This design comes from an exercise in tuning for small area and a short achievable clock period on the open sky130 flow, not from production work. At most, simulation tests tie the RTL to the original design; equivalence was not proved. The series may have gaps, and a smaller design here may also do less where the tests do not look. The RTL of runs 2 to 4 was laid out without a check of its function.

Fig. 1: run 1, sequential cells coloured by netlist name
(2 px per µm) Other sequential cells in the stronger grey, the rest of the logic in the fainter grey.
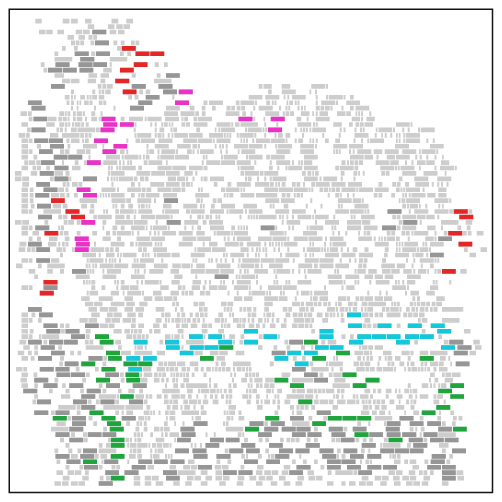
Fig. 2: run 1, metal 1
(2 px per µm) Supply wires on this layer in grey. Cells faint in the background.
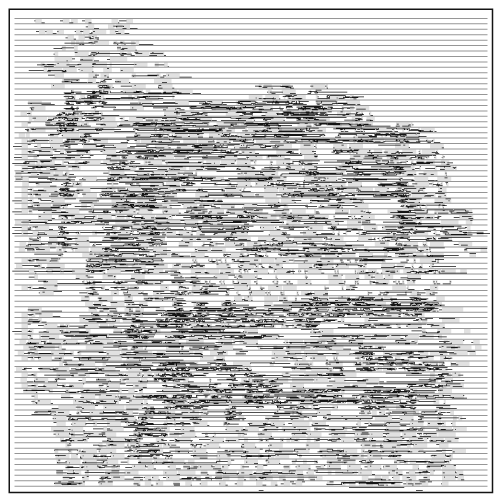
Fig. 3: run 1, placed standard cells
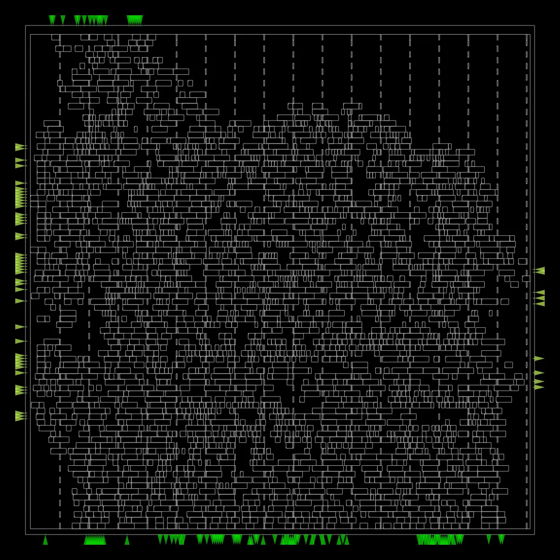
==> design/flow/design.v <==
 module d_flipflop #(parameter N = 18 )
                    ( output reg [N-1:0] q,
                      input [N-1:0] d,
                      input clk,rstn);
  always @(posedge clk) begin
      if (!rstn)
         q <= 0;
      else 
         q <= d;   
  end    
 endmodule
 module add_sub #( parameter TYPE = "ADD", parameter M =19)
                 ( output reg [M-1:0] result,
                   input [M-1:0] a,b);
      always @(*) begin
         if (TYPE == "ADD")
            result = a+b;
         else if (TYPE == "SUB")
            result = a-b;
      end             
 endmodule
 module multi ( output [47:0] out,
                input [18:0] x,
                input [17:0] y);
   assign out = x*y;  
 endmodule 
 module circuit ( output [47:0] p,
                  input [17:0] a,b,d,
                  input [47:0] c,
                  input clk,rstn);
wire [17:0] d_f,b_f,a_f1,a_f2;
wire [47:0] c_f1,c_f2,c_f3;
wire [18:0] w1,w1_f;
wire [47:0] w2,w2_f,w3;
d_flipflop #(18) d1 (d_f,d,clk,rstn);
d_flipflop #(18) d2 (b_f,b,clk,rstn);
add_sub #(.M(19)) a1 (w1,{1'b0,d_f},{1'b0,b_f});
d_flipflop #(19) d6 (w1_f,w1,clk,rstn);
d_flipflop #(18) d3 (a_f1,a,clk,rstn);
d_flipflop #(18) d4 (a_f2,a_f1,clk,rstn);
multi b1 (w2,w1_f,a_f2);
d_flipflop #(48) d7 (w2_f,w2,clk,rstn);
d_flipflop #(48) d5 (c_f1,c,clk,rstn);
d_flipflop #(48) d9 (c_f2,c_f1,clk,rstn);
d_flipflop #(48) d10 (c_f3,c_f2,clk,rstn);
add_sub #(.M(48)) a2 (w3,w2_f,c_f3);
d_flipflop #(48) d8 (p,w3,clk,rstn);
 endmodule
==> design/flow/run.sh <==
#!/bin/bash
# synth_recipe.tcl (not shown) runs the flow's synth.tcl, then flattens the netlist and writes it again
# the make line also repeats each setting of config.mk as NAME=value (left out here)
make -C /OpenROAD-flow-scripts/flow DESIGN_CONFIG=/design/flow/config.mk WORK_HOME=/design/flow/orfs CLKGATE_MAP_FILE= SYNTH_SCRIPT=/design/flow/synth_recipe.tcl finish
==> design/flow/config.mk <==
export PLATFORM = sky130hd
export DESIGN_NAME = circuit
export DESIGN_NICKNAME = circuit
export VERILOG_FILES = /design/flow/design.v
export SDC_FILE = /design/flow/constraint.sdc
export NUM_CORES = 4
export LEC_CHECK = 0
export CAP_MARGIN = 20
export CORE_MARGIN = 2
export CORE_UTILIZATION = 40
export SLEW_MARGIN = 20
==> design/flow/constraint.sdc <==
create_clock -name core_clock -period 7.0 [get_ports {clk}]
set_input_delay 1.4000 -clock core_clock [delete_from_list [all_inputs] [get_ports {clk}]]
set_output_delay 1.4000 -clock core_clock [all_outputs]
set_load 0.01 [all_outputs]
==> metrics.md, run 1 <==
| Metric | Value |
|---|---|
| Multi-input combinational area share | 55.3% |
| Mux share of post-synthesis cell area | less than 1% |
| Final Hold Viols | 0 |
| WP depth | 20 |
| CTS tree | done |
| CLK BUF | 51 |
| Synthesized area | around 22,000 µm² |
| Vias in the first global route | 16,400 |
| HP Class | register to register |
| Non-CTS buffers | 179 |
| Met3 usage | 2.60% |
| CP Launch Point | d4.q[3] |
| M1 WL | approximately 21,000 µm |
| GPL Wtd Cong | roughly 0.88 |
| PortBufs | between 150 and 200 |
| Synth top area cells | dfxtp_1 (29%), fa_1 (24%), and2_1 (11%), ha_1 (9.3%), inv_1 (5.7%) |
| Fmax | 152 MHz |
| Syn Nets | 2,936 |
| Clock Pin Slew Worst Setup and Hold Paths | about 50 ps |
| DRT iter0 DRCs | 893 |
| Inverters | 341 |
| Gr usage total | 17.8% |
| Die X | 241 µm |
| Ratio of cells with drive above 1 in the final layout | under 10% |
| Post-synthesis sequential element count | 320 |
| Hold depth | 1 |
| Total core area | 55,300 µm² |
| CP Cell Sequence | nand2_1 -> fa_1 -> fa_1 -> fa_1 -> inv_1 -> fa_1 -> fa_1 -> inv_1 -> fa_1 -> inv_1 -> ha_1 -> a21o_1 -> a21o_1 -> a21oi_1 -> and3_1 -> a21oi_1 -> a211o_1 -> a221oi_2 -> xnor2_1 -> and2_1 |
| Distinct cells, synth | 67 |
| XOR/XNOR Fraction of Synth Area | 2.81% |
| WS Path Type | register to register |
| Footprint of the multi-input gates | roughly 14,000 µm² |
| Setup Skew | 30.2 ps |
| Ant diodes | 0 |
| M2 GR Usage | 30.5% |
| Tap cell count | 748 |
| Top post-synthesis cells by count | and2_1 (387), inv_1 (341), dfxtp_1 (320), fa_1 (274), nand2_1 (264) |
| Reg area | 6410 µm² |
| Leading cell kind | multi-input gates |
| Nets | 3,050 |
| Count leader, synth | and2_1 |
| CP max stage delay | 800 ps |
| Worst Hold Endpoint | d4.q[12] |
| Die span in y | 241 µm |
| # IOs | 152 |
| Met3 wire len | 2410 µm |
| First-pass GRT wire length | approximately 82,000 µm |
| # DRC | 0 |
| HP Start | d3.q[12] |
| Max-cap violations | 0 |
| Finish-stage setup viols | 0 |
| H-tree depth | 2 |
| Final sequential cell count | 320 |
| Cell taking the most area after synthesis | dfxtp_1 |
| HPWL after detailed placement | 39,800 µm |
| Final Max Slew Viols | 0 |
| Placed cell areas | 24,700 µm² |
| Top_reg_cell synth | dfxtp_1 |
| Worst Path Arrival | 7030 ps |
| Min cycle time layout | 6600 ps |
| CTS Root Cell | clkbuf_16 |
| CP Max Fanout | 19 |
| CTS Hold Bufs | 0 |
| CP bufs+invs | 3 |
| Hold Slack | 422 ps |
| GR peak layer | met2 |
| Synth warn | 5 |
| Routed WL | 49,800 µm |
| DR top layer | met4 |
| Reg2Reg Setup Slack | 400 ps |
| Count of flip-flops with a built-in enable after synthesis | 0 |
| Most common cell after layout, fill and taps aside | and2_1 |
| CTS buffer count | 37 |
| Global route total overflow | 0 |
| Die area | around 58,000 µm² |
| Share of synthesized cell area in full adder, half adder and majority cells | roughly a third |
| RSZ-0062 raised after global routing | no |
| Status | timing/DRC/antenna clean |
| Slowest CP cell | dfxtp_1 |
| Placed cell count | 3,215 |
| Buffering overhead | 6.63% |
| Req. time, crit path | 7430 ps |
| Largest family of logic cells by synthesized area | adder cells |
| Avg Inst Size Synth | between 9 and 10 µm² |
| Top-area cell type share of the netlist area | 28.6% |
| Vias | 15,800 |
| Sequential fraction of the synthesis area | 28.6% |
| Cell family with most CP delay | adder cells |
| Multi-input gates | roughly 1,600 |
| CP endpoint kind | register |
| Vias per cell | 4.81 |
| Period Utilization, post-route | a little over nine tenths |
| DRT antenna net count | 0 |
| Router iterations before antenna repair | 5 |
| Slew margin rel. | between 40% and 50% |
| Setup slack at placement | 474 ps |
| Post-synthesis instance total | 2,392 |
| Reg2reg end | d7.q[36] |
| Startpoint types | register |
| Global Route met1 Usage | 22.9% |
| Cts repair resizes | 0 |
| Worst-Margin Slew | ~830 ps |
Notes on Fig. 1 above:
| colour | signal | placed flops |
|---|---|---|
| magenta | `d6.q` | 19 |
| green | `d10.q` | 48 |
| red | `d3.q` | 18 |
| cyan | `d7.q` | 37 |
not coloured: 198

Notes on Fig. 2 above:
longest straight run: 56.6 µm
nets with wire on the layer: 2,780
share of all routed wire: 43%
wire length on this layer: 21.3 mm
main direction: horizontal

Notes on Fig. 3 above:
filler instances: 5,382
Std-Cell Rows: 86
Seq area share: 24.7%
Non-Filler Instances: 3,279

Fig. 4: run 1, routed metal per tile
(1.5 px per µm) 24 x 24 tiles, from black (low) to pale yellow (high), scaled to the fullest tile. Values are wire area over tile area, all layers added.
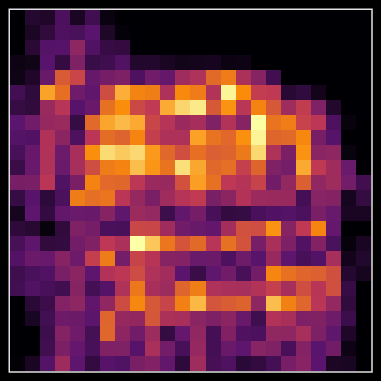

## Run 2: files that changed since run 1, shown whole
==> design/flow/design.v <==
module fa (input x, y, z, output s, co);
  assign s  = x ^ y ^ z;
  assign co = (x & y) | (x & z) | (y & z);
endmodule
module han (input x, y, output s, co);
  assign s  = ~(x ^ y);
  assign co = x | y;
endmodule
module circuit (
  output [47:0] p,
  input  [17:0] a, b, d,
  input  [47:0] c,
  input  clk, rstn);
  reg [18:0] s_r;
  reg [17:0] a_r;
  reg [36:0] cn_r;
  reg [10:0] ch_r, ch_r1;
  reg v0, v1, v2;
  reg [47:0] r_r;
  reg [47:0] p_r;
  reg t_r_0_0;
  reg t_r_0_1;
  reg t_r_1_0;
  reg t_r_1_1;
  reg t_r_1_2;
  reg t_r_2_0;
  reg t_r_2_1;
  reg t_r_2_2;
  reg t_r_2_3;
  reg t_r_3_0;
  reg t_r_3_1;
  reg t_r_3_2;
  reg t_r_3_3;
  reg t_r_4_0;
  reg t_r_4_1;
  reg t_r_4_2;
  reg t_r_4_3;
  reg t_r_5_0;
  reg t_r_5_1;
  reg t_r_5_2;
  reg t_r_5_3;
  reg t_r_6_0;
  reg t_r_6_1;
  reg t_r_6_2;
  reg t_r_6_3;
  reg t_r_7_0;
  reg t_r_7_1;
  reg t_r_7_2;
  reg t_r_7_3;
  reg t_r_8_0;
  reg t_r_8_1;
  reg t_r_8_2;
  reg t_r_8_3;
  reg t_r_9_0;
  reg t_r_9_1;
  reg t_r_9_2;
  reg t_r_9_3;
  reg t_r_10_0;
  reg t_r_10_1;
  reg t_r_10_2;
  reg t_r_10_3;
  reg t_r_11_0;
  reg t_r_11_1;
  reg t_r_11_2;
  reg t_r_11_3;
  reg t_r_12_0;
  reg t_r_12_1;
  reg t_r_12_2;
  reg t_r_12_3;
  reg t_r_13_0;
  reg t_r_13_1;
  reg t_r_13_2;
  reg t_r_13_3;
  reg t_r_14_0;
  reg t_r_14_1;
  reg t_r_14_2;
  reg t_r_14_3;
  reg t_r_15_0;
  reg t_r_15_1;
  reg t_r_15_2;
  reg t_r_15_3;
  reg t_r_16_0;
  reg t_r_16_1;
  reg t_r_16_2;
  reg t_r_16_3;
  reg t_r_17_0;
  reg t_r_17_1;
  reg t_r_17_2;
  reg t_r_17_3;
  reg t_r_18_0;
  reg t_r_18_1;
  reg t_r_18_2;
  reg t_r_18_3;
  reg t_r_19_0;
  reg t_r_19_1;
  reg t_r_19_2;
  reg t_r_19_3;
  reg t_r_20_0;
  reg t_r_20_1;
  reg t_r_20_2;
  reg t_r_20_3;
  reg t_r_21_0;
  reg t_r_21_1;
  reg t_r_21_2;
  reg t_r_21_3;
  reg t_r_22_0;
  reg t_r_22_1;
  reg t_r_22_2;
  reg t_r_22_3;
  reg t_r_23_0;
  reg t_r_23_1;
  reg t_r_23_2;
  reg t_r_23_3;
  reg t_r_24_0;
  reg t_r_24_1;
  reg t_r_24_2;
  reg t_r_24_3;
  reg t_r_25_0;
  reg t_r_25_1;
  reg t_r_25_2;
  reg t_r_25_3;
  reg t_r_26_0;
  reg t_r_26_1;
  reg t_r_26_2;
  reg t_r_26_3;
  reg t_r_27_0;
  reg t_r_27_1;
  reg t_r_27_2;
  reg t_r_27_3;
  reg t_r_28_0;
  reg t_r_28_1;
  reg t_r_28_2;
  reg t_r_28_3;
  reg t_r_29_0;
  reg t_r_29_1;
  reg t_r_29_2;
  reg t_r_29_3;
  reg t_r_30_0;
  reg t_r_30_1;
  reg t_r_30_2;
  reg t_r_30_3;
  reg t_r_31_0;
  reg t_r_31_1;
  reg t_r_31_2;
  reg t_r_31_3;
  reg t_r_32_0;
  reg t_r_32_1;
  reg t_r_32_2;
  reg t_r_32_3;
  reg t_r_33_0;
  reg t_r_33_1;
  reg t_r_33_2;
  reg t_r_33_3;
  reg t_r_34_0;
  reg t_r_34_1;
  reg t_r_34_2;
  reg t_r_34_3;
  reg t_r_35_0;
  reg t_r_35_1;
  reg t_r_36_0;
  wire [341:0] pn;
  wire hs1;
  wire hc2;
  wire fs4;
  wire fc5;
  wire hs7;
  wire hc8;
  wire fs10;
  wire fc11;
  wire fs13;
  wire fc14;
  wire hs16;
  wire hc17;
  wire fs19;
  wire fc20;
  wire fs22;
  wire fc23;
  wire fs25;
  wire fc26;
  wire hs28;
  wire hc29;
  wire fs31;
  wire fc32;
  wire fs34;
  wire fc35;
  wire fs37;
  wire fc38;
  wire fs40;
  wire fc41;
  wire hs43;
  wire hc44;
  wire fs46;
  wire fc47;
  wire fs49;
  wire fc50;
  wire fs52;
  wire fc53;
  wire fs55;
  wire fc56;
  wire fs58;
  wire fc59;
  wire hs61;
  wire hc62;
  wire fs64;
  wire fc65;
  wire fs67;
  wire fc68;
  wire fs70;
  wire fc71;
  wire fs73;
  wire fc74;
  wire fs76;
  wire fc77;
  wire fs79;
  wire fc80;
  wire hs82;
  wire hc83;
  wire fs85;
  wire fc86;
  wire fs88;
  wire fc89;
  wire fs91;
  wire fc92;
  wire fs94;
  wire fc95;
  wire fs97;
  wire fc98;
  wire fs100;
  wire fc101;
  wire fs103;
  wire fc104;
  wire hs106;
  wire hc107;
  wire fs109;
  wire fc110;
  wire fs112;
  wire fc113;
  wire fs115;
  wire fc116;
  wire fs118;
  wire fc119;
  wire fs121;
  wire fc122;
  wire fs124;
  wire fc125;
  wire fs127;
  wire fc128;
  wire fs130;
  wire fc131;
  wire hs133;
  wire hc134;
  wire fs136;
  wire fc137;
  wire fs139;
  wire fc140;
  wire fs142;
  wire fc143;
  wire fs145;
  wire fc146;
  wire fs148;
  wire fc149;
  wire fs151;
  wire fc152;
  wire fs154;
  wire fc155;
  wire fs157;
  wire fc158;
  wire fs160;
  wire fc161;
  wire hs163;
  wire hc164;
  wire fs166;
  wire fc167;
  wire fs169;
  wire fc170;
  wire fs172;
  wire fc173;
  wire fs175;
  wire fc176;
  wire fs178;
  wire fc179;
  wire fs181;
  wire fc182;
  wire fs184;
  wire fc185;
  wire fs187;
  wire fc188;
  wire fs190;
  wire fc191;
  wire fs193;
  wire fc194;
  wire hs196;
  wire hc197;
  wire fs199;
  wire fc200;
  wire fs202;
  wire fc203;
  wire fs205;
  wire fc206;
  wire fs208;
  wire fc209;
  wire fs211;
  wire fc212;
  wire fs214;
  wire fc215;
  wire fs217;
  wire fc218;
  wire fs220;
  wire fc221;
  wire fs223;
  wire fc224;
  wire fs226;
  wire fc227;
  wire fs229;
  wire fc230;
  wire hs232;
  wire hc233;
  wire fs235;
  wire fc236;
  wire fs238;
  wire fc239;
  wire fs241;
  wire fc242;
  wire fs244;
  wire fc245;
  wire fs247;
  wire fc248;
  wire fs250;
  wire fc251;
  wire fs253;
  wire fc254;
  wire fs256;
  wire fc257;
  wire fs259;
  wire fc260;
  wire fs262;
  wire fc263;
  wire fs265;
  wire fc266;
  wire fs268;
  wire fc269;
  wire hs271;
  wire hc272;
  wire fs274;
  wire fc275;
  wire fs277;
  wire fc278;
  wire fs280;
  wire fc281;
  wire fs283;
  wire fc284;
  wire fs286;
  wire fc287;
  wire fs289;
  wire fc290;
  wire fs292;
  wire fc293;
  wire fs295;
  wire fc296;
  wire fs298;
  wire fc299;
  wire fs301;
  wire fc302;
  wire fs304;
  wire fc305;
  wire fs307;
  wire fc308;
  wire fs310;
  wire fc311;
  wire hs313;
  wire hc314;
  wire fs316;
  wire fc317;
  wire fs319;
  wire fc320;
  wire fs322;
  wire fc323;
  wire fs325;
  wire fc326;
  wire fs328;
  wire fc329;
  wire fs331;
  wire fc332;
  wire fs334;
  wire fc335;
  wire fs337;
  wire fc338;
  wire fs340;
  wire fc341;
  wire fs343;
  wire fc344;
  wire fs346;
  wire fc347;
  wire fs349;
  wire fc350;
  wire fs352;
  wire fc353;
  wire fs355;
  wire fc356;
  wire hs358;
  wire hc359;
  wire fs361;
  wire fc362;
  wire fs364;
  wire fc365;
  wire fs367;
  wire fc368;
  wire fs370;
  wire fc371;
  wire fs373;
  wire fc374;
  wire fs376;
  wire fc377;
  wire fs379;
  wire fc380;
  wire fs382;
  wire fc383;
  wire fs385;
  wire fc386;
  wire fs388;
  wire fc389;
  wire fs391;
  wire fc392;
  wire fs394;
  wire fc395;
  wire fs397;
  wire fc398;
  wire fs400;
  wire fc401;
  wire fs403;
  wire fc404;
  wire fs406;
  wire fc407;
  wire fs409;
  wire fc410;
  wire fs412;
  wire fc413;
  wire fs415;
  wire fc416;
  wire fs418;
  wire fc419;
  wire fs421;
  wire fc422;
  wire fs424;
  wire fc425;
  wire fs427;
  wire fc428;
  wire fs430;
  wire fc431;
  wire fs433;
  wire fc434;
  wire fs436;
  wire fc437;
  wire fs439;
  wire fc440;
  wire fs442;
  wire fc443;
  wire fs445;
  wire fc446;
  wire hs448;
  wire hc449;
  wire fs451;
  wire fc452;
  wire fs454;
  wire fc455;
  wire fs457;
  wire fc458;
  wire fs460;
  wire fc461;
  wire fs463;
  wire fc464;
  wire fs466;
  wire fc467;
  wire fs469;
  wire fc470;
  wire fs472;
  wire fc473;
  wire fs475;
  wire fc476;
  wire fs478;
  wire fc479;
  wire fs481;
  wire fc482;
  wire fs484;
  wire fc485;
  wire fs487;
  wire fc488;
  wire fs490;
  wire fc491;
  wire fs493;
  wire fc494;
  wire fs496;
  wire fc497;
  wire fs499;
  wire fc500;
  wire fs502;
  wire fc503;
  wire fs505;
  wire fc506;
  wire fs508;
  wire fc509;
  wire fs511;
  wire fc512;
  wire fs514;
  wire fc515;
  wire fs517;
  wire fc518;
  wire fs520;
  wire fc521;
  wire fs523;
  wire fc524;
  wire fs526;
  wire fc527;
  wire fs529;
  wire fc530;
  wire fs532;
  wire fc533;
  wire fs535;
  wire fc536;
  wire fs538;
  wire fc539;
  wire fs541;
  wire fc542;
  wire fs544;
  wire fc545;
  wire fs547;
  wire fc548;
  wire fs550;
  wire fc551;
  wire fs553;
  wire fc554;
  wire fs556;
  wire fc557;
  wire fs559;
  wire fc560;
  wire fs562;
  wire fc563;
  wire fs565;
  wire fc566;
  wire fs568;
  wire fc569;
  wire fs571;
  wire fc572;
  wire fs574;
  wire fc575;
  wire fs577;
  wire fc578;
  wire fs580;
  wire fc581;
  wire fs583;
  wire fc584;
  wire fs586;
  wire fc587;
  wire fs589;
  wire fc590;
  wire fs592;
  wire fc593;
  wire fs595;
  wire fc596;
  wire fs598;
  wire fc599;
  wire fs601;
  wire fc602;
  wire fs604;
  wire fc605;
  wire fs607;
  wire fc608;
  wire fs610;
  wire fc611;
  wire fs613;
  wire fc614;
  wire fs616;
  wire fc617;
  wire fs619;
  wire fc620;
  wire fs622;
  wire fc623;
  wire fs625;
  wire fc626;
  wire fs628;
  wire fc629;
  wire fs631;
  wire fc632;
  wire fs634;
  wire fc635;
  wire fs637;
  wire fc638;
  wire fs640;
  wire fc641;
  wire fs643;
  wire fc644;
  wire fs646;
  wire fc647;
  wire fs649;
  wire fc650;
  wire fs652;
  wire fc653;
  wire fs655;
  wire fc656;
  wire fs658;
  wire fc659;
  wire fs661;
  wire fc662;
  wire fs664;
  wire fc665;
  wire fs667;
  wire fc668;
  wire fs670;
  wire fc671;
  wire fs673;
  wire fc674;
  wire fs676;
  wire fc677;
  wire fs679;
  wire fc680;
  wire fs682;
  wire fc683;
  wire fs685;
  wire fc686;
  wire fs688;
  wire fc689;
  wire fs691;
  wire fc692;
  wire fs694;
  wire fc695;
  wire fs697;
  wire fc698;
  wire fs700;
  wire fc701;
  wire fs703;
  wire fc704;
  wire fs706;
  wire fc707;
  wire fs709;
  wire fc710;
  wire fs712;
  wire fc713;
  wire fs715;
  wire fc716;
  wire fs718;
  wire fc719;
  wire fs721;
  wire fc722;
  wire fs724;
  wire fc725;
  wire fs727;
  wire fc728;
  wire fs730;
  wire fc731;
  wire fs733;
  wire fc734;
  wire fs736;
  wire fc737;
  wire fs739;
  wire fc740;
  wire fs742;
  wire fc743;
  wire fs745;
  wire fc746;
  wire fs748;
  wire fc749;
  wire fs751;
  wire fc752;
  wire fs754;
  wire fc755;
  wire fs757;
  wire fc758;
  wire fs760;
  wire fc761;
  wire fs763;
  wire fc764;
  wire hs766;
  wire hc767;
  wire fs769;
  wire fc770;
  wire hs772;
  wire hc773;
  wire fs775;
  wire fc776;
  wire fs778;
  wire fc779;
  wire fs781;
  wire fc782;
  wire fs784;
  wire fc785;
  wire fs787;
  wire fc788;
  wire fs790;
  wire fc791;
  wire fs793;
  wire fc794;
  wire fs796;
  wire fc797;
  wire fs799;
  wire fc800;
  wire fs802;
  wire fc803;
  wire fs805;
  wire fc806;
  wire fs808;
  wire fc809;
  wire fs811;
  wire fc812;
  wire fs814;
  wire fc815;
  wire fs817;
  wire fc818;
  wire fs820;
  wire fc821;
  wire fs823;
  wire fc824;
  wire fs826;
  wire fc827;
  wire fs829;
  wire fc830;
  wire fs832;
  wire fc833;
  wire fs835;
  wire fc836;
  wire fs838;
  wire fc839;
  wire fs841;
  wire fc842;
  wire fs844;
  wire fc845;
  wire fs847;
  wire fc848;
  wire fs850;
  wire fc851;
  wire fs853;
  wire fc854;
  wire fs856;
  wire fc857;
  wire fs859;
  wire fc860;
  wire fs862;
  wire fc863;
  wire fs865;
  wire fc866;
  wire fs868;
  wire fc869;
  wire fs871;
  wire fc872;
  wire fs874;
  wire fc875;
  wire fs877;
  wire fc878;
  wire fs880;
  wire fc881;
  wire fs883;
  wire fc884;
  wire fs886;
  wire fc887;
  wire fs889;
  wire fc890;
  wire fs892;
  wire fc893;
  wire fs895;
  wire fc896;
  wire fs898;
  wire fc899;
  wire fs901;
  wire fc902;
  wire fs904;
  wire fc905;
  wire fs907;
  wire fc908;
  wire fs910;
  wire fc911;
  wire fs913;
  wire fc914;
  wire fs916;
  wire fc917;
  wire fs919;
  wire fc920;
  wire fs922;
  wire fc923;
  wire fs925;
  wire fc926;
  wire fs928;
  wire fc929;
  wire fs931;
  wire fc932;
  wire fs934;
  wire fc935;
  wire fs937;
  wire fc938;
  wire fs940;
  wire fc941;
  wire fs943;
  wire fc944;
  wire fs946;
  wire fc947;
  wire fs949;
  wire fc950;
  wire fs952;
  wire fc953;
  wire fs955;
  wire fc956;
  wire fs958;
  wire fc959;
  wire fs961;
  wire fc962;
  wire fs964;
  wire fc965;
  wire fs967;
  wire fc968;
  wire [37:0] rowA, rowB;
  wire [37:0] lo;
  always @(posedge clk) begin
    s_r <= {1'b0, d} + {1'b0, b};
    a_r <= a;
    cn_r <= ~c[36:0];
    ch_r <= c[47:37];
    v0 <= rstn;
    v1 <= v0 & rstn;
    v2 <= v1 & rstn;
  end
  genvar gi, gj;
  generate for (gi = 0; gi < 18; gi = gi + 1) begin : g_pp
    for (gj = 0; gj < 19; gj = gj + 1) begin : g_ppj
      assign pn[gi*19+gj] = ~(s_r[gj] & a_r[gi]);
    end
  end endgenerate
  han u3 (.x(cn_r[3]), .y(pn[21]), .s(hs1), .co(hc2));
  fa u6 (.x(cn_r[4]), .y(pn[22]), .z(pn[40]), .s(fs4), .co(fc5));
  han u9 (.x(pn[4]), .y(pn[58]), .s(hs7), .co(hc8));
  fa u12 (.x(cn_r[5]), .y(pn[23]), .z(pn[41]), .s(fs10), .co(fc11));
  fa u15 (.x(pn[59]), .y(pn[5]), .z(pn[77]), .s(fs13), .co(fc14));
  han u18 (.x(pn[95]), .y(hc8), .s(hs16), .co(hc17));
  fa u21 (.x(cn_r[6]), .y(pn[114]), .z(pn[24]), .s(fs19), .co(fc20));
  fa u24 (.x(pn[42]), .y(pn[60]), .z(pn[6]), .s(fs22), .co(fc23));
  fa u27 (.x(pn[78]), .y(pn[96]), .z(fc11), .s(fs25), .co(fc26));
  han u30 (.x(fc14), .y(hc17), .s(hs28), .co(hc29));
  fa u33 (.x(cn_r[7]), .y(pn[115]), .z(pn[133]), .s(fs31), .co(fc32));
  fa u36 (.x(pn[25]), .y(pn[43]), .z(pn[61]), .s(fs34), .co(fc35));
  fa u39 (.x(pn[79]), .y(pn[7]), .z(pn[97]), .s(fs37), .co(fc38));
  fa u42 (.x(fc20), .y(fc23), .z(fs31), .s(fs40), .co(fc41));
  han u45 (.x(fs34), .y(fs37), .s(hs43), .co(hc44));
  fa u48 (.x(cn_r[8]), .y(pn[116]), .z(pn[134]), .s(fs46), .co(fc47));
  fa u51 (.x(pn[152]), .y(pn[26]), .z(pn[44]), .s(fs49), .co(fc50));
  fa u54 (.x(pn[62]), .y(pn[80]), .z(pn[8]), .s(fs52), .co(fc53));
  fa u57 (.x(pn[98]), .y(fc32), .z(fc35), .s(fs55), .co(fc56));
  fa u60 (.x(fc38), .y(fs46), .z(fs49), .s(fs58), .co(fc59));
  han u63 (.x(fs52), .y(hc44), .s(hs61), .co(hc62));
  fa u66 (.x(cn_r[9]), .y(pn[117]), .z(pn[135]), .s(fs64), .co(fc65));
  fa u69 (.x(pn[153]), .y(pn[171]), .z(pn[27]), .s(fs67), .co(fc68));
  fa u72 (.x(pn[45]), .y(pn[63]), .z(pn[81]), .s(fs70), .co(fc71));
  fa u75 (.x(pn[99]), .y(pn[9]), .z(fc47), .s(fs73), .co(fc74));
  fa u78 (.x(fc50), .y(fc53), .z(fs64), .s(fs76), .co(fc77));
  fa u81 (.x(fs67), .y(fs70), .z(fc56), .s(fs79), .co(fc80));
  han u84 (.x(fs73), .y(fc59), .s(hs82), .co(hc83));
  fa u87 (.x(cn_r[10]), .y(pn[100]), .z(pn[10]), .s(fs85), .co(fc86));
  fa u90 (.x(pn[118]), .y(pn[136]), .z(pn[154]), .s(fs88), .co(fc89));
  fa u93 (.x(pn[172]), .y(pn[190]), .z(pn[28]), .s(fs91), .co(fc92));
  fa u96 (.x(pn[46]), .y(pn[64]), .z(pn[82]), .s(fs94), .co(fc95));
  fa u99 (.x(fc65), .y(fc68), .z(fc71), .s(fs97), .co(fc98));
  fa u102 (.x(fs85), .y(fs88), .z(fs91), .s(fs100), .co(fc101));
  fa u105 (.x(fs94), .y(fc74), .z(fs97), .s(fs103), .co(fc104));
  han u108 (.x(fc77), .y(fs100), .s(hs106), .co(hc107));
  fa u111 (.x(cn_r[11]), .y(pn[101]), .z(pn[119]), .s(fs109), .co(fc110));
  fa u114 (.x(pn[11]), .y(pn[137]), .z(pn[155]), .s(fs112), .co(fc113));
  fa u117 (.x(pn[173]), .y(pn[191]), .z(pn[209]), .s(fs115), .co(fc116));
  fa u120 (.x(pn[29]), .y(pn[47]), .z(pn[65]), .s(fs118), .co(fc119));
  fa u123 (.x(pn[83]), .y(fc86), .z(fc89), .s(fs121), .co(fc122));
  fa u126 (.x(fc92), .y(fc95), .z(fs109), .s(fs124), .co(fc125));
  fa u129 (.x(fs112), .y(fs115), .z(fs118), .s(fs127), .co(fc128));
  fa u132 (.x(fc98), .y(fs121), .z(fc101), .s(fs130), .co(fc131));
  han u135 (.x(fs124), .y(fs127), .s(hs133), .co(hc134));
  fa u138 (.x(cn_r[12]), .y(pn[102]), .z(pn[120]), .s(fs136), .co(fc137));
  fa u141 (.x(pn[12]), .y(pn[138]), .z(pn[156]), .s(fs139), .co(fc140));
  fa u144 (.x(pn[174]), .y(pn[192]), .z(pn[210]), .s(fs142), .co(fc143));
  fa u147 (.x(pn[228]), .y(pn[30]), .z(pn[48]), .s(fs145), .co(fc146));
  fa u150 (.x(pn[66]), .y(pn[84]), .z(fc110), .s(fs148), .co(fc149));
  fa u153 (.x(fc113), .y(fc116), .z(fc119), .s(fs151), .co(fc152));
  fa u156 (.x(fs136), .y(fs139), .z(fs142), .s(fs154), .co(fc155));
  fa u159 (.x(fs145), .y(fc122), .z(fs148), .s(fs157), .co(fc158));
  fa u162 (.x(fs151), .y(fc125), .z(fc128), .s(fs160), .co(fc161));
  han u165 (.x(fs154), .y(hc134), .s(hs163), .co(hc164));
  fa u168 (.x(cn_r[13]), .y(pn[103]), .z(pn[121]), .s(fs166), .co(fc167));
  fa u171 (.x(pn[139]), .y(pn[13]), .z(pn[157]), .s(fs169), .co(fc170));
  fa u174 (.x(pn[175]), .y(pn[193]), .z(pn[211]), .s(fs172), .co(fc173));
  fa u177 (.x(pn[229]), .y(pn[247]), .z(pn[31]), .s(fs175), .co(fc176));
  fa u180 (.x(pn[49]), .y(pn[67]), .z(pn[85]), .s(fs178), .co(fc179));
  fa u183 (.x(fc137), .y(fc140), .z(fc143), .s(fs181), .co(fc182));
  fa u186 (.x(fc146), .y(fs166), .z(fs169), .s(fs184), .co(fc185));
  fa u189 (.x(fs172), .y(fs175), .z(fs178), .s(fs187), .co(fc188));
  fa u192 (.x(fc149), .y(fc152), .z(fs181), .s(fs190), .co(fc191));
  fa u195 (.x(fc155), .y(fs184), .z(fs187), .s(fs193), .co(fc194));
  han u198 (.x(fc158), .y(fc161), .s(hs196), .co(hc197));
  fa u201 (.x(cn_r[14]), .y(pn[104]), .z(pn[122]), .s(fs199), .co(fc200));
  fa u204 (.x(pn[140]), .y(pn[14]), .z(pn[158]), .s(fs202), .co(fc203));
  fa u207 (.x(pn[176]), .y(pn[194]), .z(pn[212]), .s(fs205), .co(fc206));
  fa u210 (.x(pn[230]), .y(pn[248]), .z(pn[266]), .s(fs208), .co(fc209));
  fa u213 (.x(pn[32]), .y(pn[50]), .z(pn[68]), .s(fs211), .co(fc212));
  fa u216 (.x(pn[86]), .y(fc167), .z(fc170), .s(fs214), .co(fc215));
  fa u219 (.x(fc173), .y(fc176), .z(fc179), .s(fs217), .co(fc218));
  fa u222 (.x(fs199), .y(fs202), .z(fs205), .s(fs220), .co(fc221));
  fa u225 (.x(fs208), .y(fs211), .z(fc182), .s(fs223), .co(fc224));
  fa u228 (.x(fs214), .y(fs217), .z(fc185), .s(fs226), .co(fc227));
  fa u231 (.x(fc188), .y(fs220), .z(fc191), .s(fs229), .co(fc230));
  han u234 (.x(fs223), .y(fc194), .s(hs232), .co(hc233));
  fa u237 (.x(cn_r[15]), .y(pn[105]), .z(pn[123]), .s(fs235), .co(fc236));
  fa u240 (.x(pn[141]), .y(pn[159]), .z(pn[15]), .s(fs238), .co(fc239));
  fa u243 (.x(pn[177]), .y(pn[195]), .z(pn[213]), .s(fs241), .co(fc242));
  fa u246 (.x(pn[231]), .y(pn[249]), .z(pn[267]), .s(fs244), .co(fc245));
  fa u249 (.x(pn[285]), .y(pn[33]), .z(pn[51]), .s(fs247), .co(fc248));
  fa u252 (.x(pn[69]), .y(pn[87]), .z(fc200), .s(fs250), .co(fc251));
  fa u255 (.x(fc203), .y(fc206), .z(fc209), .s(fs253), .co(fc254));
  fa u258 (.x(fc212), .y(fs235), .z(fs238), .s(fs256), .co(fc257));
  fa u261 (.x(fs241), .y(fs244), .z(fs247), .s(fs259), .co(fc260));
  fa u264 (.x(fc215), .y(fc218), .z(fs250), .s(fs262), .co(fc263));
  fa u267 (.x(fs253), .y(fc221), .z(fs256), .s(fs265), .co(fc266));
  fa u270 (.x(fs259), .y(fc224), .z(fc227), .s(fs268), .co(fc269));
  han u273 (.x(fs262), .y(fs265), .s(hs271), .co(hc272));
  fa u276 (.x(cn_r[16]), .y(pn[106]), .z(pn[124]), .s(fs274), .co(fc275));
  fa u279 (.x(pn[142]), .y(pn[160]), .z(pn[16]), .s(fs277), .co(fc278));
  fa u282 (.x(pn[178]), .y(pn[196]), .z(pn[214]), .s(fs280), .co(fc281));
  fa u285 (.x(pn[232]), .y(pn[250]), .z(pn[268]), .s(fs283), .co(fc284));
  fa u288 (.x(pn[286]), .y(pn[304]), .z(pn[34]), .s(fs286), .co(fc287));
  fa u291 (.x(pn[52]), .y(pn[70]), .z(pn[88]), .s(fs289), .co(fc290));
  fa u294 (.x(fc236), .y(fc239), .z(fc242), .s(fs292), .co(fc293));
  fa u297 (.x(fc245), .y(fc248), .z(fs274), .s(fs295), .co(fc296));
  fa u300 (.x(fs277), .y(fs280), .z(fs283), .s(fs298), .co(fc299));
  fa u303 (.x(fs286), .y(fs289), .z(fc251), .s(fs301), .co(fc302));
  fa u306 (.x(fc254), .y(fs292), .z(fc257), .s(fs304), .co(fc305));
  fa u309 (.x(fc260), .y(fs295), .z(fs298), .s(fs307), .co(fc308));
  fa u312 (.x(fc263), .y(fs301), .z(fc266), .s(fs310), .co(fc311));
  han u315 (.x(fs304), .y(fs307), .s(hs313), .co(hc314));
  fa u318 (.x(cn_r[17]), .y(pn[107]), .z(pn[125]), .s(fs316), .co(fc317));
  fa u321 (.x(pn[143]), .y(pn[161]), .z(pn[179]), .s(fs319), .co(fc320));
  fa u324 (.x(pn[17]), .y(pn[197]), .z(pn[215]), .s(fs322), .co(fc323));
  fa u327 (.x(pn[233]), .y(pn[251]), .z(pn[269]), .s(fs325), .co(fc326));
  fa u330 (.x(pn[287]), .y(pn[305]), .z(pn[323]), .s(fs328), .co(fc329));
  fa u333 (.x(pn[35]), .y(pn[53]), .z(pn[71]), .s(fs331), .co(fc332));
  fa u336 (.x(pn[89]), .y(fc275), .z(fc278), .s(fs334), .co(fc335));
  fa u339 (.x(fc281), .y(fc284), .z(fc287), .s(fs337), .co(fc338));
  fa u342 (.x(fc290), .y(fs316), .z(fs319), .s(fs340), .co(fc341));
  fa u345 (.x(fs322), .y(fs325), .z(fs328), .s(fs343), .co(fc344));
  fa u348 (.x(fs331), .y(fc293), .z(fs334), .s(fs346), .co(fc347));
  fa u351 (.x(fs337), .y(fc296), .z(fc299), .s(fs349), .co(fc350));
  fa u354 (.x(fs340), .y(fs343), .z(fc302), .s(fs352), .co(fc353));
  fa u357 (.x(fc305), .y(fc308), .z(fs346), .s(fs355), .co(fc356));
  han u360 (.x(fs349), .y(hc314), .s(hs358), .co(hc359));
  fa u363 (.x(cn_r[18]), .y(pn[108]), .z(pn[126]), .s(fs361), .co(fc362));
  fa u366 (.x(pn[144]), .y(pn[162]), .z(pn[180]), .s(fs364), .co(fc365));
  fa u369 (.x(pn[18]), .y(pn[198]), .z(pn[216]), .s(fs367), .co(fc368));
  fa u372 (.x(pn[234]), .y(pn[252]), .z(pn[270]), .s(fs370), .co(fc371));
  fa u375 (.x(pn[288]), .y(pn[306]), .z(pn[324]), .s(fs373), .co(fc374));
  fa u378 (.x(pn[36]), .y(pn[54]), .z(pn[72]), .s(fs376), .co(fc377));
  fa u381 (.x(pn[90]), .y(fc317), .z(fc320), .s(fs379), .co(fc380));
  fa u384 (.x(fc323), .y(fc326), .z(fc329), .s(fs382), .co(fc383));
  fa u387 (.x(fc332), .y(fs361), .z(fs364), .s(fs385), .co(fc386));
  fa u390 (.x(fs367), .y(fs370), .z(fs373), .s(fs388), .co(fc389));
  fa u393 (.x(fs376), .y(fc335), .z(fc338), .s(fs391), .co(fc392));
  fa u396 (.x(fs379), .y(fs382), .z(fc341), .s(fs394), .co(fc395));
  fa u399 (.x(fc344), .y(fs385), .z(fs388), .s(fs397), .co(fc398));
  fa u402 (.x(fc347), .y(fc350), .z(fs391), .s(fs400), .co(fc401));
  fa u405 (.x(fs394), .y(fs397), .z(fc353), .s(fs403), .co(fc404));
  fa u408 (.x(cn_r[19]), .y(pn[109]), .z(pn[127]), .s(fs406), .co(fc407));
  fa u411 (.x(pn[145]), .y(pn[163]), .z(pn[181]), .s(fs409), .co(fc410));
  fa u414 (.x(pn[199]), .y(pn[217]), .z(pn[235]), .s(fs412), .co(fc413));
  fa u417 (.x(pn[253]), .y(pn[271]), .z(pn[289]), .s(fs415), .co(fc416));
  fa u420 (.x(pn[307]), .y(pn[325]), .z(pn[37]), .s(fs418), .co(fc419));
  fa u423 (.x(pn[55]), .y(pn[73]), .z(pn[91]), .s(fs421), .co(fc422));
  fa u426 (.x(fc362), .y(fc365), .z(fc368), .s(fs424), .co(fc425));
  fa u429 (.x(fc371), .y(fc374), .z(fc377), .s(fs427), .co(fc428));
  fa u432 (.x(fs406), .y(fs409), .z(fs412), .s(fs430), .co(fc431));
  fa u435 (.x(fs415), .y(fs418), .z(fs421), .s(fs433), .co(fc434));
  fa u438 (.x(fc380), .y(fc383), .z(fs424), .s(fs436), .co(fc437));
  fa u441 (.x(fs427), .y(fc386), .z(fc389), .s(fs439), .co(fc440));
  fa u444 (.x(fs430), .y(fs433), .z(fc392), .s(fs442), .co(fc443));
  fa u447 (.x(fc395), .y(fc398), .z(fs436), .s(fs445), .co(fc446));
  han u450 (.x(fs439), .y(fc401), .s(hs448), .co(hc449));
  fa u453 (.x(cn_r[20]), .y(pn[110]), .z(pn[128]), .s(fs451), .co(fc452));
  fa u456 (.x(pn[146]), .y(pn[164]), .z(pn[182]), .s(fs454), .co(fc455));
  fa u459 (.x(pn[200]), .y(pn[218]), .z(pn[236]), .s(fs457), .co(fc458));
  fa u462 (.x(pn[254]), .y(pn[272]), .z(pn[290]), .s(fs460), .co(fc461));
  fa u465 (.x(pn[308]), .y(pn[326]), .z(pn[56]), .s(fs463), .co(fc464));
  fa u468 (.x(pn[74]), .y(pn[92]), .z(fc407), .s(fs466), .co(fc467));
  fa u471 (.x(fc410), .y(fc413), .z(fc416), .s(fs469), .co(fc470));
  fa u474 (.x(fc419), .y(fc422), .z(fs451), .s(fs472), .co(fc473));
  fa u477 (.x(fs454), .y(fs457), .z(fs460), .s(fs475), .co(fc476));
  fa u480 (.x(fs463), .y(fc425), .z(fc428), .s(fs478), .co(fc479));
  fa u483 (.x(fs466), .y(fs469), .z(fc431), .s(fs481), .co(fc482));
  fa u486 (.x(fc434), .y(fs472), .z(fs475), .s(fs484), .co(fc485));
  fa u489 (.x(fc437), .y(fc440), .z(fs478), .s(fs487), .co(fc488));
  fa u492 (.x(fs481), .y(fs484), .z(fc443), .s(fs490), .co(fc491));
  fa u495 (.x(cn_r[21]), .y(pn[111]), .z(pn[129]), .s(fs493), .co(fc494));
  fa u498 (.x(pn[147]), .y(pn[165]), .z(pn[183]), .s(fs496), .co(fc497));
  fa u501 (.x(pn[201]), .y(pn[219]), .z(pn[237]), .s(fs499), .co(fc500));
  fa u504 (.x(pn[255]), .y(pn[273]), .z(pn[291]), .s(fs502), .co(fc503));
  fa u507 (.x(pn[309]), .y(pn[327]), .z(pn[75]), .s(fs505), .co(fc506));
  fa u510 (.x(pn[93]), .y(fc452), .z(fc455), .s(fs508), .co(fc509));
  fa u513 (.x(fc458), .y(fc461), .z(fc464), .s(fs511), .co(fc512));
  fa u516 (.x(fs493), .y(fs496), .z(fs499), .s(fs514), .co(fc515));
  fa u519 (.x(fs502), .y(fs505), .z(fc467), .s(fs517), .co(fc518));
  fa u522 (.x(fc470), .y(fs508), .z(fs511), .s(fs520), .co(fc521));
  fa u525 (.x(fc473), .y(fc476), .z(fs514), .s(fs523), .co(fc524));
  fa u528 (.x(fc479), .y(fc482), .z(fs517), .s(fs526), .co(fc527));
  fa u531 (.x(fc485), .y(fs520), .z(fs523), .s(fs529), .co(fc530));
  fa u534 (.x(cn_r[22]), .y(pn[112]), .z(pn[130]), .s(fs532), .co(fc533));
  fa u537 (.x(pn[148]), .y(pn[166]), .z(pn[184]), .s(fs535), .co(fc536));
  fa u540 (.x(pn[202]), .y(pn[220]), .z(pn[238]), .s(fs538), .co(fc539));
  fa u543 (.x(pn[256]), .y(pn[274]), .z(pn[292]), .s(fs541), .co(fc542));
  fa u546 (.x(pn[310]), .y(pn[328]), .z(pn[94]), .s(fs544), .co(fc545));
  fa u549 (.x(fc494), .y(fc497), .z(fc500), .s(fs547), .co(fc548));
  fa u552 (.x(fc503), .y(fc506), .z(fs532), .s(fs550), .co(fc551));
  fa u555 (.x(fs535), .y(fs538), .z(fs541), .s(fs553), .co(fc554));
  fa u558 (.x(fs544), .y(fc509), .z(fc512), .s(fs556), .co(fc557));
  fa u561 (.x(fs547), .y(fc515), .z(fs550), .s(fs559), .co(fc560));
  fa u564 (.x(fs553), .y(fc518), .z(fc521), .s(fs562), .co(fc563));
  fa u567 (.x(fs556), .y(fc524), .z(fs559), .s(fs565), .co(fc566));
  fa u570 (.x(cn_r[23]), .y(pn[113]), .z(pn[131]), .s(fs568), .co(fc569));
  fa u573 (.x(pn[149]), .y(pn[167]), .z(pn[185]), .s(fs571), .co(fc572));
  fa u576 (.x(pn[203]), .y(pn[221]), .z(pn[239]), .s(fs574), .co(fc575));
  fa u579 (.x(pn[257]), .y(pn[275]), .z(pn[293]), .s(fs577), .co(fc578));
  fa u582 (.x(pn[311]), .y(pn[329]), .z(fc533), .s(fs580), .co(fc581));
  fa u585 (.x(fc536), .y(fc539), .z(fc542), .s(fs583), .co(fc584));
  fa u588 (.x(fc545), .y(fs568), .z(fs571), .s(fs586), .co(fc587));
  fa u591 (.x(fs574), .y(fs577), .z(fc548), .s(fs589), .co(fc590));
  fa u594 (.x(fs580), .y(fs583), .z(fc551), .s(fs592), .co(fc593));
  fa u597 (.x(fc554), .y(fs586), .z(fc557), .s(fs595), .co(fc596));
  fa u600 (.x(fs589), .y(fc560), .z(fs592), .s(fs598), .co(fc599));
  fa u603 (.x(cn_r[24]), .y(pn[132]), .z(pn[150]), .s(fs601), .co(fc602));
  fa u606 (.x(pn[168]), .y(pn[186]), .z(pn[204]), .s(fs604), .co(fc605));
  fa u609 (.x(pn[222]), .y(pn[240]), .z(pn[258]), .s(fs607), .co(fc608));
  fa u612 (.x(pn[276]), .y(pn[294]), .z(pn[312]), .s(fs610), .co(fc611));
  fa u615 (.x(pn[330]), .y(fc569), .z(fc572), .s(fs613), .co(fc614));
  fa u618 (.x(fc575), .y(fc578), .z(fs601), .s(fs616), .co(fc617));
  fa u621 (.x(fs604), .y(fs607), .z(fs610), .s(fs619), .co(fc620));
  fa u624 (.x(fc581), .y(fc584), .z(fs613), .s(fs622), .co(fc623));
  fa u627 (.x(fc587), .y(fs616), .z(fs619), .s(fs625), .co(fc626));
  fa u630 (.x(fc590), .y(fc593), .z(fs622), .s(fs628), .co(fc629));
  fa u633 (.x(cn_r[25]), .y(pn[151]), .z(pn[169]), .s(fs631), .co(fc632));
  fa u636 (.x(pn[187]), .y(pn[205]), .z(pn[223]), .s(fs634), .co(fc635));
  fa u639 (.x(pn[241]), .y(pn[259]), .z(pn[277]), .s(fs637), .co(fc638));
  fa u642 (.x(pn[295]), .y(pn[313]), .z(pn[331]), .s(fs640), .co(fc641));
  fa u645 (.x(fc602), .y(fc605), .z(fc608), .s(fs643), .co(fc644));
  fa u648 (.x(fc611), .y(fs631), .z(fs634), .s(fs646), .co(fc647));
  fa u651 (.x(fs637), .y(fs640), .z(fc614), .s(fs649), .co(fc650));
  fa u654 (.x(fs643), .y(fc617), .z(fc620), .s(fs652), .co(fc653));
  fa u657 (.x(fs646), .y(fc623), .z(fs649), .s(fs655), .co(fc656));
  fa u660 (.x(cn_r[26]), .y(pn[170]), .z(pn[188]), .s(fs658), .co(fc659));
  fa u663 (.x(pn[206]), .y(pn[224]), .z(pn[242]), .s(fs661), .co(fc662));
  fa u666 (.x(pn[260]), .y(pn[278]), .z(pn[296]), .s(fs664), .co(fc665));
  fa u669 (.x(pn[314]), .y(pn[332]), .z(fc632), .s(fs667), .co(fc668));
  fa u672 (.x(fc635), .y(fc638), .z(fc641), .s(fs670), .co(fc671));
  fa u675 (.x(fs658), .y(fs661), .z(fs664), .s(fs673), .co(fc674));
  fa u678 (.x(fc644), .y(fs667), .z(fs670), .s(fs676), .co(fc677));
  fa u681 (.x(fc647), .y(fs673), .z(fc650), .s(fs679), .co(fc680));
  fa u684 (.x(cn_r[27]), .y(pn[189]), .z(pn[207]), .s(fs682), .co(fc683));
  fa u687 (.x(pn[225]), .y(pn[243]), .z(pn[261]), .s(fs685), .co(fc686));
  fa u690 (.x(pn[279]), .y(pn[297]), .z(pn[315]), .s(fs688), .co(fc689));
  fa u693 (.x(pn[333]), .y(fc659), .z(fc662), .s(fs691), .co(fc692));
  fa u696 (.x(fc665), .y(fs682), .z(fs685), .s(fs694), .co(fc695));
  fa u699 (.x(fs688), .y(fc668), .z(fc671), .s(fs697), .co(fc698));
  fa u702 (.x(fs691), .y(fc674), .z(fs694), .s(fs700), .co(fc701));
  fa u705 (.x(cn_r[28]), .y(pn[208]), .z(pn[226]), .s(fs703), .co(fc704));
  fa u708 (.x(pn[244]), .y(pn[262]), .z(pn[280]), .s(fs706), .co(fc707));
  fa u711 (.x(pn[298]), .y(pn[316]), .z(pn[334]), .s(fs709), .co(fc710));
  fa u714 (.x(fc683), .y(fc686), .z(fc689), .s(fs712), .co(fc713));
  fa u717 (.x(fs703), .y(fs706), .z(fs709), .s(fs715), .co(fc716));
  fa u720 (.x(fc692), .y(fs712), .z(fc695), .s(fs718), .co(fc719));
  fa u723 (.x(cn_r[29]), .y(pn[227]), .z(pn[245]), .s(fs721), .co(fc722));
  fa u726 (.x(pn[263]), .y(pn[281]), .z(pn[299]), .s(fs724), .co(fc725));
  fa u729 (.x(pn[317]), .y(pn[335]), .z(fc704), .s(fs727), .co(fc728));
  fa u732 (.x(fc707), .y(fc710), .z(fs721), .s(fs730), .co(fc731));
  fa u735 (.x(fs724), .y(fc713), .z(fs727), .s(fs733), .co(fc734));
  fa u738 (.x(cn_r[30]), .y(pn[246]), .z(pn[264]), .s(fs736), .co(fc737));
  fa u741 (.x(pn[282]), .y(pn[300]), .z(pn[318]), .s(fs739), .co(fc740));
  fa u744 (.x(pn[336]), .y(fc722), .z(fc725), .s(fs742), .co(fc743));
  fa u747 (.x(fs736), .y(fs739), .z(fc728), .s(fs745), .co(fc746));
  fa u750 (.x(cn_r[31]), .y(pn[265]), .z(pn[283]), .s(fs748), .co(fc749));
  fa u753 (.x(pn[301]), .y(pn[319]), .z(pn[337]), .s(fs751), .co(fc752));
  fa u756 (.x(fc737), .y(fc740), .z(fs748), .s(fs754), .co(fc755));
  fa u759 (.x(cn_r[32]), .y(pn[284]), .z(pn[302]), .s(fs757), .co(fc758));
  fa u762 (.x(pn[320]), .y(pn[338]), .z(fc749), .s(fs760), .co(fc761));
  fa u765 (.x(cn_r[33]), .y(pn[303]), .z(pn[321]), .s(fs763), .co(fc764));
  han u768 (.x(t_r_1_0), .y(t_r_1_1), .s(hs766), .co(hc767));
  fa u771 (.x(t_r_2_0), .y(t_r_2_1), .z(t_r_2_2), .s(fs769), .co(fc770));
  han u774 (.x(t_r_2_3), .y(hc767), .s(hs772), .co(hc773));
  fa u777 (.x(t_r_3_0), .y(t_r_3_1), .z(t_r_3_2), .s(fs775), .co(fc776));
  fa u780 (.x(t_r_3_3), .y(fc770), .z(hc773), .s(fs778), .co(fc779));
  fa u783 (.x(t_r_4_0), .y(t_r_4_1), .z(t_r_4_2), .s(fs781), .co(fc782));
  fa u786 (.x(t_r_4_3), .y(fc776), .z(fs781), .s(fs784), .co(fc785));
  fa u789 (.x(t_r_5_0), .y(t_r_5_1), .z(t_r_5_2), .s(fs787), .co(fc788));
  fa u792 (.x(t_r_5_3), .y(fc782), .z(fs787), .s(fs790), .co(fc791));
  fa u795 (.x(t_r_6_0), .y(t_r_6_1), .z(t_r_6_2), .s(fs793), .co(fc794));
  fa u798 (.x(t_r_6_3), .y(fc788), .z(fs793), .s(fs796), .co(fc797));
  fa u801 (.x(t_r_7_0), .y(t_r_7_1), .z(t_r_7_2), .s(fs799), .co(fc800));
  fa u804 (.x(t_r_7_3), .y(fc794), .z(fs799), .s(fs802), .co(fc803));
  fa u807 (.x(t_r_8_0), .y(t_r_8_1), .z(t_r_8_2), .s(fs805), .co(fc806));
  fa u810 (.x(t_r_8_3), .y(fc800), .z(fs805), .s(fs808), .co(fc809));
  fa u813 (.x(t_r_9_0), .y(t_r_9_1), .z(t_r_9_2), .s(fs811), .co(fc812));
  fa u816 (.x(t_r_9_3), .y(fc806), .z(fs811), .s(fs814), .co(fc815));
  fa u819 (.x(t_r_10_0), .y(t_r_10_1), .z(t_r_10_2), .s(fs817), .co(fc818));
  fa u822 (.x(t_r_10_3), .y(fc812), .z(fs817), .s(fs820), .co(fc821));
  fa u825 (.x(t_r_11_0), .y(t_r_11_1), .z(t_r_11_2), .s(fs823), .co(fc824));
  fa u828 (.x(t_r_11_3), .y(fc818), .z(fs823), .s(fs826), .co(fc827));
  fa u831 (.x(t_r_12_0), .y(t_r_12_1), .z(t_r_12_2), .s(fs829), .co(fc830));
  fa u834 (.x(t_r_12_3), .y(fc824), .z(fs829), .s(fs832), .co(fc833));
  fa u837 (.x(t_r_13_0), .y(t_r_13_1), .z(t_r_13_2), .s(fs835), .co(fc836));
  fa u840 (.x(t_r_13_3), .y(fc830), .z(fs835), .s(fs838), .co(fc839));
  fa u843 (.x(t_r_14_0), .y(t_r_14_1), .z(t_r_14_2), .s(fs841), .co(fc842));
  fa u846 (.x(t_r_14_3), .y(fc836), .z(fs841), .s(fs844), .co(fc845));
  fa u849 (.x(t_r_15_0), .y(t_r_15_1), .z(t_r_15_2), .s(fs847), .co(fc848));
  fa u852 (.x(t_r_15_3), .y(fc842), .z(fs847), .s(fs850), .co(fc851));
  fa u855 (.x(t_r_16_0), .y(t_r_16_1), .z(t_r_16_2), .s(fs853), .co(fc854));
  fa u858 (.x(t_r_16_3), .y(fc848), .z(fs853), .s(fs856), .co(fc857));
  fa u861 (.x(t_r_17_0), .y(t_r_17_1), .z(t_r_17_2), .s(fs859), .co(fc860));
  fa u864 (.x(t_r_17_3), .y(fc854), .z(fs859), .s(fs862), .co(fc863));
  fa u867 (.x(t_r_18_0), .y(t_r_18_1), .z(t_r_18_2), .s(fs865), .co(fc866));
  fa u870 (.x(t_r_18_3), .y(fc860), .z(fs865), .s(fs868), .co(fc869));
  fa u873 (.x(t_r_19_0), .y(t_r_19_1), .z(t_r_19_2), .s(fs871), .co(fc872));
  fa u876 (.x(t_r_19_3), .y(fc866), .z(fs871), .s(fs874), .co(fc875));
  fa u879 (.x(t_r_20_0), .y(t_r_20_1), .z(t_r_20_2), .s(fs877), .co(fc878));
  fa u882 (.x(t_r_20_3), .y(fc872), .z(fs877), .s(fs880), .co(fc881));
  fa u885 (.x(t_r_21_0), .y(t_r_21_1), .z(t_r_21_2), .s(fs883), .co(fc884));
  fa u888 (.x(t_r_21_3), .y(fc878), .z(fs883), .s(fs886), .co(fc887));
  fa u891 (.x(t_r_22_0), .y(t_r_22_1), .z(t_r_22_2), .s(fs889), .co(fc890));
  fa u894 (.x(t_r_22_3), .y(fc884), .z(fs889), .s(fs892), .co(fc893));
  fa u897 (.x(t_r_23_0), .y(t_r_23_1), .z(t_r_23_2), .s(fs895), .co(fc896));
  fa u900 (.x(t_r_23_3), .y(fc890), .z(fs895), .s(fs898), .co(fc899));
  fa u903 (.x(t_r_24_0), .y(t_r_24_1), .z(t_r_24_2), .s(fs901), .co(fc902));
  fa u906 (.x(t_r_24_3), .y(fc896), .z(fs901), .s(fs904), .co(fc905));
  fa u909 (.x(t_r_25_0), .y(t_r_25_1), .z(t_r_25_2), .s(fs907), .co(fc908));
  fa u912 (.x(t_r_25_3), .y(fc902), .z(fs907), .s(fs910), .co(fc911));
  fa u915 (.x(t_r_26_0), .y(t_r_26_1), .z(t_r_26_2), .s(fs913), .co(fc914));
  fa u918 (.x(t_r_26_3), .y(fc908), .z(fs913), .s(fs916), .co(fc917));
  fa u921 (.x(t_r_27_0), .y(t_r_27_1), .z(t_r_27_2), .s(fs919), .co(fc920));
  fa u924 (.x(t_r_27_3), .y(fc914), .z(fs919), .s(fs922), .co(fc923));
  fa u927 (.x(t_r_28_0), .y(t_r_28_1), .z(t_r_28_2), .s(fs925), .co(fc926));
  fa u930 (.x(t_r_28_3), .y(fc920), .z(fs925), .s(fs928), .co(fc929));
  fa u933 (.x(t_r_29_0), .y(t_r_29_1), .z(t_r_29_2), .s(fs931), .co(fc932));
  fa u936 (.x(t_r_29_3), .y(fc926), .z(fs931), .s(fs934), .co(fc935));
  fa u939 (.x(t_r_30_0), .y(t_r_30_1), .z(t_r_30_2), .s(fs937), .co(fc938));
  fa u942 (.x(t_r_30_3), .y(fc932), .z(fs937), .s(fs940), .co(fc941));
  fa u945 (.x(t_r_31_0), .y(t_r_31_1), .z(t_r_31_2), .s(fs943), .co(fc944));
  fa u948 (.x(t_r_31_3), .y(fc938), .z(fs943), .s(fs946), .co(fc947));
  fa u951 (.x(t_r_32_0), .y(t_r_32_1), .z(t_r_32_2), .s(fs949), .co(fc950));
  fa u954 (.x(t_r_32_3), .y(fc944), .z(fs949), .s(fs952), .co(fc953));
  fa u957 (.x(t_r_33_0), .y(t_r_33_1), .z(t_r_33_2), .s(fs955), .co(fc956));
  fa u960 (.x(t_r_33_3), .y(fc950), .z(fs955), .s(fs958), .co(fc959));
  fa u963 (.x(t_r_34_0), .y(t_r_34_1), .z(t_r_34_2), .s(fs961), .co(fc962));
  fa u966 (.x(t_r_34_3), .y(fc956), .z(fs961), .s(fs964), .co(fc965));
  fa u969 (.x(t_r_35_0), .y(t_r_35_1), .z(fc962), .s(fs967), .co(fc968));
  always @(posedge clk) begin
    t_r_0_0 <= pn[0];
    t_r_0_1 <= cn_r[0];
    t_r_1_0 <= pn[1];
    t_r_1_1 <= pn[19];
    t_r_1_2 <= cn_r[1];
    t_r_2_0 <= pn[2];
    t_r_2_1 <= pn[20];
    t_r_2_2 <= pn[38];
    t_r_2_3 <= cn_r[2];
    t_r_3_0 <= pn[39];
    t_r_3_1 <= pn[3];
    t_r_3_2 <= pn[57];
    t_r_3_3 <= hs1;
    t_r_4_0 <= pn[76];
    t_r_4_1 <= hc2;
    t_r_4_2 <= fs4;
    t_r_4_3 <= hs7;
    t_r_5_0 <= fc5;
    t_r_5_1 <= fs10;
    t_r_5_2 <= fs13;
    t_r_5_3 <= hs16;
    t_r_6_0 <= fs19;
    t_r_6_1 <= fs22;
    t_r_6_2 <= fs25;
    t_r_6_3 <= hs28;
    t_r_7_0 <= hc29;
    t_r_7_1 <= fc26;
    t_r_7_2 <= fs40;
    t_r_7_3 <= hs43;
    t_r_8_0 <= fs55;
    t_r_8_1 <= fc41;
    t_r_8_2 <= fs58;
    t_r_8_3 <= hs61;
    t_r_9_0 <= hc62;
    t_r_9_1 <= fs76;
    t_r_9_2 <= fs79;
    t_r_9_3 <= hs82;
    t_r_10_0 <= hc83;
    t_r_10_1 <= fc80;
    t_r_10_2 <= fs103;
    t_r_10_3 <= hs106;
    t_r_11_0 <= hc107;
    t_r_11_1 <= fc104;
    t_r_11_2 <= fs130;
    t_r_11_3 <= hs133;
    t_r_12_0 <= fc131;
    t_r_12_1 <= fs157;
    t_r_12_2 <= fs160;
    t_r_12_3 <= hs163;
    t_r_13_0 <= fs190;
    t_r_13_1 <= hc164;
    t_r_13_2 <= fs193;
    t_r_13_3 <= hs196;
    t_r_14_0 <= fs226;
    t_r_14_1 <= hc197;
    t_r_14_2 <= fs229;
    t_r_14_3 <= hs232;
    t_r_15_0 <= hc233;
    t_r_15_1 <= fc230;
    t_r_15_2 <= fs268;
    t_r_15_3 <= hs271;
    t_r_16_0 <= hc272;
    t_r_16_1 <= fc269;
    t_r_16_2 <= fs310;
    t_r_16_3 <= hs313;
    t_r_17_0 <= fs352;
    t_r_17_1 <= fc311;
    t_r_17_2 <= fs355;
    t_r_17_3 <= hs358;
    t_r_18_0 <= fc356;
    t_r_18_1 <= fs400;
    t_r_18_2 <= hc359;
    t_r_18_3 <= fs403;
    t_r_19_0 <= fs442;
    t_r_19_1 <= fs445;
    t_r_19_2 <= fc404;
    t_r_19_3 <= hs448;
    t_r_20_0 <= fc446;
    t_r_20_1 <= fs487;
    t_r_20_2 <= hc449;
    t_r_20_3 <= fs490;
    t_r_21_0 <= fc488;
    t_r_21_1 <= fs526;
    t_r_21_2 <= fc491;
    t_r_21_3 <= fs529;
    t_r_22_0 <= fc527;
    t_r_22_1 <= fs562;
    t_r_22_2 <= fc530;
    t_r_22_3 <= fs565;
    t_r_23_0 <= fc563;
    t_r_23_1 <= fs595;
    t_r_23_2 <= fc566;
    t_r_23_3 <= fs598;
    t_r_24_0 <= fs625;
    t_r_24_1 <= fc596;
    t_r_24_2 <= fc599;
    t_r_24_3 <= fs628;
    t_r_25_0 <= fc626;
    t_r_25_1 <= fs652;
    t_r_25_2 <= fc629;
    t_r_25_3 <= fs655;
    t_r_26_0 <= fc653;
    t_r_26_1 <= fs676;
    t_r_26_2 <= fc656;
    t_r_26_3 <= fs679;
    t_r_27_0 <= fc677;
    t_r_27_1 <= fs697;
    t_r_27_2 <= fc680;
    t_r_27_3 <= fs700;
    t_r_28_0 <= fs715;
    t_r_28_1 <= fc698;
    t_r_28_2 <= fc701;
    t_r_28_3 <= fs718;
    t_r_29_0 <= fc716;
    t_r_29_1 <= fs730;
    t_r_29_2 <= fc719;
    t_r_29_3 <= fs733;
    t_r_30_0 <= fs742;
    t_r_30_1 <= fc731;
    t_r_30_2 <= fc734;
    t_r_30_3 <= fs745;
    t_r_31_0 <= fs751;
    t_r_31_1 <= fc743;
    t_r_31_2 <= fc746;
    t_r_31_3 <= fs754;
    t_r_32_0 <= fc752;
    t_r_32_1 <= fs757;
    t_r_32_2 <= fc755;
    t_r_32_3 <= fs760;
    t_r_33_0 <= pn[339];
    t_r_33_1 <= fc758;
    t_r_33_2 <= fc761;
    t_r_33_3 <= fs763;
    t_r_34_0 <= pn[322];
    t_r_34_1 <= pn[340];
    t_r_34_2 <= cn_r[34];
    t_r_34_3 <= fc764;
    t_r_35_0 <= pn[341];
    t_r_35_1 <= cn_r[35];
    t_r_36_0 <= cn_r[36];
    ch_r1 <= ch_r;
  end
  assign rowA = {1'b1, t_r_36_0, fc965, fc959, fc953, fc947, fc941, fc935, fc929, fc923, fc917, fc911, fc905, fc899, fc893, fc887, fc881, fc875, fc869, fc863, fc857, fc851, fc845, fc839, fc833, fc827, fc821, fc815, fc809, fc803, fc797, fc791, fc785, fc779, fs775, fs769, t_r_1_2, t_r_0_0};
  assign rowB = {1'b1, fc968, fs967, fs964, fs958, fs952, fs946, fs940, fs934, fs928, fs922, fs916, fs910, fs904, fs898, fs892, fs886, fs880, fs874, fs868, fs862, fs856, fs850, fs844, fs838, fs832, fs826, fs820, fs814, fs808, fs802, fs796, fs790, fs784, fs778, hs772, hs766, t_r_0_1};
  assign lo = ~rowA + ~rowB;
  always @(posedge clk) begin
    r_r <= {ch_r1 + {10'd0, lo[37]}, lo[36:0]};
    if (rstn && v2) p_r <= r_r;
    else p_r <= 48'd0;
  end
  assign p = p_r;
endmodule
==> design/flow/config.mk <==
export PLATFORM = sky130hd
export DESIGN_NAME = circuit
export DESIGN_NICKNAME = circuit
export VERILOG_FILES = /design/flow/design.v
export SDC_FILE = /design/flow/constraint.sdc
export NUM_CORES = 4
export LEC_CHECK = 0
export CAP_MARGIN = 20
export CORE_MARGIN = 2
export CORE_UTILIZATION = 40
export SLEW_MARGIN = 20
export SYNTH_HIERARCHICAL = 1
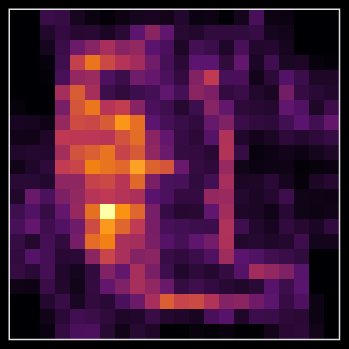
Fig. 5. Routed metal per tile (run 2).
(1.5 px per µm) 22 x 22 tiles, from black (low) to pale yellow (high), scaled to the fullest tile. Values are wire area over tile area, all layers added.
tiles over half the peak: 9.7%
nearly empty tiles: 11%
mean over tiles: 0.15
fullest tile: 0.72

==> metrics.md, run 2 <==
| Metric | Value |
|---|---|
| Status | timing/DRC/antenna clean |
| Footprint of the multi-input gates | 10,700 µm² |
| Avg Inst Size Synth | 10.8 µm² |
| Final Hold Viols | 0 |
| Syn Nets | 2,209 |
| Most common cell after layout, fill and taps aside | nand2_1 |
| Cell taking the most area after synthesis | dfxtp_1 |
| Largest family of logic cells by synthesized area | adder cells |
| CTS tree | done |
| Vias per cell | 4.90 |
| Hold depth | 0 |
| Share of synthesized cell area in full adder, half adder and majority cells | between 30% and 40% |
| Non-Filler Instances | 2,465 |
| H-tree depth | 2 |
| CP endpoint kind | register |
| Final Max Slew Viols | 0 |
| Buffering overhead | 7.41% |
| M1 WL | roughly 18,000 µm |
| CP max stage delay | 550 ps |
| Die area | roughly 48,000 µm² |
| Vias | 12,100 |
| Top_reg_cell synth | dfxtp_1 |
| Fmax | 224 MHz |
| Multi-input gates | 1,093 |
| Cts repair resizes | 0 |
| GPL Wtd Cong | 0.868 |
| Ratio of cells with drive above 1 in the final layout | 4.29% |
| Die X | 219 µm |
| HP Class | register to register |
| Routed WL | 43,500 µm |
| Starting Density | 40.7% |
| CP Cell Sequence | fa_1 -> fa_1 -> inv_1 -> ha_1 -> o21ai_0 -> nor2_1 -> o211ai_1 -> a2111oi_4 -> nor3_2 -> o21a_1 -> o21ai_0 -> ha_1 -> ha_1 -> and3_1 -> nand3_1 -> xnor2_1 |
| Top-area cell type share of the netlist area | between 30 and 40% |
| First-pass GRT wire length | just over 70,000 µm |
| Slew margin rel. | a little under a quarter |
| Ant diodes | 0 |
| Met3 wire len | about 4300 µm |
| Met3 usage | 5.81% |
| RSZ-0062 raised after global routing | no |
| # DRC | 0 |
| Post-synthesis instance total | 1,723 |
| M2 GR Usage | between 30% and 40% |
| Finish-stage setup viols | 0 |
| Distinct cells, synth | 48 |
| CP Launch Point | t_r_2_1 |
| XOR/XNOR Fraction of Synth Area | 2.74% |
| Setup slack at placement | 2530 ps |
| Leading cell kind | multi-input gates |
| Tap cell count | 600 |
| Count of flip-flops with a built-in enable after synthesis | 0 |
| Vias in the first global route | around 14,000 |
| CTS Hold Bufs | 0 |
| Count leader, synth | nand2_1 |
| Max-cap violations | 0 |
| Reg2Reg Setup Slack | 2540 ps |
| CTS buffer count | 39 |
| Router iterations before antenna repair | 5 |
| Gr usage total | 19.1% |
| Startpoint types | register |
| Final sequential cell count | 335 |
| DRT antenna net count | 0 |
| Hold Slack | 325 ps |
| Synth warn | 7 |
| Std-Cell Rows | 78 |
| Synthesis-to-layout area growth | 17.8% |
| Req. time, crit path | 7430 ps |
| Post-synthesis sequential element count | around 340 |
| FF-to-FF path depth | 16 |
| Multi-input combinational area share | 49.0% |
| Setup Skew | 19.2 ps |
| Filler instances | 4,207 |
| Period Utilization, post-route | 63.8% |
| Top post-synthesis cells by count | nand2_1 (374), dfxtp_1 (335), fa_1 (307), inv_1 (203), clkbuf_1 (76) |
| DR top layer | met5 |
| HP Start | ch_r[1] |
| # IOs | ~150 |
| Die span in y | 219 µm |
| Worst Path Arrival | 4900 ps |
| Total core area | 45,600 µm² |
| WP depth | 16 |
| CTS Root Cell | clkbuf_16 |
| PortBufs | 151 |
| Seq area share | 30.7% |
| Nets | 2,323 |
| WS Path Type | register to register |
| Mux share of post-synthesis cell area | 0.0540% |
| CP bufs+invs | 1 |
| Non-CTS buffers | 165 |
| Synth top area cells | dfxtp_1 (36%), fa_1 (33%), nand2_1 (7.6%), ha_1 (5.1%), inv_1 (4.1%) |
| Clock Pin Slew Worst Setup and Hold Paths | around 60 ps |
| CLK BUF | 55 |
| Slowest CP cell | fa_1 |
| Min cycle time layout | around 4500 ps |
| TNS Setup | 0 ps |
| Reg2reg end | r_r[47] |
| Worst-Margin Slew | 1150 ps |
| Placed cell count | approximately 2,400 |
| CP Max Fanout | 5 |
| HPWL after detailed placement | approximately 32,000 µm |
| GR peak layer | met2 |
| Synthesized area | 18,500 µm² |
| Inverters | 203 |
| Placed cell areas | 20,500 µm² |
| Sequential fraction of the synthesis area | 36.2% |
| Global Route met1 Usage | between 20 and 25% |
| Worst Hold Endpoint | ch_r1[1] |
| Reg area | 6710 µm² |
| DRT iter0 DRCs | 703 |
| Cell family with most CP delay | adder cells |
| Global route total overflow | 0 |
| Ys async rst share | 0% |
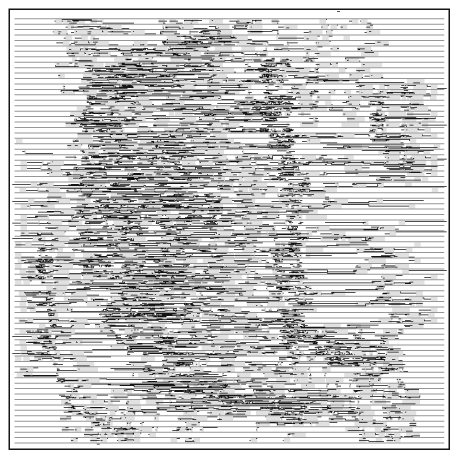
Fig. 6. Metal 1 (run 2).
(2 px per µm) Supply wires on this layer in grey. Cells faint in the background.
share of all routed wire: 42%
longest straight run: 47.1 µm

Fig. 7: run 2, placed standard cells
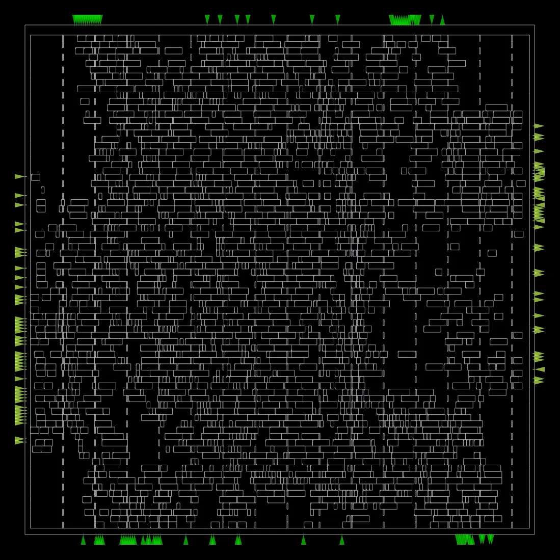

## Run 3: large edit since run 2, in outline
design/flow/design.v: 1300 -> 1561 lines; modules unchanged: 0
  circuit: edited, 1292 -> 1561 lines
  removed: fa, han
--- a/design/flow/config.mk
+++ b/design/flow/config.mk
@@ -10,3 +10,2 @@
 export CORE_UTILIZATION = 40
 export SLEW_MARGIN = 20
-export SYNTH_HIERARCHICAL = 1
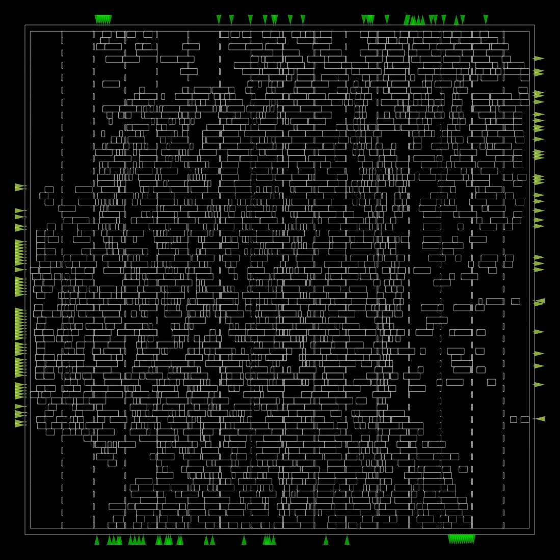
Fig. 8. Placed standard cells (run 3).
Non-Filler Instances: 2,599
Std-Cell Rows: 80
tap cell count: 615
total core area: 47,500 µm²

==> metrics.md, run 3 <==
| Metric | Value |
|---|---|
| Routed WL | 45,200 µm |
| Router iterations before antenna repair | 5 |
| Final sequential cell count | 303 |
| Top-area cell type share of the netlist area | 32.0% |
| Placed cell areas | 21,300 µm² |
| Hold depth | 0 |
| Synth top area cells | fa_1 (32%), dfxtp_1 (32%), and2_1 (7.1%), inv_1 (5.8%), ha_1 (4.8%) |
| Slew margin rel. | between 20% and 30% |
| Reg2reg end | t_r_18_2 |
| First-pass GRT wire length | 73,600 µm |
| Hold Slack | 325 ps |
| CP Max Fanout | 18 |
| Share of synthesized cell area in full adder, half adder and majority cells | 36.8% |
| Mux share of post-synthesis cell area | 0% |
| Filler instances | 4,391 |
| Req. time, crit path | 7420 ps |
| Synthesis-to-layout area growth | 17.3% |
| Vias in the first global route | about 14,000 |
| CP endpoint kind | register |
| HP Start | c_r[42] |
| PortBufs | roughly 150 |
| Met3 wire len | about 3200 µm |
| Worst Path Arrival | 4290 ps |
| Clock Pin Slew Worst Setup and Hold Paths | roughly 60 ps |
| M1 WL | roughly 21,000 µm |
| XOR/XNOR Fraction of Synth Area | 2.28% |
| Distinct cells, synth | 69 |
| Most common cell after layout, fill and taps aside | fa_1 |
| Synthesized area | 19,200 µm² |
| Die span in y | 223 µm |
| Vias | 12,800 |
| Setup slack at placement | 2870 ps |
| Worst-Margin Slew | approximately 1100 ps |
| M2 GR Usage | ~29% |
| Met3 usage | 3.56% |
| Starting Density | 40.4% |
| Finish-stage setup viols | 0 |
| Status | timing/DRC/antenna clean |
| Die X | 223 µm |
| Non-CTS buffers | 160 |
| CP Launch Point | s_r[15] |
| RSZ-0062 raised after global routing | no |
| WP depth | 7 |
| Gr usage total | approximately a fifth |
| Die area | 49,800 µm² |
| CTS Root Cell | clkbuf_16 |
| Largest family of logic cells by synthesized area | adder cells |
| Startpoint types | register |
| DRT iter0 DRCs | 753 |
| Multi-input gates | about 1,200 |
| Ant diodes | 0 |
| GPL Wtd Cong | 0.852 |
| H-tree depth | 2 |
| Buffering overhead | 7.01% |
| Avg Inst Size Synth | 10.5 µm² |
| Reg2Reg Setup Slack | 3130 ps |
| CP Cell Sequence | nand2_1 -> fa_1 -> fa_1 -> inv_1 -> fa_1 -> fa_1 -> fa_1 |
| DRT antenna net count | 0 |
| Ys async rst share | 0% |
| CTS tree | done |
| HP Class | register to register |
| Count leader, synth | fa_1 |
| Cts repair resizes | 0 |
| Ratio of cells with drive above 1 in the final layout | 4.64% |
| Setup Skew | 21.0 ps |
| Count of flip-flops with a built-in enable after synthesis | 0 |
| Final Max Slew Viols | 0 |
| WS Path Type | register to register |
| Reg area | approximately 6000 µm² |
| Global Route met1 Usage | 26.6% |
| Nets | 2,441 |
| # DRC | 0 |
| Cell taking the most area after synthesis | fa_1 |
| CP max stage delay | 950 ps |
| CTS Hold Bufs | 0 |
| Final Hold Viols | 0 |
| Min cycle time layout | 3870 ps |
| Syn Nets | 2,310 |
| Post-synthesis instance total | between 1,500 and 2,000 |
| Footprint of the multi-input gates | 11,700 µm² |
| Top_reg_cell synth | dfxtp_1 |
| Slowest CP cell | dfxtp_1 |
| Top post-synthesis cells by count | fa_1 (307), dfxtp_1 (303), inv_1 (299), and2_1 (218), nand2_1 (162) |
| HPWL after detailed placement | 32,600 µm |
| TNS Setup | 0 ps |
| Placed cell count | 2,535 |
| Period Utilization, post-route | 55.3% |
| Max-cap violations | 0 |
| CTS buffer count | 35 |
| Multi-input combinational area share | 52.1% |
| Inverters | around 300 |
| # IOs | 152 |
| DR top layer | met4 |
| Sequential fraction of the synthesis area | 31.6% |
| Worst Hold Endpoint | t_r_42_0 |
| CP bufs+invs | 1 |
| Seq area share | 26.9% |
| CLK BUF | 47 |
| Cell family with most CP delay | adder cells |
| Vias per cell | 4.93 |
| FF-to-FF path depth | 7 |
| GR peak layer | met2 |
| Post-synthesis sequential element count | 303 |
| Leading cell kind | multi-input gates |
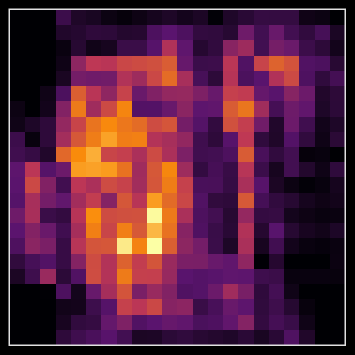
Fig. 9. Routed metal per tile (run 3).
(1.5 px per µm) 22 x 22 tiles, from black (low) to pale yellow (high), scaled to the fullest tile. Values are wire area over tile area, all layers added.
nearly empty tiles: 10%
mean over tiles: 0.15
fullest tile: 0.55

Fig. 10: run 3, metal 1
(2 px per µm) Supply wires on this layer in grey. Cells faint in the background.
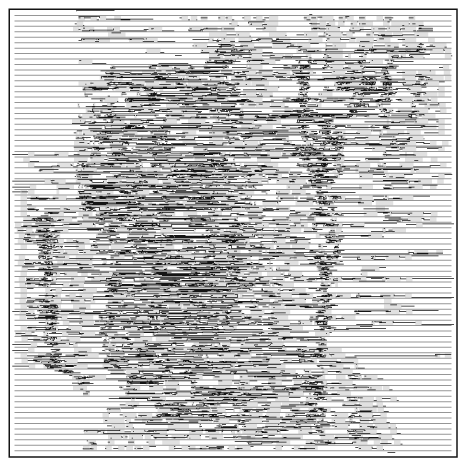

## Run 4: large edit since run 3, in outline
design/flow/design.v: 1561 -> 1493 lines; modules unchanged: 0
  circuit: edited, 1561 -> 1493 lines
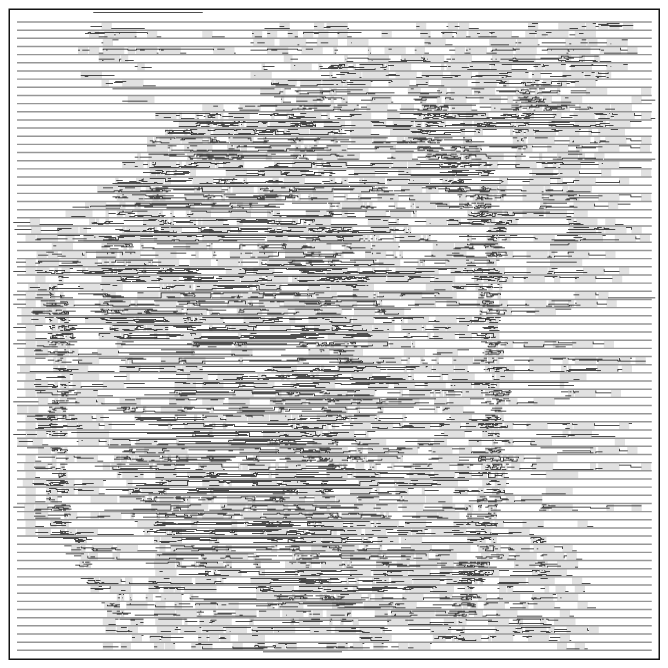
Fig. 11. Metal 1 (run 4).
(3 px per µm) Supply wires on this layer in grey. Cells faint in the background.
longest straight run: 70.8 µm
main direction: horizontal
share of all routed wire: 46%
wire length on this layer: 20.1 mm
nets with wire on the layer: 2,159

==> metrics.md, run 4 <==
| Metric | Value |
|---|---|
| CTS Root Cell | clkbuf_16 |
| WP depth | 9 |
| Vias in the first global route | 13,000 |
| Vias per cell | 4.78 |
| Setup slack at placement | about 2400 ps |
| Count of flip-flops with a built-in enable after synthesis | 0 |
| Met3 wire len | 3570 µm |
| WL per Instance | 17.4 µm |
| Synthesis-to-layout area growth | 17.1% |
| Final Max Slew Viols | 0 |
| Final Hold Viols | 0 |
| Filler instances | 4,110 |
| Synthesized area | 18,000 µm² |
| Multi-input gates | 1,138 |
| Share of synthesized cell area in full adder, half adder and majority cells | 39.2% |
| Router iterations before antenna repair | 5 |
| Distinct cells, synth | 56 |
| Die X | 216 µm |
| Finish-stage setup viols | 0 |
| Post-synthesis sequential element count | 269 |
| CP endpoint kind | register |
| Placed cell count | 2,447 |
| Leading cell kind | multi-input gates |
| Top_reg_cell synth | dfxtp_1 |
| Die area | ~47,000 µm² |
| CP Launch Point | a_r[2] |
| CTS buffer count | 29 |
| Std-Cell Rows | 77 |
| Hold depth | 0 |
| Largest family of logic cells by synthesized area | adder cells |
| Inverters | 283 |
| CP Cell Sequence | nand2_1 -> fa_1 -> fa_1 -> fa_1 -> fa_1 -> fa_1 -> fa_1 -> inv_1 -> fa_1 |
| HP Start | c_r[36] |
| CP Max Fanout | 19 |
| Multi-input combinational area share | approximately 54% |
| Seq area share | 25.6% |
| Hold Slack | between 300 and 400 ps |
| # IOs | about 150 |
| Setup Skew | 17.6 ps |
| Starting Density | 40.6% |
| Nets | 2,370 |
| Buffering overhead | 7.67% |
| Placed cell areas | 20,100 µm² |
| Gr usage total | 19.1% |
| Cell family with most CP delay | adder cells |
| H-tree depth | 1 |
| CTS tree | done |
| Startpoint types | register |
| PortBufs | around 150 |
| M2 GR Usage | 30.2% |
| CTS Hold Bufs | 0 |
| Worst-Margin Slew | 987 ps |
| Final sequential cell count | 269 |
| DRT antenna net count | 0 |
| Fmax | 220 MHz |
| Met3 usage | 4.86% |
| Non-CTS buffers | 165 |
| HPWL after detailed placement | 32,600 µm |
| RSZ-0062 raised after global routing | no |
| Total core area | 44,300 µm² |
| Reg2Reg Setup Slack | 2450 ps |
| WS Path Type | register to register |
| Most common cell after layout, fill and taps aside | fa_1 |
| Reg area | 5390 µm² |
| Count leader, synth | fa_1 |
| TNS Setup | 0 ps |
| Setup ws final | 2450 ps |
| Vias | ~12,000 |
| DR top layer | met4 |
| Synth top area cells | fa_1 (34%), dfxtp_1 (30%), inv_1 (5.9%), nand2_1 (5.1%), ha_1 (5.1%) |
| Syn Nets | 2,243 |
| Post-synthesis instance total | between 1,500 and 2,000 |
| Top-area cell type share of the netlist area | between 30 and 40% |
| Routed WL | 43,600 µm |
| Global route total overflow | 0 |
| Top post-synthesis cells by count | fa_1 (307), inv_1 (283), dfxtp_1 (269), nand2_1 (247), and2_1 (142) |
| Status | timing/DRC/antenna clean |
| Clock Pin Slew Worst Setup and Hold Paths | 60 ps |
| Req. time, crit path | roughly 7500 ps |
| CLK BUF | 35 |
| Tap cell count | 592 |
| GPL Wtd Cong | about 0.9 |
| Global Route met1 Usage | between 20% and 30% |
| Non-Filler Instances | 2,498 |
| Routed wl met2 | about 19,000 µm |
| # DRC | 0 |
| Worst Path Arrival | 5000 ps |
| Period Utilization, post-route | about 65% |
| Min cycle time layout | 4550 ps |
| Ratio of cells with drive above 1 in the final layout | 3.78% |
| Mux share of post-synthesis cell area | 0% |
| XOR/XNOR Fraction of Synth Area | under 10% |
| Cts repair resizes | 0 |
| First-pass GRT wire length | 70,200 µm |
| Max-cap violations | 0 |
| GR peak layer | met2 |
| Avg Inst Size Synth | 10.2 µm² |
| Reg2reg end | t_r_20_1 |
| HP Class | register to register |
| Slew margin rel. | 34.1% |
| Clock latency on the worst-skew pair | around 570 ps |
| Synth warn | 1 |
| M1 WL | 20,100 µm |
| Footprint of the multi-input gates | 11,300 µm² |
| Sequential fraction of the synthesis area | 29.9% |
| Ys async rst share | 0% |
| Slowest CP cell | dfxtp_1 |
| Worst Hold Endpoint | t_r_36_0 |
| CP max stage delay | 910 ps |
| Ant diodes | 0 |
| Die span in y | around 220 µm |
| CP bufs+invs | 1 |
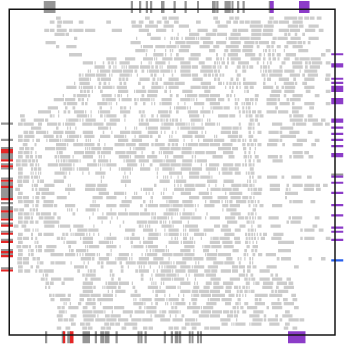
Fig. 12. Ports around the boundary (run 4).
(1.5 px per µm) Pins as bars across the die edge, other pins in grey.
| colour | port | pins | direction | edge |
|---|---|---|---|---|
| purple | `p` | 48 | output | 27 east, 12 south, 9 north |
| blue | `rstn` | 1 | input | east |
| red | `b` | 18 | input | 15 west, 3 south |

-- re-timing with driven ports --
In the flow no input, the clock included, has a driving cell. The finished layouts below were timed again as built, in two steps. Step 1 sets driving cells, clkbuf_16 on the clock port and buf_2 on the other inputs (assumed; they add their load-dependent delay and slew). Step 2 adds t to the input delays and takes it off the output delays; t is the mean of the earliest and latest rising clock arrival at the registers after step 1. Input paths then give back, and output paths get back, about the clock's delay inside the block. Three values: no drivers, after step 1, after step 2; two values: the first two.
run	shift t [ns]	setup WS [ns]	clock arrival spread, ns
run 1	0.609	0.402 / 0.402 / 0.402	0.031 / 0.031
run 2	0.601	2.536 / 2.536 / 2.536	0.019 / 0.019
run 3	0.585	3.128 / 3.128 / 2.873	0.022 / 0.023
run 4	0.613	2.451 / 2.451 / 2.451	0.018 / 0.017
After both steps every run listed still meets setup and hold. For run 3, which loses most, drivers alone change the setup slack by 0.000 ns; drivers and shift together by -0.255 ns.
